Background: an optimization exercise with open tools, aiming at a short achievable clock period and few clock cycles. Do not read the settings as production practice. Function was checked by simulation only, so behaviour that the tests miss may differ from the original. Power and IR drop assume default switching activity.

==> flow/design.v <==
`timescale 1ns/1ps
module mult_iter #(parameter SIGNED = 1) (
    input clk,
    input [31:0] a,
    input [31:0] b,
    input ce,
    input [2:0] step,
    output [63:0] p
);
    reg [63:0] acc;
    wire [32:0] a_ext = {SIGNED ? a[31] : 1'b0, a};
    reg [7:0] b_byte;
    always_comb begin
        case (step[1:0])
            2'd0: b_byte = b[7:0];
            2'd1: b_byte = b[15:8];
            2'd2: b_byte = b[23:16];
            default: b_byte = b[31:24];
        endcase
    end
    wire [8:0] b_ext = {(SIGNED && step[1:0] == 2'd3) ? b_byte[7] : 1'b0, b_byte};
    wire signed [41:0] part = $signed(a_ext) * $signed(b_ext);
    wire [63:0] part64 = {{22{part[41]}}, part};
    reg [63:0] part_sh;
    always_comb begin
        case (step[1:0])
            2'd0: part_sh = part64;
            2'd1: part_sh = part64 << 8;
            2'd2: part_sh = part64 << 16;
            default: part_sh = part64 << 24;
        endcase
    end
    always_ff @(posedge clk) begin
        if (ce && step < 4) begin
            acc <= (step == 0 ? 64'd0 : acc) + part_sh;
        end
    end
    assign p = acc;
endmodule
module div_iter #(parameter SIGNED = 1) (
    input clk,
    input rst,
    input en,
    input [31:0] dividend,
    input [31:0] divisor,
    output ok,
    output [63:0] res
);
    reg busy, done;
    reg [4:0] cnt;
    reg [31:0] q, r;
    wire neg_a = SIGNED && dividend[31];
    wire neg_b = SIGNED && divisor[31];
    wire [31:0] a_mag = neg_a ? -dividend : dividend;
    wire [31:0] b_mag = neg_b ? -divisor : divisor;
    wire [32:0] r_sh = {r, q[31]};
    wire [33:0] diff = {1'b0, r_sh} - {2'b0, b_mag};
    always_ff @(posedge clk) begin
        if (!rst || !en) begin
            busy <= 0;
            done <= 0;
            cnt <= 0;
        end
        else if (done) begin
            done <= 0;
        end
        else if (!busy) begin
            busy <= 1;
            cnt <= 0;
            q <= a_mag;
            r <= 0;
        end
        else begin
            if (diff[33]) begin
                r <= r_sh[31:0];
                q <= {q[30:0], 1'b0};
            end
            else begin
                r <= diff[31:0];
                q <= {q[30:0], 1'b1};
            end
            cnt <= cnt + 1;
            if (cnt == 31) begin
                busy <= 0;
                done <= 1;
            end
        end
    end
    assign ok = done && en;
    wire [31:0] q_f = (neg_a ^ neg_b) ? -q : q;
    wire [31:0] r_f = neg_a ? -r : r;
    assign res = {q_f, r_f};
endmodule
`timescale 1ns/1ps
module bitcounter(
    input rst,
    input cnt_en,
    input [31:0] val_i,
    output reg [31:0] val_o
);
    logic [31:0] count0,count1,count2,count3;
    bit_byte_counter u_counter0(
        rst,cnt_en,val_i[7:0],count0
    );
    bit_byte_counter u_counter1(
        rst,cnt_en,val_i[15:8],count1
    );
    bit_byte_counter u_counter2(
        rst,cnt_en,val_i[23:16],count2
    );
    bit_byte_counter u_counter3(
        rst,cnt_en,val_i[31:24],count3
    );
    always_comb begin
        if(!rst) begin
            val_o <= 0;
        end
        else begin
            if(count3 == 0) begin
                val_o <= 0;
            end
            else if(count3 < 8) begin
                val_o <= count3;
            end
            else if(count2 < 8) begin
                val_o <= count2 + 8;
            end
            else if(count1 < 8) begin
                val_o <= count1 + 16;
            end
            else begin
                val_o <= count0 + 24;
            end
        end
    end
endmodule
    module bit_byte_counter(
        input rst,
        input cnt_en,
        input [7:0] val_i,
        output reg [31:0] val_o
    );
        always_comb begin
            if(!rst) begin
                val_o <= 0;
            end
            else begin
                val_o <= 0;
                if(cnt_en) begin
                    casez(val_i)
                        8'b0???_????:val_o <= 0;
                        8'b10??_????:val_o <= 1;
                        8'b110?_????:val_o <= 2;
                        8'b1110_????:val_o <= 3;
                        8'b1111_0???:val_o <= 4;
                        8'b1111_10??:val_o <= 5;
                        8'b1111_110?:val_o <= 6;
                        8'b1111_1110:val_o <= 7;
                        8'b1111_1111:val_o <= 8;
                    endcase
                end
                else begin
                    casez(val_i)
                        8'b1???_????:val_o <= 0;
                        8'b01??_????:val_o <= 1;
                        8'b001?_????:val_o <= 2;
                        8'b0001_????:val_o <= 3;
                        8'b0000_1???:val_o <= 4;
                        8'b0000_01??:val_o <= 5;
                        8'b0000_001?:val_o <= 6;
                        8'b0000_0001:val_o <= 7;
                        8'b0000_0000:val_o <= 8;
                    endcase                    
                end
            end
        end
    endmodule
`timescale 1ns/1ps
module pipeline_ctrl(
    input rst,
    input exception_flag,
    input ex_br_flag,
    input [1:0] load_related_flag,
    input ex_stall_req,
    output reg [4:0] stall,
    output reg [4:0] flush
);
    always_comb begin
        flush[4] = 1'b0;
        flush[3] = rst && exception_flag;
        flush[2] = rst && exception_flag;
        flush[1] = rst && (exception_flag || ex_br_flag);
        flush[0] = rst && (exception_flag || ex_br_flag);
    end
    always_comb begin
        if(!rst) begin
            stall <= 0;
        end
        else if(ex_stall_req) begin
            stall <= 5'b01111;
        end
        else if(load_related_flag) begin
            stall <= 5'b00111;
        end
        else begin
            stall <= 0;
        end
    end
endmodule
`timescale 1ns/1ps
module IF(
    input clk,
    input rst,
    input stall_if,
    input exception_flag,
    input [31:0] exc_pc,
    input id_br_flag,
    input [31:0] id_br_addr,
    input ex_br_flag,
    input [31:0] ex_br_addr,
    output rom_en_o,
    output reg [31:0] pc,
    output reg [31:0] exception_type_o
);
    reg rom_en;
    assign rom_en_o = rom_en && ~stall_if;
    always_ff @(posedge clk) begin
        rom_en <= rst;
    end
    always_ff @(posedge clk) begin
        casez ({rom_en,exception_flag,stall_if,ex_br_flag,id_br_flag})
            5'b0????:pc <= 32'hbfc00000;
            5'b11???:pc <= exc_pc;
            5'b10?1?:pc <= ex_br_addr;
            5'b1010?:pc <= pc;
            5'b10001:pc <= id_br_addr;
            5'b10000:pc <= pc + 4;
        endcase
    end
    always_comb begin
        if(!rst) begin
            exception_type_o <= 0;
        end
        else begin
            exception_type_o <= 0;
            exception_type_o[13] <= pc[1:0] != 2'b0;
        end
    end
endmodule
`timescale 1ns/1ps
module ID(
    input clk,
    input rst,
    input stall,
    input [31:0] exception_type_i,
    input flush,
    input [31:0] pc_i,
    input [31:0] inst_i,
    output [31:0] pc_o,
    output reg reg_wen,
    output reg reg_ren_1,
    output reg reg_ren_2,
    output reg [4:0] reg_waddr,
    output reg [4:0] reg_raddr_1,
    output reg [4:0] reg_raddr_2,
    output reg [31:0] imm_data,
    output reg [5:0] funct,
    output reg [4:0] shamt,
    output [5:0] inst_op,
    output [4:0] regimm_func,
    output reg [3:0] mem_func,
    output reg mem_imm_flag,
    output is_delay_slot,
    output reg id_br_flag,
    output reg [31:0] id_br_addr,
    output reg hi_wen,
    output reg lo_wen,
    output reg hi_ren,
    output reg lo_ren,
    output reg cp0_ren,
    output reg [7:0] cp0_raddr,
    output reg cp0_wen,
    output reg [7:0] cp0_waddr,
    output reg [31:0] exception_type
);
    reg instValid,sys_flag,eret_flag,break_flag;
    reg delay_slot;
    assign pc_o = rst & ~flush ? pc_i : 0;
    assign inst_op = rst & ~flush ? inst_i[31:26] : 0;
    assign regimm_func = rst & ~flush ? inst_i[20:16] : 0;
    assign is_delay_slot = rst & ~flush ? delay_slot : 0;
    always_ff @(posedge clk) begin
        if(!rst ||flush) begin
            delay_slot <= 0;
        end
        else if(!stall) begin
            case(inst_i[31:26])
                6'b0:begin
                    delay_slot <= inst_i[5:0] == 6'b001000 || inst_i[5:0] == 6'b001001;
                end
                6'b000100,6'b000101,6'b000111,6'b000110,6'b000010,6'b000011:begin
                    delay_slot <= 1;
                end
                6'b000001:begin
                    case (inst_i[20:16])
                        5'b00001,5'b10001,5'b00000,5'b10000:begin
                            delay_slot <= 1;
                        end
                        default:delay_slot <= 0;
                    endcase
                end
                default:delay_slot <= 0;
            endcase
        end
    end
    always_comb begin
        if(!rst || flush) begin
            id_br_flag <= 0;
            id_br_addr <= 0;
        end
        else begin
            case(inst_i[31:26])
                6'b000011,6'b000010:begin
                    id_br_flag <= 1;
                    id_br_addr <= {pc_i[31:28],inst_i[25:0],2'b0};
                end
                default begin
                    id_br_flag <= 0;
                    id_br_addr <= 0;
                end
            endcase
        end
    end
    always_comb begin
        if(!rst || flush) begin
            reg_ren_1 <= 0;
            reg_ren_2 <= 0;
            instValid <= flush;
        end
        else begin
            case (inst_i[31:26])
                6'b0,6'b011100:begin
                    reg_ren_1 <= ~(inst_i[25:21] == 0 );
                    reg_ren_2 <= ~(inst_i[20:16] == 0 );
                    instValid <= 1;
                end
                6'b000001:begin
                    reg_ren_1 <= ~(inst_i[25:21] == 0);
                    reg_ren_2 <= 0;
                    instValid <= 1;
                end
                6'b001000,6'b001001,6'b001111,
                6'b001100,6'b001101,6'b001110,
                6'b001010,6'b001011,
                6'b000111,6'b000110,
                6'b100000,6'b100100,6'b100001,6'b100101,6'b100011:begin
                    reg_ren_1 <= ~(inst_i[25:21] == 0 );
                    reg_ren_2 <= 0;
                    instValid <= 1;
                end
                6'b000100,6'b000101,
                6'b101000,6'b101001,6'b101011:begin
                    reg_ren_1 <= 1;
                    reg_ren_2 <= 1;
                    instValid <= 1;
                end
                6'b010000:begin
                    reg_ren_1 <= 0;
                    reg_ren_2 <= inst_i[23];
                    instValid <= 1;
                end
                default:begin
                    reg_ren_1 <= 0;
                    reg_ren_2 <= 0;
                    instValid <= inst_i[31:26] == 6'b000010 || inst_i[31:26] == 6'b000011;
                end
            endcase
        end
    end
    always_comb begin
        if(!rst || flush) begin
            reg_wen <= 0;
        end
        else begin
            case (inst_i[31:26])
                6'b0,6'b011100:begin
                    reg_wen <= ~(inst_i[15:11] == 0);
                end
                6'b001000,6'b001001,6'b001111,
                6'b001100,6'b001101,6'b001110,
                6'b001010,6'b001011,
                6'b100000,6'b100100,6'b100001,6'b100101,6'b100011:begin
                    reg_wen <= ~(inst_i[20:16] == 0);                    
                end
                6'b000001:begin
                    reg_wen <= inst_i[20];
                end
                6'b000011:begin
                    reg_wen <= 1;
                end
                6'b010000:begin
                    reg_wen <= ~inst_i[23];
                end
                default:begin
                    reg_wen <= 0;
                end
            endcase
        end
    end
    always_comb begin
        if(!rst || flush) begin
            funct <= 0;
        end
        else begin
            case(inst_i[31:26])
                6'b0,6'b011100:begin
                    funct <= inst_i[5:0];
                end
                6'b001000:begin
                    funct <= 6'b100000;
                end
                6'b001001,6'b001111,6'b000011,
                6'b100000,6'b100100,6'b100001,6'b100101,6'b100011,
                6'b101000,6'b101001,6'b101011:begin
                    funct <= 6'b100001;
                end
                6'b001100:begin
                    funct <= 6'b100100;
                end
                6'b001010:begin
                    funct <= 6'b101010;
                end
                6'b001011:begin
                    funct <= 6'b101011;
                end
                6'b001101:begin
                    funct <= 6'b100101;
                end
                6'b001110:begin
                    funct <= 6'b100110;
                end
                default:begin
                    funct <= 6'b111111;
                end
            endcase
        end
    end
    always_comb begin
        if(!rst || flush) begin
            shamt <= 0;
        end
        else begin
            case(inst_i[31:26])
                6'b0,6'b011100:begin
                    shamt <= inst_i[10:6];
                end
                default:begin
                    shamt <= 0;
                end
            endcase
        end
    end
    always_comb begin
        if(!rst || flush) begin
            reg_raddr_1 <= 0;
            reg_raddr_2 <= 0;
        end
        else begin
            case(inst_i[31:26])
                6'b0,6'b011100,
                6'b000100,6'b000101,
                6'b101000,6'b101001,6'b101011:begin
                    reg_raddr_1 <= inst_i[25:21];
                    reg_raddr_2 <= inst_i[20:16];
                end
                6'b001000,6'b001001,6'b001111,
                6'b000001,
                6'b001100,6'b001101,6'b001110,
                6'b001010,6'b001011,
                6'b000111,6'b000110,
                6'b100000,6'b100100,6'b100001,6'b100101,6'b100011:begin
                    reg_raddr_1 <= inst_i[25:21];
                    reg_raddr_2 <= 0;                    
                end
                6'b010000:begin
                    reg_raddr_1 <= 0;
                    reg_raddr_2 <= inst_i[20:16];
                end
                default:begin
                    reg_raddr_1 <= 0;
                    reg_raddr_2 <= 0;
                end
            endcase
        end
    end
    always_comb begin
        if(!rst || flush) begin
            reg_waddr <= 0;
        end
        else begin
            case(inst_i[31:26])
                6'b0,6'b011100:begin
                    reg_waddr <= inst_i[15:11];
                end
                6'b001000,6'b001001,6'b001111,
                6'b001100,6'b001101,6'b001110,
                6'b001010,6'b001011,
                6'b100000,6'b100100,6'b100001,6'b100101,6'b100011:begin
                    reg_waddr <= inst_i[20:16];
                end
                6'b000001,6'b000011:begin
                    reg_waddr <= 31;
                end
                6'b010000:begin
                    reg_waddr <= inst_i[20:16];
                end
                default:begin
                    reg_waddr <= 0;
                end
            endcase
        end
    end
    always_comb begin
        if(!rst || flush) begin
            imm_data <= 0;
        end
        else begin
            case(inst_i[31:26])
                6'b0,6'b011100:begin
                    imm_data <= 0;
                end
                6'b001000,6'b001001,
                6'b001010,6'b001011,
                6'b100000,6'b100100,6'b100001,6'b100101,6'b100011,
                6'b101000,6'b101001,6'b101011:begin
                    imm_data <= {{16{inst_i[15]}},inst_i[15:0]};
                end
                6'b001100,6'b001101,6'b001110:begin
                    imm_data <= {16'b0,inst_i[15:0]};
                end
                6'b000001,
                6'b000100,6'b000101,
                6'b000111,6'b000110:begin
                    imm_data <= {{14{inst_i[15]}},inst_i[15:0],2'b0};
                end
                6'b001111:begin
                    imm_data <= {inst_i[15:0],16'b0};
                end
                6'b000011:begin
                    imm_data <= pc_i + 8;
                end
                default:begin
                    imm_data <= 0;
                end
            endcase
        end
    end
    always_comb begin
        if(!rst ||flush) begin
            mem_func <= 0;
            mem_imm_flag <= 0;
        end
        else begin
            case (inst_i[31:26])
                6'b100000:begin
                    mem_func <= 4'b0101;
                    mem_imm_flag <= 1;
                end
                6'b100100:begin
                    mem_func <= 4'b0101;
                    mem_imm_flag <= 0;
                end
                6'b100001:begin
                    mem_func <= 4'b0110;
                    mem_imm_flag <= 1;
                end
                6'b100101:begin
                    mem_func <= 4'b0110;
                    mem_imm_flag <= 0;
                end
                6'b100011:begin
                    mem_func <= 4'b0111;
                    mem_imm_flag <= 1;
                end
                6'b101000:begin
                    mem_func <= 4'b1001;
                    mem_imm_flag <= 0;
                end
                6'b101001:begin
                    mem_func <= 4'b1010;
                    mem_imm_flag <= 0;
                end
                6'b101011:begin
                    mem_func <= 4'b1011;
                    mem_imm_flag <= 0;
                end
                default begin
                    mem_func <= 0;
                    mem_imm_flag <= 0;
                end
            endcase
        end
    end
    always_comb begin
        if(!rst) begin
            hi_wen <= 0;
            lo_wen <= 0;
            hi_ren <= 0;
            lo_ren <= 0;
        end
        else if(inst_i[31:26] == 6'b0) begin
            hi_wen <= 0;
            lo_wen <= 0;
            hi_ren <= 0;
            lo_ren <= 0;
            case (inst_i[5:0])
                6'b011000,6'b011001,6'b011010,6'b011011:begin
                    hi_wen <= 1;
                    lo_wen <= 1;
                end
                6'b010000:begin
                    hi_ren <= 1;
                end
                6'b010010:begin
                    lo_ren <= 1;
                end
                6'b010001:begin
                    hi_wen <= 1;
                end
                6'b010011:begin
                    lo_wen <= 1;
                end
            endcase
        end
        else begin
            hi_wen <= 0;
            lo_wen <= 0;
            hi_ren <= 0;
            lo_ren <= 0;
        end
    end
    always_comb begin
        if(!rst) begin
            cp0_wen <= 0;
            cp0_waddr <= 0;
        end
        else begin
            case(inst_i[31:26])
                6'b010000:begin
                    cp0_wen <= inst_i[23];
                    cp0_waddr <= {inst_i[15:11],inst_i[2:0]};
                end
                default begin
                    cp0_wen <= 0;
                    cp0_waddr <= 0;
                end
            endcase
        end
    end
    always_comb begin
        if(!rst) begin
            cp0_ren <= 0;
            cp0_raddr <= 0;
        end
        else begin
            case (inst_i[31:26])
                6'b010000:begin
                    cp0_ren <= ~inst_i[23];
                    cp0_raddr <= {inst_i[15:11],inst_i[2:0]};
                end
                default begin
                    cp0_ren <= 0;
                    cp0_raddr <= 0;
                end
            endcase
        end
    end
    always_comb begin
        if(!rst || flush) begin
            sys_flag <= 0;
            eret_flag <= 0;
            break_flag <= 0;
        end
        else if (inst_i[31:26] == 6'b0) begin
            sys_flag <= inst_i[5:0] == 6'b001100;
            eret_flag <= 0;
            break_flag <= inst_i[5:0] == 6'b001101;
        end
        else if (inst_i[31:26] == 6'b010000) begin
            sys_flag <= 0;
            eret_flag <= inst_i[5:0] == 6'b011000;
            break_flag <= 0;
        end
        else begin
            sys_flag <=0;
            eret_flag <= 0;
            break_flag <= 0;
        end
    end
    always_comb begin
        if(!rst) begin
            exception_type <= 0;
        end
        else begin
            exception_type <= exception_type_i;
            exception_type[8] <= sys_flag;
            exception_type[12] <= eret_flag;
            exception_type[15] <= break_flag;
            exception_type[9] <= ~instValid;
        end
    end
endmodule
`timescale 1ns/1ps
module read_reg(
    input clk,
    input rst,
    input flush,
        input load_related_done,
    input [31:0] id_pc_i,
    input id_reg_wen_i,
    input id_reg_ren_1_i,id_reg_ren_2_i,
    input [4:0] id_reg_waddr_i,id_reg_raddr_1_i,id_reg_raddr_2_i,
    input [31:0] id_imm_data_i,
    input [5:0] id_funct_i,
    input [4:0] id_shamt_i,
    input [5:0] id_instop_i,
    input [31:0] id_exception_type_i,
    input is_delay_slot_i,
    input [4:0] id_regimm_func,
    input [3:0] id_mem_func,
    input id_mem_imm_flag,
    input id_hi_wen,
    input id_lo_wen,
    input id_hi_ren,
    input id_lo_ren,
    input id_cp0_ren,
    input [7:0] id_cp0_raddr,
    input id_cp0_wen,
    input [7:0] id_cp0_waddr,
    input ex_reg_wen,
    input [4:0] ex_reg_waddr,
    input [31:0] ex_reg_wdata,
    input [3:0] ex_mem_func,
    input [1:0] ex_hilo_wen,
    input [63:0] ex_hilo_wdata,
    input [7:0] ex_cp0_waddr,
    input [31:0] ex_cp0_wdata,
    input mem_reg_wen,
    input [4:0] mem_reg_waddr,
    input [31:0] mem_reg_wdata,
    input [3:0] mem_mem_func,
    input wb_reg_wen,
    input [4:0] wb_reg_waddr,
    input [31:0] wb_reg_wdata,
    output [31:0] pc_o,
    output reg_wen_o,
    output [4:0] reg_waddr_o,
    output [5:0] funct_o,
    output [4:0] shamt_o,
    output [5:0] instop_o,
    output reg [31:0] reg_rdata_1,reg_rdata_2,
    output reg [31:0] br_imm_data,
    output [31:0] exception_type_o,
    output is_delay_slot_o,
    output hi_wen,
    output lo_wen,
    output reg [31:0] hi_rdata,
    output reg [31:0] lo_rdata,
    output regimm_en,
    output [4:0] regimm_func,
    output [3:0] mem_func,
    output mem_imm_flag,
    output reg [31:0] mem_wdata,
    output special2_en,
    output [1:0] load_related_flag,
    input mem_cp0_wen,
    input [7:0] mem_cp0_waddr,
    input [31:0] mem_cp0_wdata,
    input [5:0] interrupt_i,
    input [31:0] mem_exception_type,
    input [31:0] mem_pc,
    input [31:0] mem_badaddr,
    input mem_is_delay_slot,
    output cp0_ren_o,
    output cp0_wen_o,
    output [7:0] cp0_waddr_o,
    output reg [31:0] cp0_rdata,
    output reg [31:0] cp0_count_o,
    output reg [31:0] cp0_compare_o,
    output reg [31:0] cp0_status_o,
    output reg [31:0] cp0_cause_o,
    output reg [31:0] cp0_epc_o,
    output reg [31:0] cp0_config_o,
    output reg [31:0] cp0_prid_o,
    output reg [31:0] cp0_badvaddr_o
);
    reg [63:0] hilo;
    reg [31:0] regfile[0:31];
    reg load_related_flag_1,load_related_flag_2;
    assign pc_o = rst? id_pc_i : 0;
    assign reg_wen_o = rst ? id_reg_wen_i : 0;
    assign reg_waddr_o = rst ? id_reg_waddr_i : 0;
    assign funct_o = rst ? id_funct_i : 0;
    assign shamt_o = rst ? id_shamt_i : 0;
    assign instop_o = rst ? id_instop_i : 0;
    assign regimm_func = rst ? id_regimm_func : 0;
    assign regimm_en = rst & id_instop_i == 6'b000001;
    assign mem_func = rst ? id_mem_func : 0;
    assign mem_imm_flag = rst ? id_mem_imm_flag : 0;
    assign special2_en = rst ? id_instop_i == 6'b011100 : 0;
    assign hi_wen = rst ? id_hi_wen : 0;
    assign lo_wen = rst ? id_lo_wen : 0;
    assign cp0_wen_o = rst ? id_cp0_wen : 0;
    assign cp0_waddr_o = rst ? id_cp0_waddr : 0;
    assign exception_type_o = rst ? id_exception_type_i : 0;
    assign is_delay_slot_o = rst ? is_delay_slot_i : 0;
    assign cp0_ren_o = rst ? id_cp0_ren : 0;
    reg load_related_1,load_related_2;
    wire ex1,ex2,mem1,mem2,wb1,wb2,imm,mem;
    wire addr2_zero_flag;
    assign ex1 = ex_reg_wen && id_reg_raddr_1_i != 0 && id_reg_raddr_1_i == ex_reg_waddr;
    assign mem1 = mem_reg_wen && id_reg_raddr_1_i != 0 && id_reg_raddr_1_i == mem_reg_waddr;
    assign wb1 = wb_reg_wen && id_reg_raddr_1_i != 0 && id_reg_raddr_1_i == wb_reg_waddr;
    assign ex2 = ex_reg_wen && id_reg_raddr_2_i != 0 && id_reg_raddr_2_i == ex_reg_waddr;
    assign mem2 = mem_reg_wen && id_reg_raddr_2_i != 0 && id_reg_raddr_2_i == mem_reg_waddr;
    assign wb2 = wb_reg_wen && id_reg_raddr_2_i != 0 && id_reg_raddr_2_i == wb_reg_waddr;
    assign imm = id_mem_func[3] || ~id_reg_ren_2_i;
    assign mem = !rst && ~id_mem_func[3];
    assign addr2_zero_flag = id_reg_raddr_2_i == 0;
    assign load_related_flag = {load_related_flag_1,load_related_flag_2};
    always_ff @(posedge clk) begin
        if(!rst && ~load_related_flag_1) begin
            load_related_1 <= 0;
        end
        else begin
            load_related_1 <= load_related_flag_1;
        end
    end
    always_comb begin
        casez ({rst && id_reg_ren_1_i,ex_mem_func[2],mem_mem_func[2],load_related_done})
            4'b0???:load_related_flag_1 <= 0;
            4'b11??:load_related_flag_1 <= load_related_1 || ex1 || mem1;
            4'b101?:load_related_flag_1 <= load_related_1 || mem1;
            4'b1001:load_related_flag_1 <= 0;
            4'b1000:load_related_flag_1 <= load_related_1;
        endcase
    end
    always_ff @(posedge clk) begin
        if(!rst && ~load_related_flag_2) begin
            load_related_2 <= 0;
        end
        else begin
            load_related_2 <= load_related_flag_2;
        end
    end
    always_comb begin
        casez ({rst && id_reg_ren_2_i,ex_mem_func[2],mem_mem_func[2],load_related_done})
            4'b0???:load_related_flag_2 <= 0;
            4'b11??:load_related_flag_2 <= load_related_2 || ex2 || mem2;
            4'b101?:load_related_flag_2 <= load_related_2 || mem2;
            4'b1001:load_related_flag_2 <= 0;
            4'b1000:load_related_flag_2 <= load_related_2;
        endcase
    end
    always_comb begin
        if(!rst) begin
            br_imm_data <= 0;
        end
        else begin
            case(id_instop_i)
                6'b000100,6'b000101,
                6'b000001,
                6'b000111,
                6'b000110:begin
                    br_imm_data <= id_imm_data_i + 4;
                end
                default:begin
                    br_imm_data <= 0;
                end
            endcase
        end
    end
    always_comb begin
        casez ({rst,id_reg_ren_1_i,ex1,mem1,wb1})
            5'b0????:reg_rdata_1 <= 0;
            5'b10???:reg_rdata_1 <= 0;
            5'b111??:reg_rdata_1 <= ex_reg_wdata;
            5'b1101?:reg_rdata_1 <= mem_reg_wdata;
            5'b11001:reg_rdata_1 <= wb_reg_wdata;
            5'b11000:reg_rdata_1 <= regfile[id_reg_raddr_1_i];
            default begin
                reg_rdata_1 <= 0;
            end
        endcase
    end
    always_comb begin
        casez ({rst,imm,ex2,mem2,wb2})
            5'b0????:reg_rdata_2 <= 0;
            5'b11???:reg_rdata_2 <= id_imm_data_i;
            5'b101??:reg_rdata_2 <= ex_reg_wdata;
            5'b1001?:reg_rdata_2 <= mem_reg_wdata;
            5'b10001:reg_rdata_2 <= wb_reg_wdata;
            5'b10000:reg_rdata_2 <= regfile[id_reg_raddr_2_i];
            default begin
                reg_rdata_2 <= 0;
            end
        endcase        
    end
    always_comb begin       
        casez ({mem,addr2_zero_flag,ex2,mem2,wb2})
            5'b1????,5'b11???:mem_wdata <= 0;
            5'b001??:mem_wdata <= ex_reg_wdata;
            5'b0001?:mem_wdata <= mem_reg_wdata;
            5'b00001:mem_wdata <= wb_reg_wdata;
            5'b0:mem_wdata <= regfile[id_reg_raddr_2_i];
            default:mem_wdata <= 0;
        endcase
    end
    always_comb begin
        if(!rst) begin
            hi_rdata <= 0;
        end
        else if(ex_hilo_wen[1]) begin
            hi_rdata <= ex_hilo_wdata[63:32];
        end
        else begin
            hi_rdata <= hilo[63:32];
        end
    end
    always_comb begin
        if(!rst) begin
            lo_rdata <= 0;
        end
        else if(ex_hilo_wen[0]) begin
            lo_rdata <= ex_hilo_wdata[31:0];
        end
        else begin
            lo_rdata <= hilo[31:0];
        end
    end
    always_ff @(posedge clk) begin
        if(!rst) begin
            for(int i=0;i<32;i++) begin
                regfile[i] <= 0;
            end
        end
        else if(wb_reg_wen && wb_reg_waddr != 0) begin
            regfile[wb_reg_waddr] <= wb_reg_wdata;
        end
    end
    always_ff @(posedge clk) begin
        if(!rst) begin
            hilo <= 0;
        end
        else if(~flush) begin
            case (ex_hilo_wen)
                2'b11:hilo <= ex_hilo_wdata;
                2'b10:hilo[63:32] <= ex_hilo_wdata[63:32];
                2'b01:hilo[31:0] <= ex_hilo_wdata[31:0];
            endcase
        end
    end
    always_comb begin
        if(!rst || ~id_cp0_ren) begin
            cp0_rdata <= 0;
        end
        else if (ex_cp0_waddr == id_cp0_raddr) begin
            cp0_rdata <= ex_cp0_wdata;
        end
        else if (mem_cp0_waddr == id_cp0_raddr && mem_cp0_wen) begin
            cp0_rdata <= mem_cp0_wdata;
        end
        else begin
            case (id_cp0_raddr)
                {5'd9,3'b0}:cp0_rdata <= cp0_count_o;
                {5'd11,3'b0}:cp0_rdata <= cp0_compare_o;
                {5'd12,3'b0}:cp0_rdata <= cp0_status_o;
                {5'd13,3'b0}:cp0_rdata <= cp0_cause_o;
                {5'd14,3'b0}:cp0_rdata <= cp0_epc_o;
                {5'd15,3'b0}:cp0_rdata <= cp0_prid_o;
                {5'd16,3'b0}:cp0_rdata <= cp0_config_o;
                {5'd8,3'b0}:cp0_rdata <= cp0_badvaddr_o;
                default:cp0_rdata <= 0;
            endcase
        end
    end
    reg cp0_cnt;
    always_ff @(posedge clk) begin
        if(!rst) begin
            cp0_cnt <= 0;
        end
        else begin
            cp0_cnt <= cp0_cnt + 1;
        end
    end
    always_ff @(posedge clk) begin
        if(!rst) begin
            cp0_count_o <= 0;
            cp0_compare_o <= 0;
            cp0_status_o <= 0;
            cp0_cause_o <= 0;
            cp0_epc_o <= 0;
            cp0_config_o <= 0;
            cp0_prid_o <= 0;
            cp0_badvaddr_o <= 0;
                cp0_config_o[9:7] <= 3'b011;
                cp0_config_o[2:0] <= 2'b10;
                cp0_config_o[30:28] <= 2'b10;
                cp0_config_o[27:25] <= cp0_status_o[2] ? 0:2'b10;
            cp0_status_o[22] <= 1'b1;
            cp0_status_o[2] <= 1'b1;
        end
        else begin
            if(cp0_cnt) begin
                cp0_count_o <= cp0_count_o + 1;
            end
            if(mem_cp0_wen) begin
                case(mem_cp0_waddr)
                    {5'd9,3'b0}:cp0_count_o <= mem_cp0_wdata;
                    {5'd11,3'b0}:begin
                        cp0_compare_o <= mem_cp0_wdata;
                    end
                    {5'd12,3'b0}:begin
                        cp0_status_o <= mem_cp0_wdata;
                    end
                    {5'd14,3'b0}:cp0_epc_o <= mem_cp0_wdata;
                    {5'd13,3'b0}:begin
                        cp0_cause_o[23] <= mem_cp0_wdata[23];
                        cp0_cause_o[22] <= mem_cp0_wdata[22];
                        cp0_cause_o[9:8] <= mem_cp0_wdata[9:8];
                    end
                endcase
            end
            casez (mem_exception_type)
                32'h0000_00FF:begin
                    if(mem_is_delay_slot) begin
                        cp0_epc_o <= mem_pc - 4;
                        cp0_cause_o[31] <= 1'b1;
                    end
                    else begin
                        cp0_epc_o <= mem_pc;
                        cp0_cause_o[31] <= 1'b0;
                    end
                    cp0_status_o[1] <= 1'b1;
                    cp0_cause_o[6:2] <= 0;
                end
                32'h0000_0100:begin
                    if(mem_is_delay_slot) begin
                        cp0_epc_o <= mem_pc - 4;
                        cp0_cause_o[31] <= 1'b1;
                    end
                    else begin
                        cp0_epc_o <= mem_pc;
                        cp0_cause_o[31] <= 1'b0;
                    end
                    cp0_status_o[1] <= 1'b1;
                    cp0_cause_o[6:2] <= 8;                    
                end
                32'h0000_0200:begin
                    if(mem_is_delay_slot) begin
                        cp0_epc_o <= mem_pc - 4;
                        cp0_cause_o[31] <= 1'b1;
                    end
                    else begin
                        cp0_epc_o <= mem_pc;
                        cp0_cause_o[31] <= 1'b0;
                    end
                    cp0_status_o[1] <= 1'b1;
                    cp0_cause_o[6:2] <= 10;                    
                end
                32'h0000_8000:begin
                    if(mem_is_delay_slot) begin
                        cp0_epc_o <= mem_pc - 4;
                        cp0_cause_o[31] <= 1'b1;
                    end
                    else begin
                        cp0_epc_o <= mem_pc;
                        cp0_cause_o[31] <= 1'b0;
                    end
                    cp0_status_o[1] <= 1'b1;
                    cp0_cause_o[6:2] <= 9;                   
                end
                32'h0000_0800:begin
                    if(mem_is_delay_slot) begin
                        cp0_epc_o <= mem_pc - 4;
                        cp0_cause_o[31] <= 1'b1;
                    end
                    else begin
                        cp0_epc_o <= mem_pc;
                        cp0_cause_o[31] <= 1'b0;
                    end
                    cp0_status_o[1] <= 1'b1;
                    cp0_cause_o[6:2] <= 12;                    
                end
                32'h0000_2000:begin
                    if(mem_is_delay_slot) begin
                        cp0_epc_o <= mem_pc - 4;
                        cp0_cause_o[31] <= 1'b1;
                    end
                    else begin
                        cp0_epc_o <= mem_pc;
                        cp0_cause_o[31] <= 1'b0;
                    end
                    cp0_status_o[1] <= 1'b1;
                    cp0_cause_o[6:2] <= 4;
                    cp0_badvaddr_o <= mem_badaddr;
                end
                32'h0000_4000:begin
                    if(mem_is_delay_slot) begin
                        cp0_epc_o <= mem_pc - 4;
                        cp0_cause_o[31] <= 1'b1;
                    end
                    else begin
                        cp0_epc_o <= mem_pc;
                        cp0_cause_o[31] <= 1'b0;
                    end
                    cp0_status_o[1] <= 1'b1;
                    cp0_cause_o[6:2] <= 5;
                    cp0_badvaddr_o <= mem_badaddr;
                end
                32'h0000_1000:begin
                    cp0_status_o[1] <= 0;
                end
            endcase
        end
    end
endmodule
`timescale 1ns/1ps
module EX(
    input clk,
    input rst,
    input flush,
    input [31:0] pc_i,
    input reg_wen_i,
    input [4:0] reg_waddr_i,
    input [5:0] funct,
    input [4:0] shamt,
    input [5:0] inst_op,
    input [31:0] reg_rdata_1,
    input [31:0] reg_rdata_2,
    input [31:0] br_imm_data,
    input is_delay_slot_i,
    input hi_wen,
    input lo_wen,
    input [31:0] hi_rdata,
    input [31:0] lo_rdata,
    input cp0_ren_i,
    input cp0_wen_i,
    input [7:0] cp0_waddr_i,
    input [31:0] cp0_rdata_i,
    input [31:0] exception_type_i,
    input regimm_en,
    input [4:0] regimm_func,
    input special2_en,
    input [3:0] mem_func_i,
    input mem_imm_flag_i,
    input [31:0] mem_wdata_i,
    output reg ex_br_flag,
    output reg [31:0] ex_br_addr,
    output [31:0] pc_o,
    output reg_wen_o,
    output [4:0] reg_waddr_o,
    output [31:0] result_o,
    output reg [1:0] ex_hilo_wen,
    output reg [63:0] ex_hilo_wdata,
    output cp0_wen_o,
    output [7:0] cp0_waddr_o,
    output [31:0] cp0_rdata_o,
    output reg [31:0] exception_type_o,
    output [3:0] mem_func_o,
    output mem_imm_flag_o,
    output [31:0] mem_wdata_o,
    output reg ex_stall_req,
    output is_delay_slot_o,
    output [31:0] cp0_wdata
);
    reg [31:0] result;
    reg [32:0] res_33;
    assign pc_o = rst ? pc_i : 0;
    assign reg_wen_o = rst ? reg_wen_i & (res_33[32] == res_33[31]): 0;
    assign reg_waddr_o = rst ? reg_waddr_i : 0;
    assign mem_func_o = rst ? mem_func_i : 0;
    assign mem_imm_flag_o = rst ? mem_imm_flag_i : 0;
    assign mem_wdata_o = rst ? mem_wdata_i : 0;
    assign cp0_wen_o = rst ? cp0_wen_i : 0;
    assign cp0_waddr_o = rst ? cp0_waddr_i : 0;
    assign cp0_rdata_o = rst ? cp0_rdata_i : 0;
    assign is_delay_slot_o = rst ? is_delay_slot_i : 0;
    assign result_o = cp0_ren_i ? cp0_rdata_i : result;
    assign cp0_wdata = cp0_wen_i ? reg_rdata_2 : 0;
    wire [31:0] CLO_res;
    wire [31:0] CLZ_res;
    wire signed [31:0] reg_rdata1,reg_rdata2;
    assign reg_rdata1 = reg_rdata_1;
    assign reg_rdata2 = reg_rdata_2;
    wire div_ok,divu_ok;
    wire [63:0] div_res,divu_res;
    reg div_en,divu_en;
    wire [63:0] mult_res,multu_res;
    reg mult_en,multu_en;
    always_comb begin
        if(!rst || flush) begin
            ex_br_flag <= 0;
            ex_br_addr <= 0;
        end
        else if(regimm_en) begin
            case (regimm_func)
                5'b00001,5'b10001:begin
                    ex_br_flag <= reg_rdata_1[31] == 0;
                    ex_br_addr <= pc_i + br_imm_data;
                end
                5'b00000,5'b10000:begin
                    ex_br_flag <= reg_rdata1 < 0;
                    ex_br_addr <= pc_i + br_imm_data;
                end                
                default:begin
                    ex_br_flag <= 0;
                    ex_br_addr <= 0;
                end
            endcase
        end
        else begin
            case(inst_op)
                6'b0:begin
                    ex_br_flag <= funct == 6'b001000 || funct ==6'b001001;
                    ex_br_addr <= reg_rdata_1;
                end
                6'b000100:begin
                    ex_br_flag <= reg_rdata_1 == reg_rdata_2;
                    ex_br_addr <= pc_i + br_imm_data;
                end
                6'b000101:begin
                    ex_br_flag <= reg_rdata_1 != reg_rdata_2;
                    ex_br_addr <= pc_i + br_imm_data;
                end
                6'b000111:begin
                    ex_br_flag <= reg_rdata_1[31] == 0 && reg_rdata_1[30:0] != 0;
                    ex_br_addr <= pc_i + br_imm_data;
                end
                6'b000110:begin
                    ex_br_flag <= reg_rdata1 <= 0;
                    ex_br_addr <= pc_i + br_imm_data;
                end
                default:begin
                    ex_br_flag <= 0;
                    ex_br_addr <= 0;
                end
            endcase
        end
    end
    always_comb begin
        if(!rst || flush) begin
            result <= 0;
            res_33 <= 0;
        end
        else if(regimm_en) begin
            res_33 <= 0;
            case (regimm_func)
                5'b10001,5'b10000:begin
                    result <= pc_i + 8;
                end
                default:begin
                    result <= 0;
                end
            endcase
        end
        else if(special2_en) begin
            res_33 <= 0;
            case(funct)
                6'b100001:begin
                    result <= CLO_res;
                end
                6'b100000:begin
                    result <= CLZ_res;
                end
                default:begin
                    result <= 0;
                end
            endcase
        end
        else begin
            res_33 <= 0;
            case (funct)
                6'b100000:begin
                    result <= reg_rdata1 + reg_rdata2;
                    res_33 <= {reg_rdata1[31],reg_rdata1} + {reg_rdata2[31],reg_rdata2};
                end
                6'b100001: begin
                    result <= reg_rdata_1 + reg_rdata_2;
                end
                6'b100100:begin
                    result <= reg_rdata_1 & reg_rdata_2;
                end
                6'b100011:begin
                    result <= reg_rdata_1 - reg_rdata_2;
                end
                6'b100010:begin
                    result <= reg_rdata1 - reg_rdata2;
                    res_33 <= {reg_rdata1[31],reg_rdata1} - {reg_rdata2[31],reg_rdata2};
                end
                6'b101010:begin
                    result <= reg_rdata1 < reg_rdata2;
                end
                6'b101011:begin
                    result <= reg_rdata_1 < reg_rdata_2;
                end
                6'b100111:begin
                    result <= ~(reg_rdata_1 | reg_rdata_2);
                end
                6'b100101:begin
                    result <= reg_rdata_1 | reg_rdata_2;
                end
                6'b100110:begin
                    result <= reg_rdata_1 ^ reg_rdata_2;
                end
                6'b001001:begin
                    result <= pc_i + 8;
                end
                6'b000100:begin
                    result <= reg_rdata_2 << (reg_rdata_1[4:0]);
                end
                6'b0:begin
                    result <= reg_rdata_2 << shamt;
                end
                6'b000111:begin
                    result <= ({32{reg_rdata_2[31]}} << (6'd32 - {1'b0, reg_rdata_1[4:0]})) | reg_rdata_2 >> reg_rdata_1[4:0];
                end
                6'b000011:begin
                    result <= ({32{reg_rdata_2[31]}} << (6'd32 - {1'b0, shamt})) | reg_rdata_2 >> shamt;
                end
                6'b000110:begin
                    result <= reg_rdata_2 >> (reg_rdata_1[4:0]);                    
                end
                6'b000010:begin
                    result <= reg_rdata_2 >> shamt;
                end
                6'b010000:begin
                    result <= hi_rdata;
                end
                6'b010010:begin
                    result <= lo_rdata;
                end
                default:begin
                    result <= 0;
                end
            endcase
        end
    end
    reg [2:0] mul_cnt;
    always_ff @(posedge clk) begin
        if(!rst) begin
            mul_cnt <= 0;
        end
        else if(mul_cnt == 6) begin
            mul_cnt <= 0;
        end
        else if(mult_en || multu_en) begin
            mul_cnt <= mul_cnt + 1;
        end
        else begin
            mul_cnt <= 0;
        end
    end
    always_comb begin
        if(!rst || flush) begin
            ex_hilo_wen <= 0;
            ex_hilo_wdata <= 0;
            ex_stall_req <= 0;
            mult_en <= 0;
            multu_en <= 0;
            div_en <= 0;
            divu_en <= 0;
        end
        else if(inst_op == 6'b0) begin
            case(funct)
                6'b010001:begin
                    ex_hilo_wen <= 2'b10;
                    ex_hilo_wdata <= {reg_rdata_1,32'h0};
                    ex_stall_req <= 0;
                    mult_en <= 0;
                    multu_en <= 0;
                    div_en <= 0;
                    divu_en <= 0;
                end
                6'b010011:begin
                    ex_hilo_wen <= 2'b01;
                    ex_hilo_wdata <= {32'h0,reg_rdata_1};
                    ex_stall_req <= 0;
                    mult_en <= 0;
                    multu_en <= 0;    
                    div_en <= 0;
                    divu_en <= 0;                
                end
                6'b011010:begin
                    ex_hilo_wen <= 2'b11;
                    ex_hilo_wdata <= {div_res[31:0],div_res[63:32]};
                    ex_stall_req <= ~div_ok;
                    mult_en <= 0;
                    multu_en <= 0;
                    div_en <= 1;
                    divu_en <= 0;
                end
                6'b011011:begin
                    ex_hilo_wen <= 2'b11;
                    ex_hilo_wdata <= {divu_res[31:0],divu_res[63:32]};
                    ex_stall_req <= ~divu_ok;
                    mult_en <= 0;
                    multu_en <= 0;
                    div_en <= 0;
                    divu_en <= 1;
                end
                6'b011000:begin
                    ex_hilo_wen <= 2'b11;
                    ex_hilo_wdata <= mult_res;
                    ex_stall_req <= mul_cnt < 6;
                    mult_en <= 1;
                    multu_en <= 0;
                    div_en <= 0;
                    divu_en <= 0;
                end
                6'b011001:begin
                    ex_hilo_wen <= 2'b11;
                    ex_hilo_wdata <= multu_res;
                    ex_stall_req <= mul_cnt < 6;
                    mult_en <= 0;
                    multu_en <= 1;
                    div_en <= 0;
                    divu_en <= 0;
                end
                default begin
                    ex_hilo_wen <= 0;
                    ex_hilo_wdata <= 0;
                    ex_stall_req <= 0;
                    mult_en <= 0;
                    multu_en <= 0;  
                    div_en <= 0;
                    divu_en <= 0;                  
                end
            endcase
        end
        else begin
            ex_hilo_wen <= 0;
            ex_hilo_wdata <= 0;
            ex_stall_req <= 0;
            mult_en <= 0;
            multu_en <= 0;
            div_en <= 0;
            divu_en <= 0;
        end
    end
    bitcounter u_CLO(rst,1'b1,reg_rdata_1,CLO_res);
    bitcounter u_CLZ(rst,1'b0,reg_rdata_1,CLZ_res);
    div_iter #(1) u_div(clk,rst,div_en,reg_rdata_1,reg_rdata_2,div_ok,div_res);
    div_iter #(0) u_divu(clk,rst,divu_en,reg_rdata_1,reg_rdata_2,divu_ok,divu_res);
    mult_iter #(1) u_mult(clk,reg_rdata_1,reg_rdata_2,mult_en,mul_cnt,mult_res);
    mult_iter #(0) u_multu(clk,reg_rdata_1,reg_rdata_2,multu_en,mul_cnt,multu_res);
    always_comb begin
        if(!rst) begin
            exception_type_o <= 0;
        end
        else begin
            exception_type_o <= exception_type_i;
            exception_type_o[11] <= res_33[32] != res_33[31];
        end
    end
endmodule
`timescale 1ns/1ps
module MEM(
    input rst,
    input [31:0] mem_pc_i,
    input mem_reg_wen_i,
    input [4:0] mem_reg_waddr_i,
    input [31:0] mem_reg_wdata_i,
    input is_delay_slot_i,
    input [3:0] mem_func_i,
    input mem_imm_flag_i,
    input [31:0] mem_wdata_i,
    input cp0_wen_i,
    input [7:0] cp0_waddr_i,
    input [31:0] cp0_wbdata_i,
    input [31:0] cp0_wdata_i,
    input [31:0] exception_type_i,
    output reg ram_en,
    output reg [3:0] ram_sel,
    output reg [31:0] ram_addr,
    output reg [31:0] ram_wdata,
    output [31:0] mem_pc_o,
    output mem_reg_wen_o,
    output [4:0] mem_reg_waddr_o,
    output [31:0] mem_reg_wdata_o,
    output [3:0] mem_func_o,
    output mem_imm_flag_o,
    output  [31:0] mem_addr_o,
    output cp0_wen_o,
    output [7:0] cp0_waddr_o,
    output [31:0] cp0_wbdata_o,
    input [31:0] cp0_count,
    input [31:0] cp0_cause,
    input [31:0] cp0_compare,
    input [31:0] cp0_config,
    input [31:0] cp0_epc,
    input [31:0] cp0_status,
    output reg [31:0] exception_type_o,
    output exception_flag,
    output reg [31:0] exc_pc,
    output is_delay_slot_o,
    output [31:0] mem_cp0_wdata,
    output reg [31:0] mem_badaddr
);
    assign mem_pc_o = rst ? mem_pc_i : 0;
    assign mem_reg_wen_o = rst ? mem_reg_wen_i & ~exception_flag : 0;
    assign mem_reg_waddr_o = rst ? mem_reg_waddr_i : 0;
    assign mem_reg_wdata_o = rst ? mem_reg_wdata_i : 0;
    assign mem_func_o = rst ? mem_func_i : 0; 
    assign mem_imm_flag_o = rst ? mem_imm_flag_i : 0;
    assign mem_addr_o = rst ? mem_reg_wdata_i : 0;
    assign is_delay_slot_o = rst ? is_delay_slot_i : 0;
    assign cp0_wen_o = rst ? cp0_wen_i : 0;
    assign cp0_waddr_o = rst ? cp0_waddr_i : 0;
    assign cp0_wbdata_o = rst ? cp0_wbdata_i : 0;
    assign mem_cp0_wdata = cp0_wen_i ? cp0_wdata_i: 0;
    always_comb begin
        if(!rst) begin
            ram_en <= 0;
        end
        else begin
            case (mem_func_i)
                4'b0101,4'b0110,4'b0111,4'b1001,4'b1010,4'b1011:begin
                    ram_en <= ~exception_flag;
                end
                default:begin
                    ram_en <= 0;
                end
            endcase
        end
    end
    always_comb begin
        if(!rst) begin
            ram_sel <= 0;
        end
        else begin
            case ({mem_func_i,mem_reg_wdata_i[1:0]})
                6'b100100:begin
                    ram_sel <= 4'b0001;
                end
                6'b100101:begin
                    ram_sel <= 4'b0010;
                end
                6'b100110:begin
                    ram_sel <= 4'b0100;
                end
                6'b100111:begin
                    ram_sel <= 4'b1000;
                end
                6'b101000:begin
                    ram_sel <= 4'b0011;
                end
                6'b101010:begin
                    ram_sel <= 4'b1100;
                end
                6'b101100:begin
                    ram_sel <= 4'b1111;
                end
                default begin
                    ram_sel <= 0;
                end
            endcase
        end
    end
    always_comb begin
        if(!rst) begin
            mem_badaddr <= 0;
        end
        else if(exception_type_i[13]) begin
            mem_badaddr <= mem_pc_i;
        end
        else begin
                case (mem_func_i) 
                    4'b1010,4'b0110:mem_badaddr <= mem_reg_wdata_i[0] ? mem_reg_wdata_i : 0;
                    4'b1011,4'b0111:mem_badaddr <= mem_reg_wdata_i[1:0] != 2'b0 ? mem_reg_wdata_i : 0;
                    default:begin
                        mem_badaddr <= 0;
                    end
                endcase
        end
    end
    always_comb begin
        if(!rst) begin
            ram_addr <= 0;
        end
        else begin
                case (mem_func_i)
                    4'b0101,4'b0110,4'b0111,4'b1001,4'b1010,4'b1011:begin
                        ram_addr <= {mem_reg_wdata_i[31:2],2'b0};
                    end
                    default:begin
                        ram_addr <= 0;
                    end
                endcase
        end
    end
    always_comb begin
        if(!rst) begin
            ram_wdata <= 0;
        end
        else begin
            case({mem_func_i,mem_reg_wdata_i[1:0]})
                6'b100100:ram_wdata <= mem_wdata_i[7:0];
                6'b100101:ram_wdata <= mem_wdata_i[7:0] << 8;
                6'b100110:ram_wdata <= mem_wdata_i[7:0] << 16;
                6'b100111:ram_wdata <= mem_wdata_i[7:0] << 24;
                6'b101000:ram_wdata <= mem_wdata_i[15:0];
                6'b101010:ram_wdata <= mem_wdata_i[15:0] << 16;
                6'b101100:ram_wdata <= mem_wdata_i;
                default:ram_wdata <= 0;
            endcase
        end
    end
    assign exception_flag = rst ? exception_type_o != 0 : 0;
    always_comb begin
        if(!rst) begin
            exception_type_o <= 0;
        end
        else begin
            exception_type_o <= exception_type_i;
            if(cp0_cause[15:8] & (cp0_status[15:8]) && cp0_status[0] && cp0_status[1] == 0) begin
                exception_type_o <= 32'h0000_00FF;
            end
            case(mem_func_i)
                4'b0110:exception_type_o[13] <= mem_reg_wdata_i[0];
                4'b0111:exception_type_o[13] <= mem_reg_wdata_i[1:0] != 2'b00;
                4'b1010:exception_type_o[14] <= mem_reg_wdata_i[0];
                4'b1011:exception_type_o[14] <= mem_reg_wdata_i[1:0] != 2'b00;
            endcase
        end
    end
    always_comb begin
        if(!rst) begin
            exc_pc <= 0;
        end
        else if(exception_type_i[12]) begin
            exc_pc <= cp0_epc;
        end
        else if(exception_type_i != 0 || exception_flag) begin
            exc_pc <= 32'hbfc0_0380;
        end
        else begin
            exc_pc <= 0;
        end
    end
endmodule
`timescale 1ns/1ps
module WB(
    input rst,
    input [31:0] wb_pc_i,
    input wb_reg_wen_i,
    input [4:0] wb_reg_waddr_i,
    input [31:0] wb_reg_wdata_i,
    output load_related_done,
    input [3:0] mem_func,
    input mem_imm_flag,
    input [31:0] mem_addr,
    input [31:0] ram_rdata,
    input [31:0] cp0_wdata_i,
    output [31:0] wb_pc_o,
    output wb_reg_wen_o,
    output [4:0] wb_reg_waddr_o,
    output reg [31:0] wb_reg_wdata_o
);
    assign wb_pc_o = rst && wb_reg_wen_i ? wb_pc_i : 0;
    assign wb_reg_wen_o = rst && wb_reg_wen_i ? wb_reg_wen_i : 0;
    assign wb_reg_waddr_o = rst && wb_reg_wen_i ? wb_reg_waddr_i : 0;
    assign load_related_done = rst ? mem_func[3:2] == 2'b01 : 0;
    always_comb begin
        if(!rst) begin
            wb_reg_wdata_o <= 0;
        end
        else if(cp0_wdata_i != 0) begin
            wb_reg_wdata_o <= cp0_wdata_i;
        end
        else begin
            case ({mem_func,mem_addr[1:0]})
                6'b010100:begin
                    wb_reg_wdata_o <= mem_imm_flag ? {{24{ram_rdata[7]}},ram_rdata[7:0]} : ram_rdata[7:0];
                end
                6'b010101:begin
                    wb_reg_wdata_o <= mem_imm_flag ? {{24{ram_rdata[15]}},ram_rdata[15:8]} : ram_rdata[15:8];
                end
                6'b010110:begin
                    wb_reg_wdata_o <= mem_imm_flag ? {{24{ram_rdata[23]}},ram_rdata[23:16]} : ram_rdata[23:16];
                end
                6'b010111:begin
                    wb_reg_wdata_o <= mem_imm_flag ? {{24{ram_rdata[31]}},ram_rdata[31:24]} : ram_rdata[31:24];
                end
                6'b011000:begin
                    wb_reg_wdata_o <= mem_imm_flag ? {{16{ram_rdata[15]}},ram_rdata[15:0]} : ram_rdata[15:0];
                end
                6'b011010:begin
                    wb_reg_wdata_o <= mem_imm_flag ? {{24{ram_rdata[31]}},ram_rdata[31:16]} : ram_rdata[31:16];
                end
                6'b011100:begin
                    wb_reg_wdata_o <= ram_rdata;
                end
                default begin
                    wb_reg_wdata_o <= wb_reg_wen_i ? wb_reg_wdata_i : 0;
                end
            endcase
        end
    end
endmodule
`timescale 1ns/1ps
module core(
    input clk,
    input rst,
    input [5:0] interrupt,
        output rom_en,
        output [31:0] rom_addr,
        input [31:0] id_inst,
        output ram_en,
        output [3:0] ram_sel,
        output [31:0] ram_addr,
        output [31:0] ram_wdata,
        input [31:0] ram_rdata,
    output  [31:0] debug_write_pc,
    output  reg_write_en,
    output  [4:0] reg_write_addr,
    output  [31:0] reg_write_data
);
wire ex_reg_wen,mem_reg_wen,mem_done_wen,wb_reg_wen;
wire [4:0] ex_reg_waddr,mem_reg_waddr,mem_done_waddr,wb_reg_waddr;
wire [31:0] ex_reg_wdata,mem_reg_wdata,mem_done_wdata,wb_reg_wdata;
wire [1:0] ex_hilo_wen;
wire [63:0] ex_hilo_wdata;
wire ex_cp0_wen,mem_cp0_wen;
wire [7:0] ex_cp0_waddr,mem_cp0_waddr;
wire [31:0] ex_cp0_wdata,mem_cp0_wdata;
wire [31:0] mem_exception_type;
wire [31:0] mem_badaddr;
wire ex_stall_req;
wire [31:0] wb_pc;
wire [3:0] rr_mem_func;
wire rr_mem_imm_flag;
wire [3:0] ex_mem_func;
wire ex_mem_imm_flag;
wire [3:0] mem_mem_func;
wire mem_mem_imm_flag;
wire [1:0] load_related_flag;
wire load_related_done;
assign mem_done_wen = 0;
assign mem_done_waddr = 0;
assign mem_done_wdata = 0;
wire ex_br_flag;
wire [31:0] ex_br_addr;
wire id_br_flag;
wire [31:0] id_br_addr;
wire [4:0] flush;
wire [4:0] stall;
wire exception_flag;
wire [31:0] exc_pc;
assign reg_write_en = wb_reg_wen;
assign reg_write_addr = wb_reg_waddr;
assign reg_write_data = wb_reg_wdata;
assign debug_write_pc = wb_pc;
wire [31:0] cp0_count_o,cp0_compare_o,cp0_status_o,
                 cp0_cause_o,cp0_epc_o,cp0_config_o,cp0_prid_o,cp0_badvaddr_o;
wire timer_int_o;
wire [31:0] mem_pc;
wire [31:0] mem_addr;
wire mem_is_delay_slot;
wire  [31:0] if_pc;
wire [31:0] if_exception_type;
IF u_IF(
    clk,rst,stall[0],
    exception_flag,
    exc_pc,
    id_br_flag,
    id_br_addr,
    ex_br_flag,
    ex_br_addr,
    rom_en,
    if_pc,
    if_exception_type
);    
assign rom_addr = if_pc;
    reg [31:0] if_id_pc;
    reg flush_id;
    reg [31:0] if_id_exception_type;
    always_ff @(posedge clk) begin
        if(!rst || flush[0]) begin
            if_id_pc <= 0;
            flush_id <= 1'b1;  
            if_id_exception_type <= 0;
        end
        else if(stall[0] && ~stall[1]) begin
            if_id_pc <= 0;
            flush_id <= 0;
            if_id_exception_type <= 0;          
        end
        else if(!stall[0])begin
            if_id_pc <= if_pc;
            flush_id <= ~rom_en;
            if_id_exception_type <= if_exception_type;
        end
    end
wire [31:0] id_pc;
wire id_reg_wen,id_reg_ren_1,id_reg_ren_2;
wire [4:0] id_reg_waddr,id_reg_raddr_1,id_reg_raddr_2;
wire [31:0] id_imm_data;
wire [5:0] id_funct;
wire [4:0] id_shamt;
wire [5:0] id_instop;
wire [4:0] id_regimm_func;
wire id_is_delay_slot;
wire [3:0] id_mem_func;
wire id_mem_imm_flag;
wire id_hi_wen,id_lo_wen,id_hi_ren,id_lo_ren;
wire id_cp0_ren,id_cp0_wen;
wire [7:0] id_cp0_raddr,id_cp0_waddr;
wire [31:0] id_exception_type;
ID u_ID(
    clk,
    rst,
    stall[1],
    if_id_exception_type,
    flush_id,
    if_id_pc,id_inst,
    id_pc,
    id_reg_wen,id_reg_ren_1,id_reg_ren_2,
    id_reg_waddr,id_reg_raddr_1,id_reg_raddr_2,
    id_imm_data,
    id_funct,id_shamt,id_instop,
    id_regimm_func,
    id_mem_func,
    id_mem_imm_flag,
    id_is_delay_slot,
    id_br_flag,
    id_br_addr,
    id_hi_wen,
    id_lo_wen,
    id_hi_ren,
    id_lo_ren,
    id_cp0_ren,
    id_cp0_raddr,
    id_cp0_wen,
    id_cp0_waddr,
    id_exception_type
);
reg [31:0] id_rr_pc;
reg id_rr_reg_wen,id_rr_reg_ren_1,id_rr_reg_ren_2;
reg [4:0] id_rr_reg_waddr,id_rr_reg_raddr_1,id_rr_reg_raddr_2;
reg [31:0] id_rr_imm_data;
reg [5:0] id_rr_funct;
reg [4:0] id_rr_shamt;
reg [5:0] id_rr_instop;
reg [4:0] id_rr_regimm_func;
reg id_rr_is_delay_slot;
reg [3:0] id_rr_mem_func;
reg id_rr_mem_imm_flag;
reg id_rr_hi_wen,id_rr_lo_wen,id_rr_hi_ren,id_rr_lo_ren;
reg id_rr_cp0_ren,id_rr_cp0_wen;
reg [7:0] id_rr_cp0_raddr,id_rr_cp0_waddr;
reg [31:0] id_rr_exception_type;
always_ff @(posedge clk) begin
    if(!rst || flush[2] || (flush[1] && !stall[1])) begin
        id_rr_pc <= 0;
        id_rr_reg_wen <= 0;
        id_rr_reg_ren_1 <= 0;
        id_rr_reg_ren_2 <= 0;
        id_rr_reg_waddr <= 0;
        id_rr_reg_raddr_1 <= 0;
        id_rr_reg_raddr_2 <= 0;
        id_rr_imm_data <= 0;
        id_rr_funct <= 0;
        id_rr_shamt <= 0;
        id_rr_instop <= 0;
        id_rr_regimm_func <= 0;
        id_rr_mem_func <= 0;
        id_rr_mem_imm_flag <= 0;
        id_rr_hi_wen <= 0;
        id_rr_lo_wen <= 0;
        id_rr_hi_ren <= 0;
        id_rr_lo_ren <= 0;
        id_rr_cp0_ren <= 0;
        id_rr_cp0_raddr <= 0;
        id_rr_cp0_wen <= 0;
        id_rr_cp0_waddr <= 0;
        id_rr_exception_type <= 0;
        id_rr_is_delay_slot <= 0;
    end
    else if((stall[1] && ~stall[2])) begin
        id_rr_pc <= 0;
        id_rr_reg_wen <= 0;
        id_rr_reg_ren_1 <= 0;
        id_rr_reg_ren_2 <= 0;
        id_rr_reg_waddr <= 0;
        id_rr_reg_raddr_1 <= 0;
        id_rr_reg_raddr_2 <= 0;
        id_rr_imm_data <= 0;
        id_rr_funct <= 0;
        id_rr_shamt <= 0;
        id_rr_instop <= 0;
        id_rr_regimm_func <= 0;
        id_rr_mem_func <= 0;
        id_rr_mem_imm_flag <= 0;
        id_rr_hi_wen <= 0;
        id_rr_lo_wen <= 0;
        id_rr_hi_ren <= 0;
        id_rr_lo_ren <= 0;    
        id_rr_cp0_ren <= 0;
        id_rr_cp0_raddr <= 0;
        id_rr_cp0_wen <= 0;
        id_rr_cp0_waddr <= 0;
        id_rr_exception_type <= 0;    
        id_rr_is_delay_slot <= 0;
    end
    else if(!stall[1]) begin
        id_rr_pc <= id_pc;
        id_rr_reg_wen <= id_reg_wen;
        id_rr_reg_ren_1 <= id_reg_ren_1;
        id_rr_reg_ren_2 <= id_reg_ren_2;
        id_rr_reg_waddr <= id_reg_waddr;
        id_rr_reg_raddr_1 <= id_reg_raddr_1;
        id_rr_reg_raddr_2 <= id_reg_raddr_2;
        id_rr_imm_data <= id_imm_data;
        id_rr_funct <= id_funct;
        id_rr_shamt <= id_shamt;
        id_rr_instop <= id_instop;
        id_rr_regimm_func <= id_regimm_func;
        id_rr_mem_func <= id_mem_func;
        id_rr_mem_imm_flag <= id_mem_imm_flag;
        id_rr_hi_wen <= id_hi_wen;
        id_rr_lo_wen <= id_lo_wen;
        id_rr_hi_ren <= id_hi_ren;
        id_rr_lo_ren <= id_lo_ren;
        id_rr_cp0_ren <= id_cp0_ren;
        id_rr_cp0_raddr <= id_cp0_raddr;
        id_rr_cp0_wen <= id_cp0_wen;
        id_rr_cp0_waddr <= id_cp0_waddr;
        id_rr_exception_type <= id_exception_type;
        id_rr_is_delay_slot <= id_is_delay_slot;
    end
end
wire [31:0] rr_pc;
wire rr_reg_wen;
wire [4:0] rr_reg_waddr;
wire [5:0] rr_funct;
wire [4:0] rr_shamt;
wire [5:0] rr_instop;
wire [31:0] rr_reg_rdata_1,rr_reg_rdata_2;
wire [31:0] rr_br_imm_data;
wire [4:0] rr_regimm_func;
wire rr_regimm_en,rr_special2_en;
wire [31:0] rr_mem_wdata;
wire rr_is_delay_slot;
wire rr_hi_wen,rr_lo_wen;
wire [31:0] rr_hi_rdata,rr_lo_rdata;
wire rr_cp0_wen,rr_cp0_ren;
wire [7:0] rr_cp0_waddr;
wire [31:0] rr_cp0_rdata;
wire [31:0] rr_exception_type;
read_reg u_read_reg(
    clk,rst,flush[2],
        load_related_done,
    id_rr_pc,
    id_rr_reg_wen,id_rr_reg_ren_1,id_rr_reg_ren_2,
    id_rr_reg_waddr,id_rr_reg_raddr_1,id_rr_reg_raddr_2,
    id_rr_imm_data,
    id_rr_funct,id_rr_shamt,
    id_rr_instop,
    id_rr_exception_type,
    id_rr_is_delay_slot,
    id_rr_regimm_func,
    id_rr_mem_func,
    id_rr_mem_imm_flag,
    id_rr_hi_wen,
    id_rr_lo_wen,
    id_rr_hi_ren,
    id_rr_lo_ren,
    id_rr_cp0_ren,
    id_rr_cp0_raddr,
    id_rr_cp0_wen,
    id_rr_cp0_waddr,
    ex_reg_wen,
    ex_reg_waddr,
    ex_reg_wdata,
    ex_mem_func,
    ex_hilo_wen,
    ex_hilo_wdata,
    ex_cp0_waddr,
    ex_cp0_wdata,
    mem_reg_wen,
    mem_reg_waddr,
    mem_reg_wdata,
    mem_mem_func,
    wb_reg_wen,
    wb_reg_waddr,
    wb_reg_wdata,
    rr_pc,
    rr_reg_wen,
    rr_reg_waddr,
    rr_funct,rr_shamt,
    rr_instop,
    rr_reg_rdata_1,rr_reg_rdata_2,
    rr_br_imm_data,
    rr_exception_type,
    rr_is_delay_slot,
    rr_hi_wen,
    rr_lo_wen,
    rr_hi_rdata,
    rr_lo_rdata,
    rr_regimm_en,
    rr_regimm_func,
    rr_mem_func,
    rr_mem_imm_flag,
    rr_mem_wdata,
    rr_special2_en,
    load_related_flag,
    mem_cp0_wen,
    mem_cp0_waddr,
    mem_cp0_wdata,
    interrupt,
    mem_exception_type,
    mem_pc,
    mem_badaddr,
    mem_is_delay_slot,
    rr_cp0_ren,
    rr_cp0_wen,
    rr_cp0_waddr,
    rr_cp0_rdata,
    cp0_count_o,
    cp0_compare_o,
    cp0_status_o,
    cp0_cause_o,
    cp0_epc_o,
    cp0_config_o,
    cp0_prid_o,
    cp0_badvaddr_o
);
reg [31:0] rr_ex_pc;
reg rr_ex_reg_wen;
reg [4:0] rr_ex_reg_waddr;
reg [5:0] rr_ex_funct;
reg [4:0] rr_ex_shamt;
reg [5:0] rr_ex_instop;
reg [31:0] rr_ex_reg_rdata_1,rr_ex_reg_rdata_2;
reg [31:0] rr_ex_br_imm_data;
reg rr_ex_is_delay_slot;
reg rr_ex_regimm_en;
reg [4:0] rr_ex_regimm_func;
reg [3:0] rr_ex_mem_func;
reg rr_ex_mem_imm_flag;
reg [31:0] rr_ex_mem_wdata;
reg rr_ex_special2_en;
reg rr_ex_hi_wen,rr_ex_lo_wen;
reg [31:0] rr_ex_hi_rdata,rr_ex_lo_rdata;
reg rr_ex_cp0_wen,rr_ex_cp0_ren;
reg [7:0] rr_ex_cp0_waddr;
reg [31:0] rr_ex_cp0_rdata;
reg [31:0] rr_ex_exception_type;
always_ff @(posedge clk) begin
    if(!rst || flush[2]) begin
        rr_ex_pc <= 0;
        rr_ex_reg_wen <= 0;
        rr_ex_reg_waddr <= 0;
        rr_ex_funct <= 0;
        rr_ex_shamt <= 0;  
        rr_ex_reg_rdata_1 <= 0;
        rr_ex_reg_rdata_2 <= 0; 
        rr_ex_instop <= 0;    
        rr_ex_br_imm_data <= 0;
        rr_ex_regimm_en <= 0;
        rr_ex_regimm_func <= 0;
        rr_ex_mem_func <= 0;
        rr_ex_mem_imm_flag <= 0;
        rr_ex_mem_wdata <= 0;
        rr_ex_special2_en <= 0;
        rr_ex_hi_wen <= 0;
        rr_ex_lo_wen <= 0;
        rr_ex_hi_rdata <= 0;
        rr_ex_lo_rdata <= 0;
        rr_ex_cp0_ren <= 0;
        rr_ex_cp0_wen <= 0;
        rr_ex_cp0_waddr <= 0;
        rr_ex_cp0_rdata <= 0;
        rr_ex_exception_type <= 0;
        rr_ex_is_delay_slot <= 0;
    end
    else if((stall[2] && ~stall[3])) begin
        rr_ex_pc <= 0;
        rr_ex_reg_wen <= 0;
        rr_ex_reg_waddr <= 0;
        rr_ex_funct <= 0;
        rr_ex_shamt <= 0;  
        rr_ex_reg_rdata_1 <= 0;
        rr_ex_reg_rdata_2 <= 0; 
        rr_ex_instop <= 0;    
        rr_ex_br_imm_data <= 0;
        rr_ex_regimm_en <= 0;
        rr_ex_regimm_func <= 0;
        rr_ex_mem_func <= 0;
        rr_ex_mem_imm_flag <= 0;
        rr_ex_mem_wdata <= 0;    
        rr_ex_special2_en <= 0;    
        rr_ex_hi_wen <= 0;
        rr_ex_lo_wen <= 0;
        rr_ex_hi_rdata <= 0;
        rr_ex_lo_rdata <= 0;
        rr_ex_cp0_ren <= 0;
        rr_ex_cp0_wen <= 0;
        rr_ex_cp0_waddr <= 0;
        rr_ex_cp0_rdata <= 0;
        rr_ex_exception_type <= 0;
        rr_ex_is_delay_slot <= 0;
    end
    else if(!stall[2])begin
        rr_ex_pc <= rr_pc;
        rr_ex_reg_wen <= rr_reg_wen;
        rr_ex_reg_waddr <= rr_reg_waddr;
        rr_ex_funct <= rr_funct;
        rr_ex_shamt <= rr_shamt;  
        rr_ex_reg_rdata_1 <= rr_reg_rdata_1;
        rr_ex_reg_rdata_2 <= rr_reg_rdata_2;
        rr_ex_instop <= rr_instop;
        rr_ex_br_imm_data <= rr_br_imm_data;
        rr_ex_regimm_en <= rr_regimm_en;
        rr_ex_regimm_func <= rr_regimm_func;
        rr_ex_mem_func <= rr_mem_func;
        rr_ex_mem_imm_flag <= rr_mem_imm_flag;
        rr_ex_mem_wdata <= rr_mem_wdata;
        rr_ex_special2_en <= rr_special2_en;
        rr_ex_hi_wen <= rr_hi_wen;
        rr_ex_lo_wen <= rr_lo_wen;
        rr_ex_hi_rdata <= rr_hi_rdata;
        rr_ex_lo_rdata <= rr_lo_rdata;
        rr_ex_cp0_ren <= rr_cp0_ren;
        rr_ex_cp0_wen <= rr_cp0_wen;
        rr_ex_cp0_waddr <= rr_cp0_waddr;
        rr_ex_cp0_rdata <= rr_cp0_rdata;
        rr_ex_exception_type <= rr_exception_type;
        rr_ex_is_delay_slot <= rr_is_delay_slot;
    end
end
wire [31:0] ex_pc;
wire [31:0] ex_result;
wire [31:0] ex_mem_wdata;
wire [31:0] ex_exception_type;
wire ex_is_delay_slot;
wire [31:0] ex_cp0_wwdata;
EX u_EX(
    clk,
    rst,
    flush[3],
    rr_ex_pc,
    rr_ex_reg_wen,rr_ex_reg_waddr,
    rr_ex_funct,rr_ex_shamt,
    rr_ex_instop,
    rr_ex_reg_rdata_1,rr_ex_reg_rdata_2,
    rr_ex_br_imm_data,
    rr_ex_is_delay_slot,
    rr_ex_hi_wen,
    rr_ex_lo_wen,
    rr_ex_hi_rdata,
    rr_ex_lo_rdata,
    rr_ex_cp0_ren,
    rr_ex_cp0_wen,
    rr_ex_cp0_waddr,
    rr_ex_cp0_rdata,
    rr_ex_exception_type,
    rr_ex_regimm_en,
    rr_ex_regimm_func,
    rr_ex_special2_en,
    rr_ex_mem_func,
    rr_ex_mem_imm_flag,
    rr_ex_mem_wdata,
    ex_br_flag,
    ex_br_addr,
    ex_pc,
    ex_reg_wen,
    ex_reg_waddr,
    ex_reg_wdata,
    ex_hilo_wen,
    ex_hilo_wdata,
    ex_cp0_wen,
    ex_cp0_waddr,
    ex_cp0_wdata,
    ex_exception_type,
    ex_mem_func,
    ex_mem_imm_flag,
    ex_mem_wdata,
    ex_stall_req,
    ex_is_delay_slot,
    ex_cp0_wwdata
);
reg [31:0] ex_mem_pc;
reg ex_mem_reg_wen;
reg [4:0] ex_mem_reg_waddr;
reg [31:0] ex_mem_result;
reg [3:0] ex_mem_mem_func;
reg ex_mem_mem_imm_flag;
reg [31:0] ex_mem_mem_wdata;
reg ex_mem_cp0_wen;
reg [7:0] ex_mem_cp0_waddr;
reg [31:0] ex_mem_cp0_wdata;
reg [31:0] ex_mem_exception_type;
reg ex_mem_is_delay_slot;
reg [31:0] ex_mem_cp0_wwdata;
always_ff @(posedge clk) begin
    if(!rst || flush[3]) begin
        ex_mem_pc <= 0;
        ex_mem_reg_wen <= 0;
        ex_mem_reg_waddr <= 0;
        ex_mem_result <= 0;
        ex_mem_mem_func <= 0;
        ex_mem_mem_imm_flag <= 0;
        ex_mem_mem_wdata <= 0;
        ex_mem_cp0_wen <= 0;
        ex_mem_cp0_waddr <= 0;
        ex_mem_cp0_wdata <= 0;
        ex_mem_exception_type <= 0;
        ex_mem_is_delay_slot <= 0;
        ex_mem_cp0_wwdata <= 0;
    end
    else if(stall[3] && ~stall[4]) begin
        ex_mem_pc <= 0;
        ex_mem_reg_wen <= 0;
        ex_mem_reg_waddr <= 0;
        ex_mem_result <= 0;
        ex_mem_mem_func <= 0;
        ex_mem_mem_imm_flag <= 0;
        ex_mem_mem_wdata <= 0;       
        ex_mem_cp0_wen <= 0;
        ex_mem_cp0_waddr <= 0;
        ex_mem_cp0_wdata <= 0; 
        ex_mem_exception_type <= 0;
        ex_mem_is_delay_slot <= 0;
        ex_mem_cp0_wwdata <= 0;
    end
    else if(!stall[3])begin
        ex_mem_pc <= ex_pc;
        ex_mem_reg_wen <= ex_reg_wen;
        ex_mem_reg_waddr <= ex_reg_waddr;
        ex_mem_result <= ex_reg_wdata;
        ex_mem_mem_func <= ex_mem_func;
        ex_mem_mem_imm_flag <= ex_mem_imm_flag;
        ex_mem_mem_wdata <= ex_mem_wdata;
        ex_mem_cp0_wen <= ex_cp0_wen;
        ex_mem_cp0_waddr <= ex_cp0_waddr;
        ex_mem_cp0_wdata <= ex_cp0_wdata;
        ex_mem_exception_type <= ex_exception_type;
        ex_mem_is_delay_slot <= ex_is_delay_slot;
        ex_mem_cp0_wwdata <= ex_cp0_wwdata;
    end
end
wire [31:0] mem_cp0_wb_data;
MEM u_MEM(
    rst,
    ex_mem_pc,
    ex_mem_reg_wen,
    ex_mem_reg_waddr,
    ex_mem_result,
    ex_mem_is_delay_slot,
    ex_mem_mem_func,
    ex_mem_mem_imm_flag,
    ex_mem_mem_wdata,
    ex_mem_cp0_wen,
    ex_mem_cp0_waddr,
    ex_mem_cp0_wdata,
    ex_mem_cp0_wwdata,
    ex_mem_exception_type,
    ram_en,
    ram_sel,ram_addr,
    ram_wdata,
    mem_pc,
    mem_reg_wen,
    mem_reg_waddr,
    mem_reg_wdata,
    mem_mem_func,
    mem_mem_imm_flag,
    mem_addr,
    mem_cp0_wen,
    mem_cp0_waddr,
    mem_cp0_wb_data,
    cp0_count_o,
    cp0_cause_o,
    cp0_compare_o,
    cp0_config_o,
    cp0_epc_o,
    cp0_status_o,
    mem_exception_type,
    exception_flag,
    exc_pc,
    mem_is_delay_slot,
    mem_cp0_wdata,
    mem_badaddr
);
reg [31:0] mem_wb_pc;
reg mem_wb_reg_wen;
reg [4:0] mem_wb_reg_waddr;
reg [31:0] mem_wb_result;
reg [3:0] mem_wb_mem_func;
reg mem_wb_mem_imm_flag;
reg [31:0] mem_wb_mem_addr;
reg [31:0] mem_wb_cp0_wb_data;
always_ff @(posedge clk) begin
    if(!rst || flush[4]) begin
        mem_wb_pc <= 0;
        mem_wb_reg_wen <= 0;
        mem_wb_reg_waddr <= 0;
        mem_wb_result <= 0;
        mem_wb_mem_func <= 0;
        mem_wb_mem_imm_flag <= 0;
        mem_wb_mem_addr <= 0;
        mem_wb_cp0_wb_data <= 0;
    end
    else begin
        mem_wb_pc <= mem_pc;
        mem_wb_reg_wen <= mem_reg_wen;
        mem_wb_reg_waddr <= mem_reg_waddr;
        mem_wb_result <= mem_reg_wdata;
        mem_wb_mem_func <= mem_mem_func;
        mem_wb_mem_imm_flag <= mem_mem_imm_flag;
        mem_wb_mem_addr <= mem_addr;
        mem_wb_cp0_wb_data <= mem_cp0_wb_data;
    end
end
WB u_WB(
    rst,
    mem_wb_pc,
    mem_wb_reg_wen,
    mem_wb_reg_waddr,
    mem_wb_result,
    load_related_done,
    mem_wb_mem_func,
    mem_wb_mem_imm_flag,
    mem_wb_mem_addr,
    ram_rdata,
    mem_wb_cp0_wb_data,
    wb_pc,
    wb_reg_wen,
    wb_reg_waddr,
    wb_reg_wdata    
);
pipeline_ctrl u_ctrl(
    rst,
    exception_flag,
    ex_br_flag,
    load_related_flag,
    ex_stall_req,
    stall,
    flush
);
endmodule
`timescale 1ns/1ps
module mycpu_top(
    input clk,
    input resetn,
    input [5:0] ext_int,
    output inst_sram_en,
    output [3:0] inst_sram_wen,
    output [31:0] inst_sram_addr,
    output [31:0] inst_sram_wdata,
    input [31:0] inst_sram_rdata,
    output data_sram_en,
    output [3:0] data_sram_wen,
    output [31:0] data_sram_addr,
    output [31:0] data_sram_wdata,
    input [31:0] data_sram_rdata,
    output [31:0] debug_wb_pc,
    output [3:0] debug_wb_rf_wen,
    output [4:0] debug_wb_rf_wnum,
    output [31:0] debug_wb_rf_wdata
);
    wire debug_write_wen;
    wire [31:0] inst_sram_addr_b,data_sram_addr_b;
    assign inst_sram_wen = 0;
    assign inst_sram_wdata = 0;
    assign debug_wb_rf_wen = {4{debug_write_wen}};
    assign inst_sram_addr = inst_sram_addr_b[31:28] >= 4'hA ? inst_sram_addr_b - 32'hA000_0000 : inst_sram_addr_b - 32'h8000_0000;
    assign data_sram_addr = data_sram_addr_b[31:28] >= 4'hA ? data_sram_addr_b - 32'hA000_0000 : data_sram_addr_b - 32'h8000_0000;
    core sram_test(
        clk,resetn,
        ext_int,
        inst_sram_en,
        inst_sram_addr_b,
        inst_sram_rdata,
        data_sram_en,
        data_sram_wen,
        data_sram_addr_b,
        data_sram_wdata,
        data_sram_rdata,
        debug_wb_pc,
        debug_write_wen,
        debug_wb_rf_wnum,
        debug_wb_rf_wdata
    );
endmodule
==> flow/run.sh <==
#!/bin/bash
# synth_recipe.tcl (not shown) runs the flow's synth.tcl, then flattens the netlist and writes it again
# the make line also repeats each setting of config.mk as NAME=value (left out here)
make -C /OpenROAD-flow-scripts/flow DESIGN_CONFIG=/design/flow/config.mk WORK_HOME=/design/flow/orfs CLKGATE_MAP_FILE= SYNTH_SCRIPT=/design/flow/synth_recipe.tcl finish
==> flow/config.mk <==
export PLATFORM = sky130hd
export DESIGN_NAME = mycpu_top
export DESIGN_NICKNAME = mycpu_top
export VERILOG_FILES = /design/flow/design.v
export SDC_FILE = /design/flow/constraint.sdc
export NUM_CORES = 4
export LEC_CHECK = 0
export CAP_MARGIN = 20
export CORE_MARGIN = 2
export CORE_UTILIZATION = 40
export SLEW_MARGIN = 20
==> flow/constraint.sdc <==
create_clock -name core_clock -period 13.0 [get_ports {clk}]
set_input_delay 2.6000 -clock core_clock [delete_from_list [all_inputs] [get_ports {clk}]]
set_output_delay 2.6000 -clock core_clock [all_outputs]
set_load 0.01 [all_outputs]
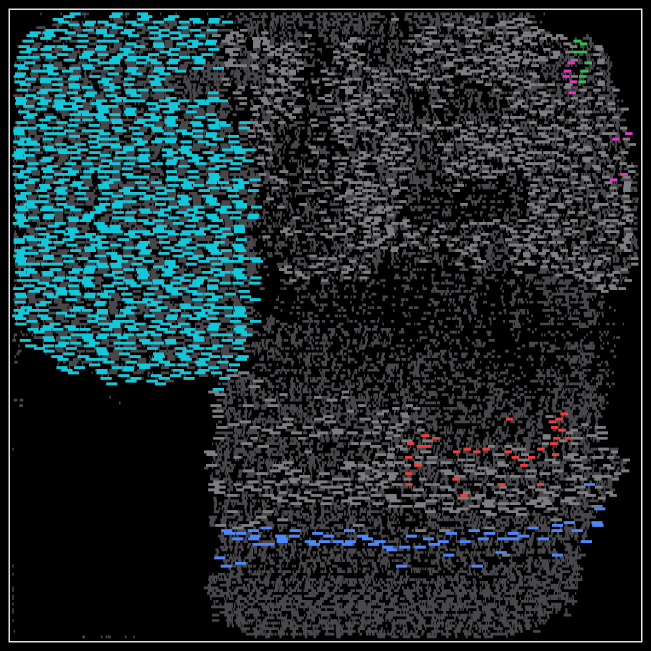
Figure 1: register map, names as in the netlist.
(1 px per um)
- green: sram_test.rr_ex_cp0_waddr (flops 8; where top right)
- red: sram_test.rr_ex_lo_rdata (flops 32)
- blue: sram_test.u_EX.u_mult.acc (flops 64)
- cyan: sram_test.u_read_reg.regfile (flops 1024)
- magenta: sram_test.u_read_reg.cp0_cause_o (flops 9; where top right)
- not coloured: 1203
fraction of area in registers: 34.4%
area taken by flip-flops and latches: 0.0601 sq mm
power consumed by sequential cells: 8.04 mW

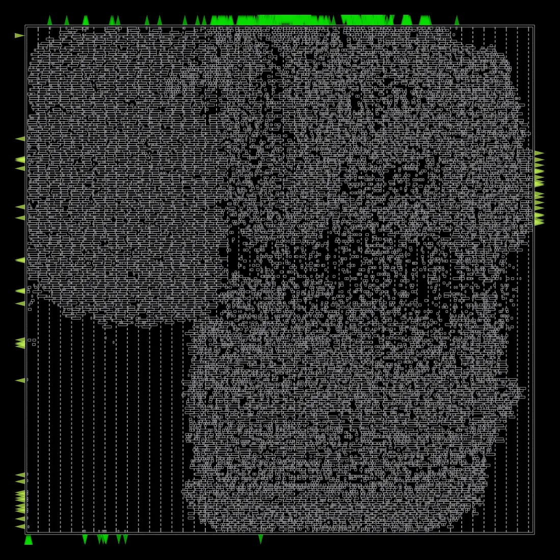
Figure 2: placement view.
count of inserted tapcells: 5220
Row Count: 230
Finished Layout Cells: 21698

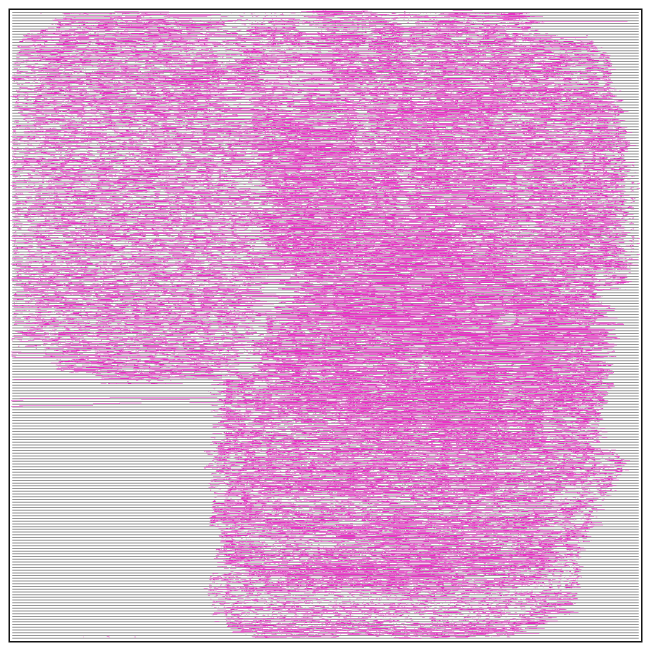
Figure 3: signal wires on met1.
(1 px per um) Supply wires on this layer in grey.
- longest straight run: 108 um
- share of all routed wire: 37%
fraction of met1 tracks used by global routing: 48.1%
total via count after detailed routing: 143296
final wirelength: 760000 um

==> summary.md <==
Of the total standard cell area in the layout, the multi-input combinational portion is 52.0%. The sequential element share of the synthesized area came out at 38.2%. The terminating pin of the worst hold path was sram_test.mem_wb_cp0_wb_data[7]. The max-slew violation total from the final report was 0. The die outline area was 0.398 sq mm.

The die boundary height works out to 631 um. The flow ran to the end and the layout has no timing, DRC or antenna violations. After technology mapping, the gate count stands at 16501. TritonCTS built the clock tree. The worst setup path startpoint is sram_test.u_EX.mul_cnt[0]. The final-layout fill cell count is 37972. Of all cell types, the one taking the most synthesized area is edfxtp_1. The number of sequential storage elements is 2340. The count of cells along the worst hold path was 1. The worst-path maximum fanout was 52; the maximum number of pins on one net before global-route repair was 192. The reg-to-reg critical path startpoint is sram_test.u_EX.mul_cnt[0]. In the synthesized netlist the dominant register cell turns out to be edfxtp_1. The launch instance of the worst min-delay path was sram_test.ex_mem_cp0_wdata[7]. The number of synthesis warnings is 14. The internal power of the cells totals 12.5 mW. The number of clock-tree buffers in the layout was 371. Setup repair after global routing left no endpoint under its margin.

The run gives 0 as the count of cells resized by post-cts repair. The final clock period utilization by the worst path is 95.7%. The longest clock path from root to sink contains 4 buffers. The tools report the power consumed by combinational cells as 985 uW. The library cells used most frequently in the layout, excluding fill and tap cells, are nor2_1 (2164), nand2_1 (1650), edfxtp_1 (1313). The tools report the number of global-route vias before repair as 132394. The logs give 0 for the residual DRC count and 0 for the number of nets with antenna violations after routing.
Testbench counts, summed over its fixed seeds: cycles 78,126.
==> logic make-up (layout without fill, tap and decap cells) <==
logic type	Yosys count	in the layout	synth area share (%)
adders and majority gates	920	920	8.88
xor gates and xnor gates	707	707	3.94
AOI/OAI and AO/OA	3698	3698	15.5
DFF	2340	2340	38.2
other	1	128	0.00239
and+or+nand+nor	5885	5885	16.9
muxes	947	947	11.6
buffers and inverters	2003	1853	5.00
==> per-stage QoR <==
| step | power (mW) | area [sq um] | cells | worst slack, ns | hold WS (ns) |
|---|---|---|---|---|---|
| after floorplan | 8.71 | 157000 | 16570 | 2.52 | 0.406 |
| after global routing | 16.9 | 175000 | 21648 | 0.224 | 0.450 |
| after global placement | 9.12 | 166000 | 21161 | 1.23 | 0.409 |
| after CTS | 16.6 | 174000 | 21634 | 1.05 | 0.427 |
| after detailed placement | 9.14 | 166000 | 21161 | 1.14 | 0.410 |
| final | 16.6 | 175000 | 21698 | 0.555 | 0.416 |
==> registers in the layout, summed over array words and instances, names as in the netlist, 64 cells and up, named ones only <==
name / count
sram_test.u_read_reg.regfile: 1024
sram_test.u_read_reg.hilo: 64
sram_test.u_EX.u_multu.acc: 64
sram_test.u_EX.u_mult.acc: 64

==> re-timing with driven ports <==
In the flow no input, the clock included, has a driving cell. The finished layout below was timed again as built, in two steps. Step 1, drivers: a clkbuf_16 drives clk and a buf_2 each remaining input, both assumed. Step 2 times the ports against the registers' clock, not the clock port: input delays grow and output delays shrink by t, the midpoint of the rising clock arrivals with the driver on. Three values: ideal ports, drivers, drivers and shift; two values: the first two.
shift t [ns]: 1.040
setup slack, ns: 0.555 / 0.555 / 0.555
hold WS [ns]: 0.416 / 0.416 / 0.416
worst register clock-pin slew, ns: 0.10 / 0.10
worst data-port slew with drivers (ns): 0.09
After both steps this run still meets setup and hold. The setup slack of this run moves by 0.000 ns with the drivers and by 0.000 ns with both steps.
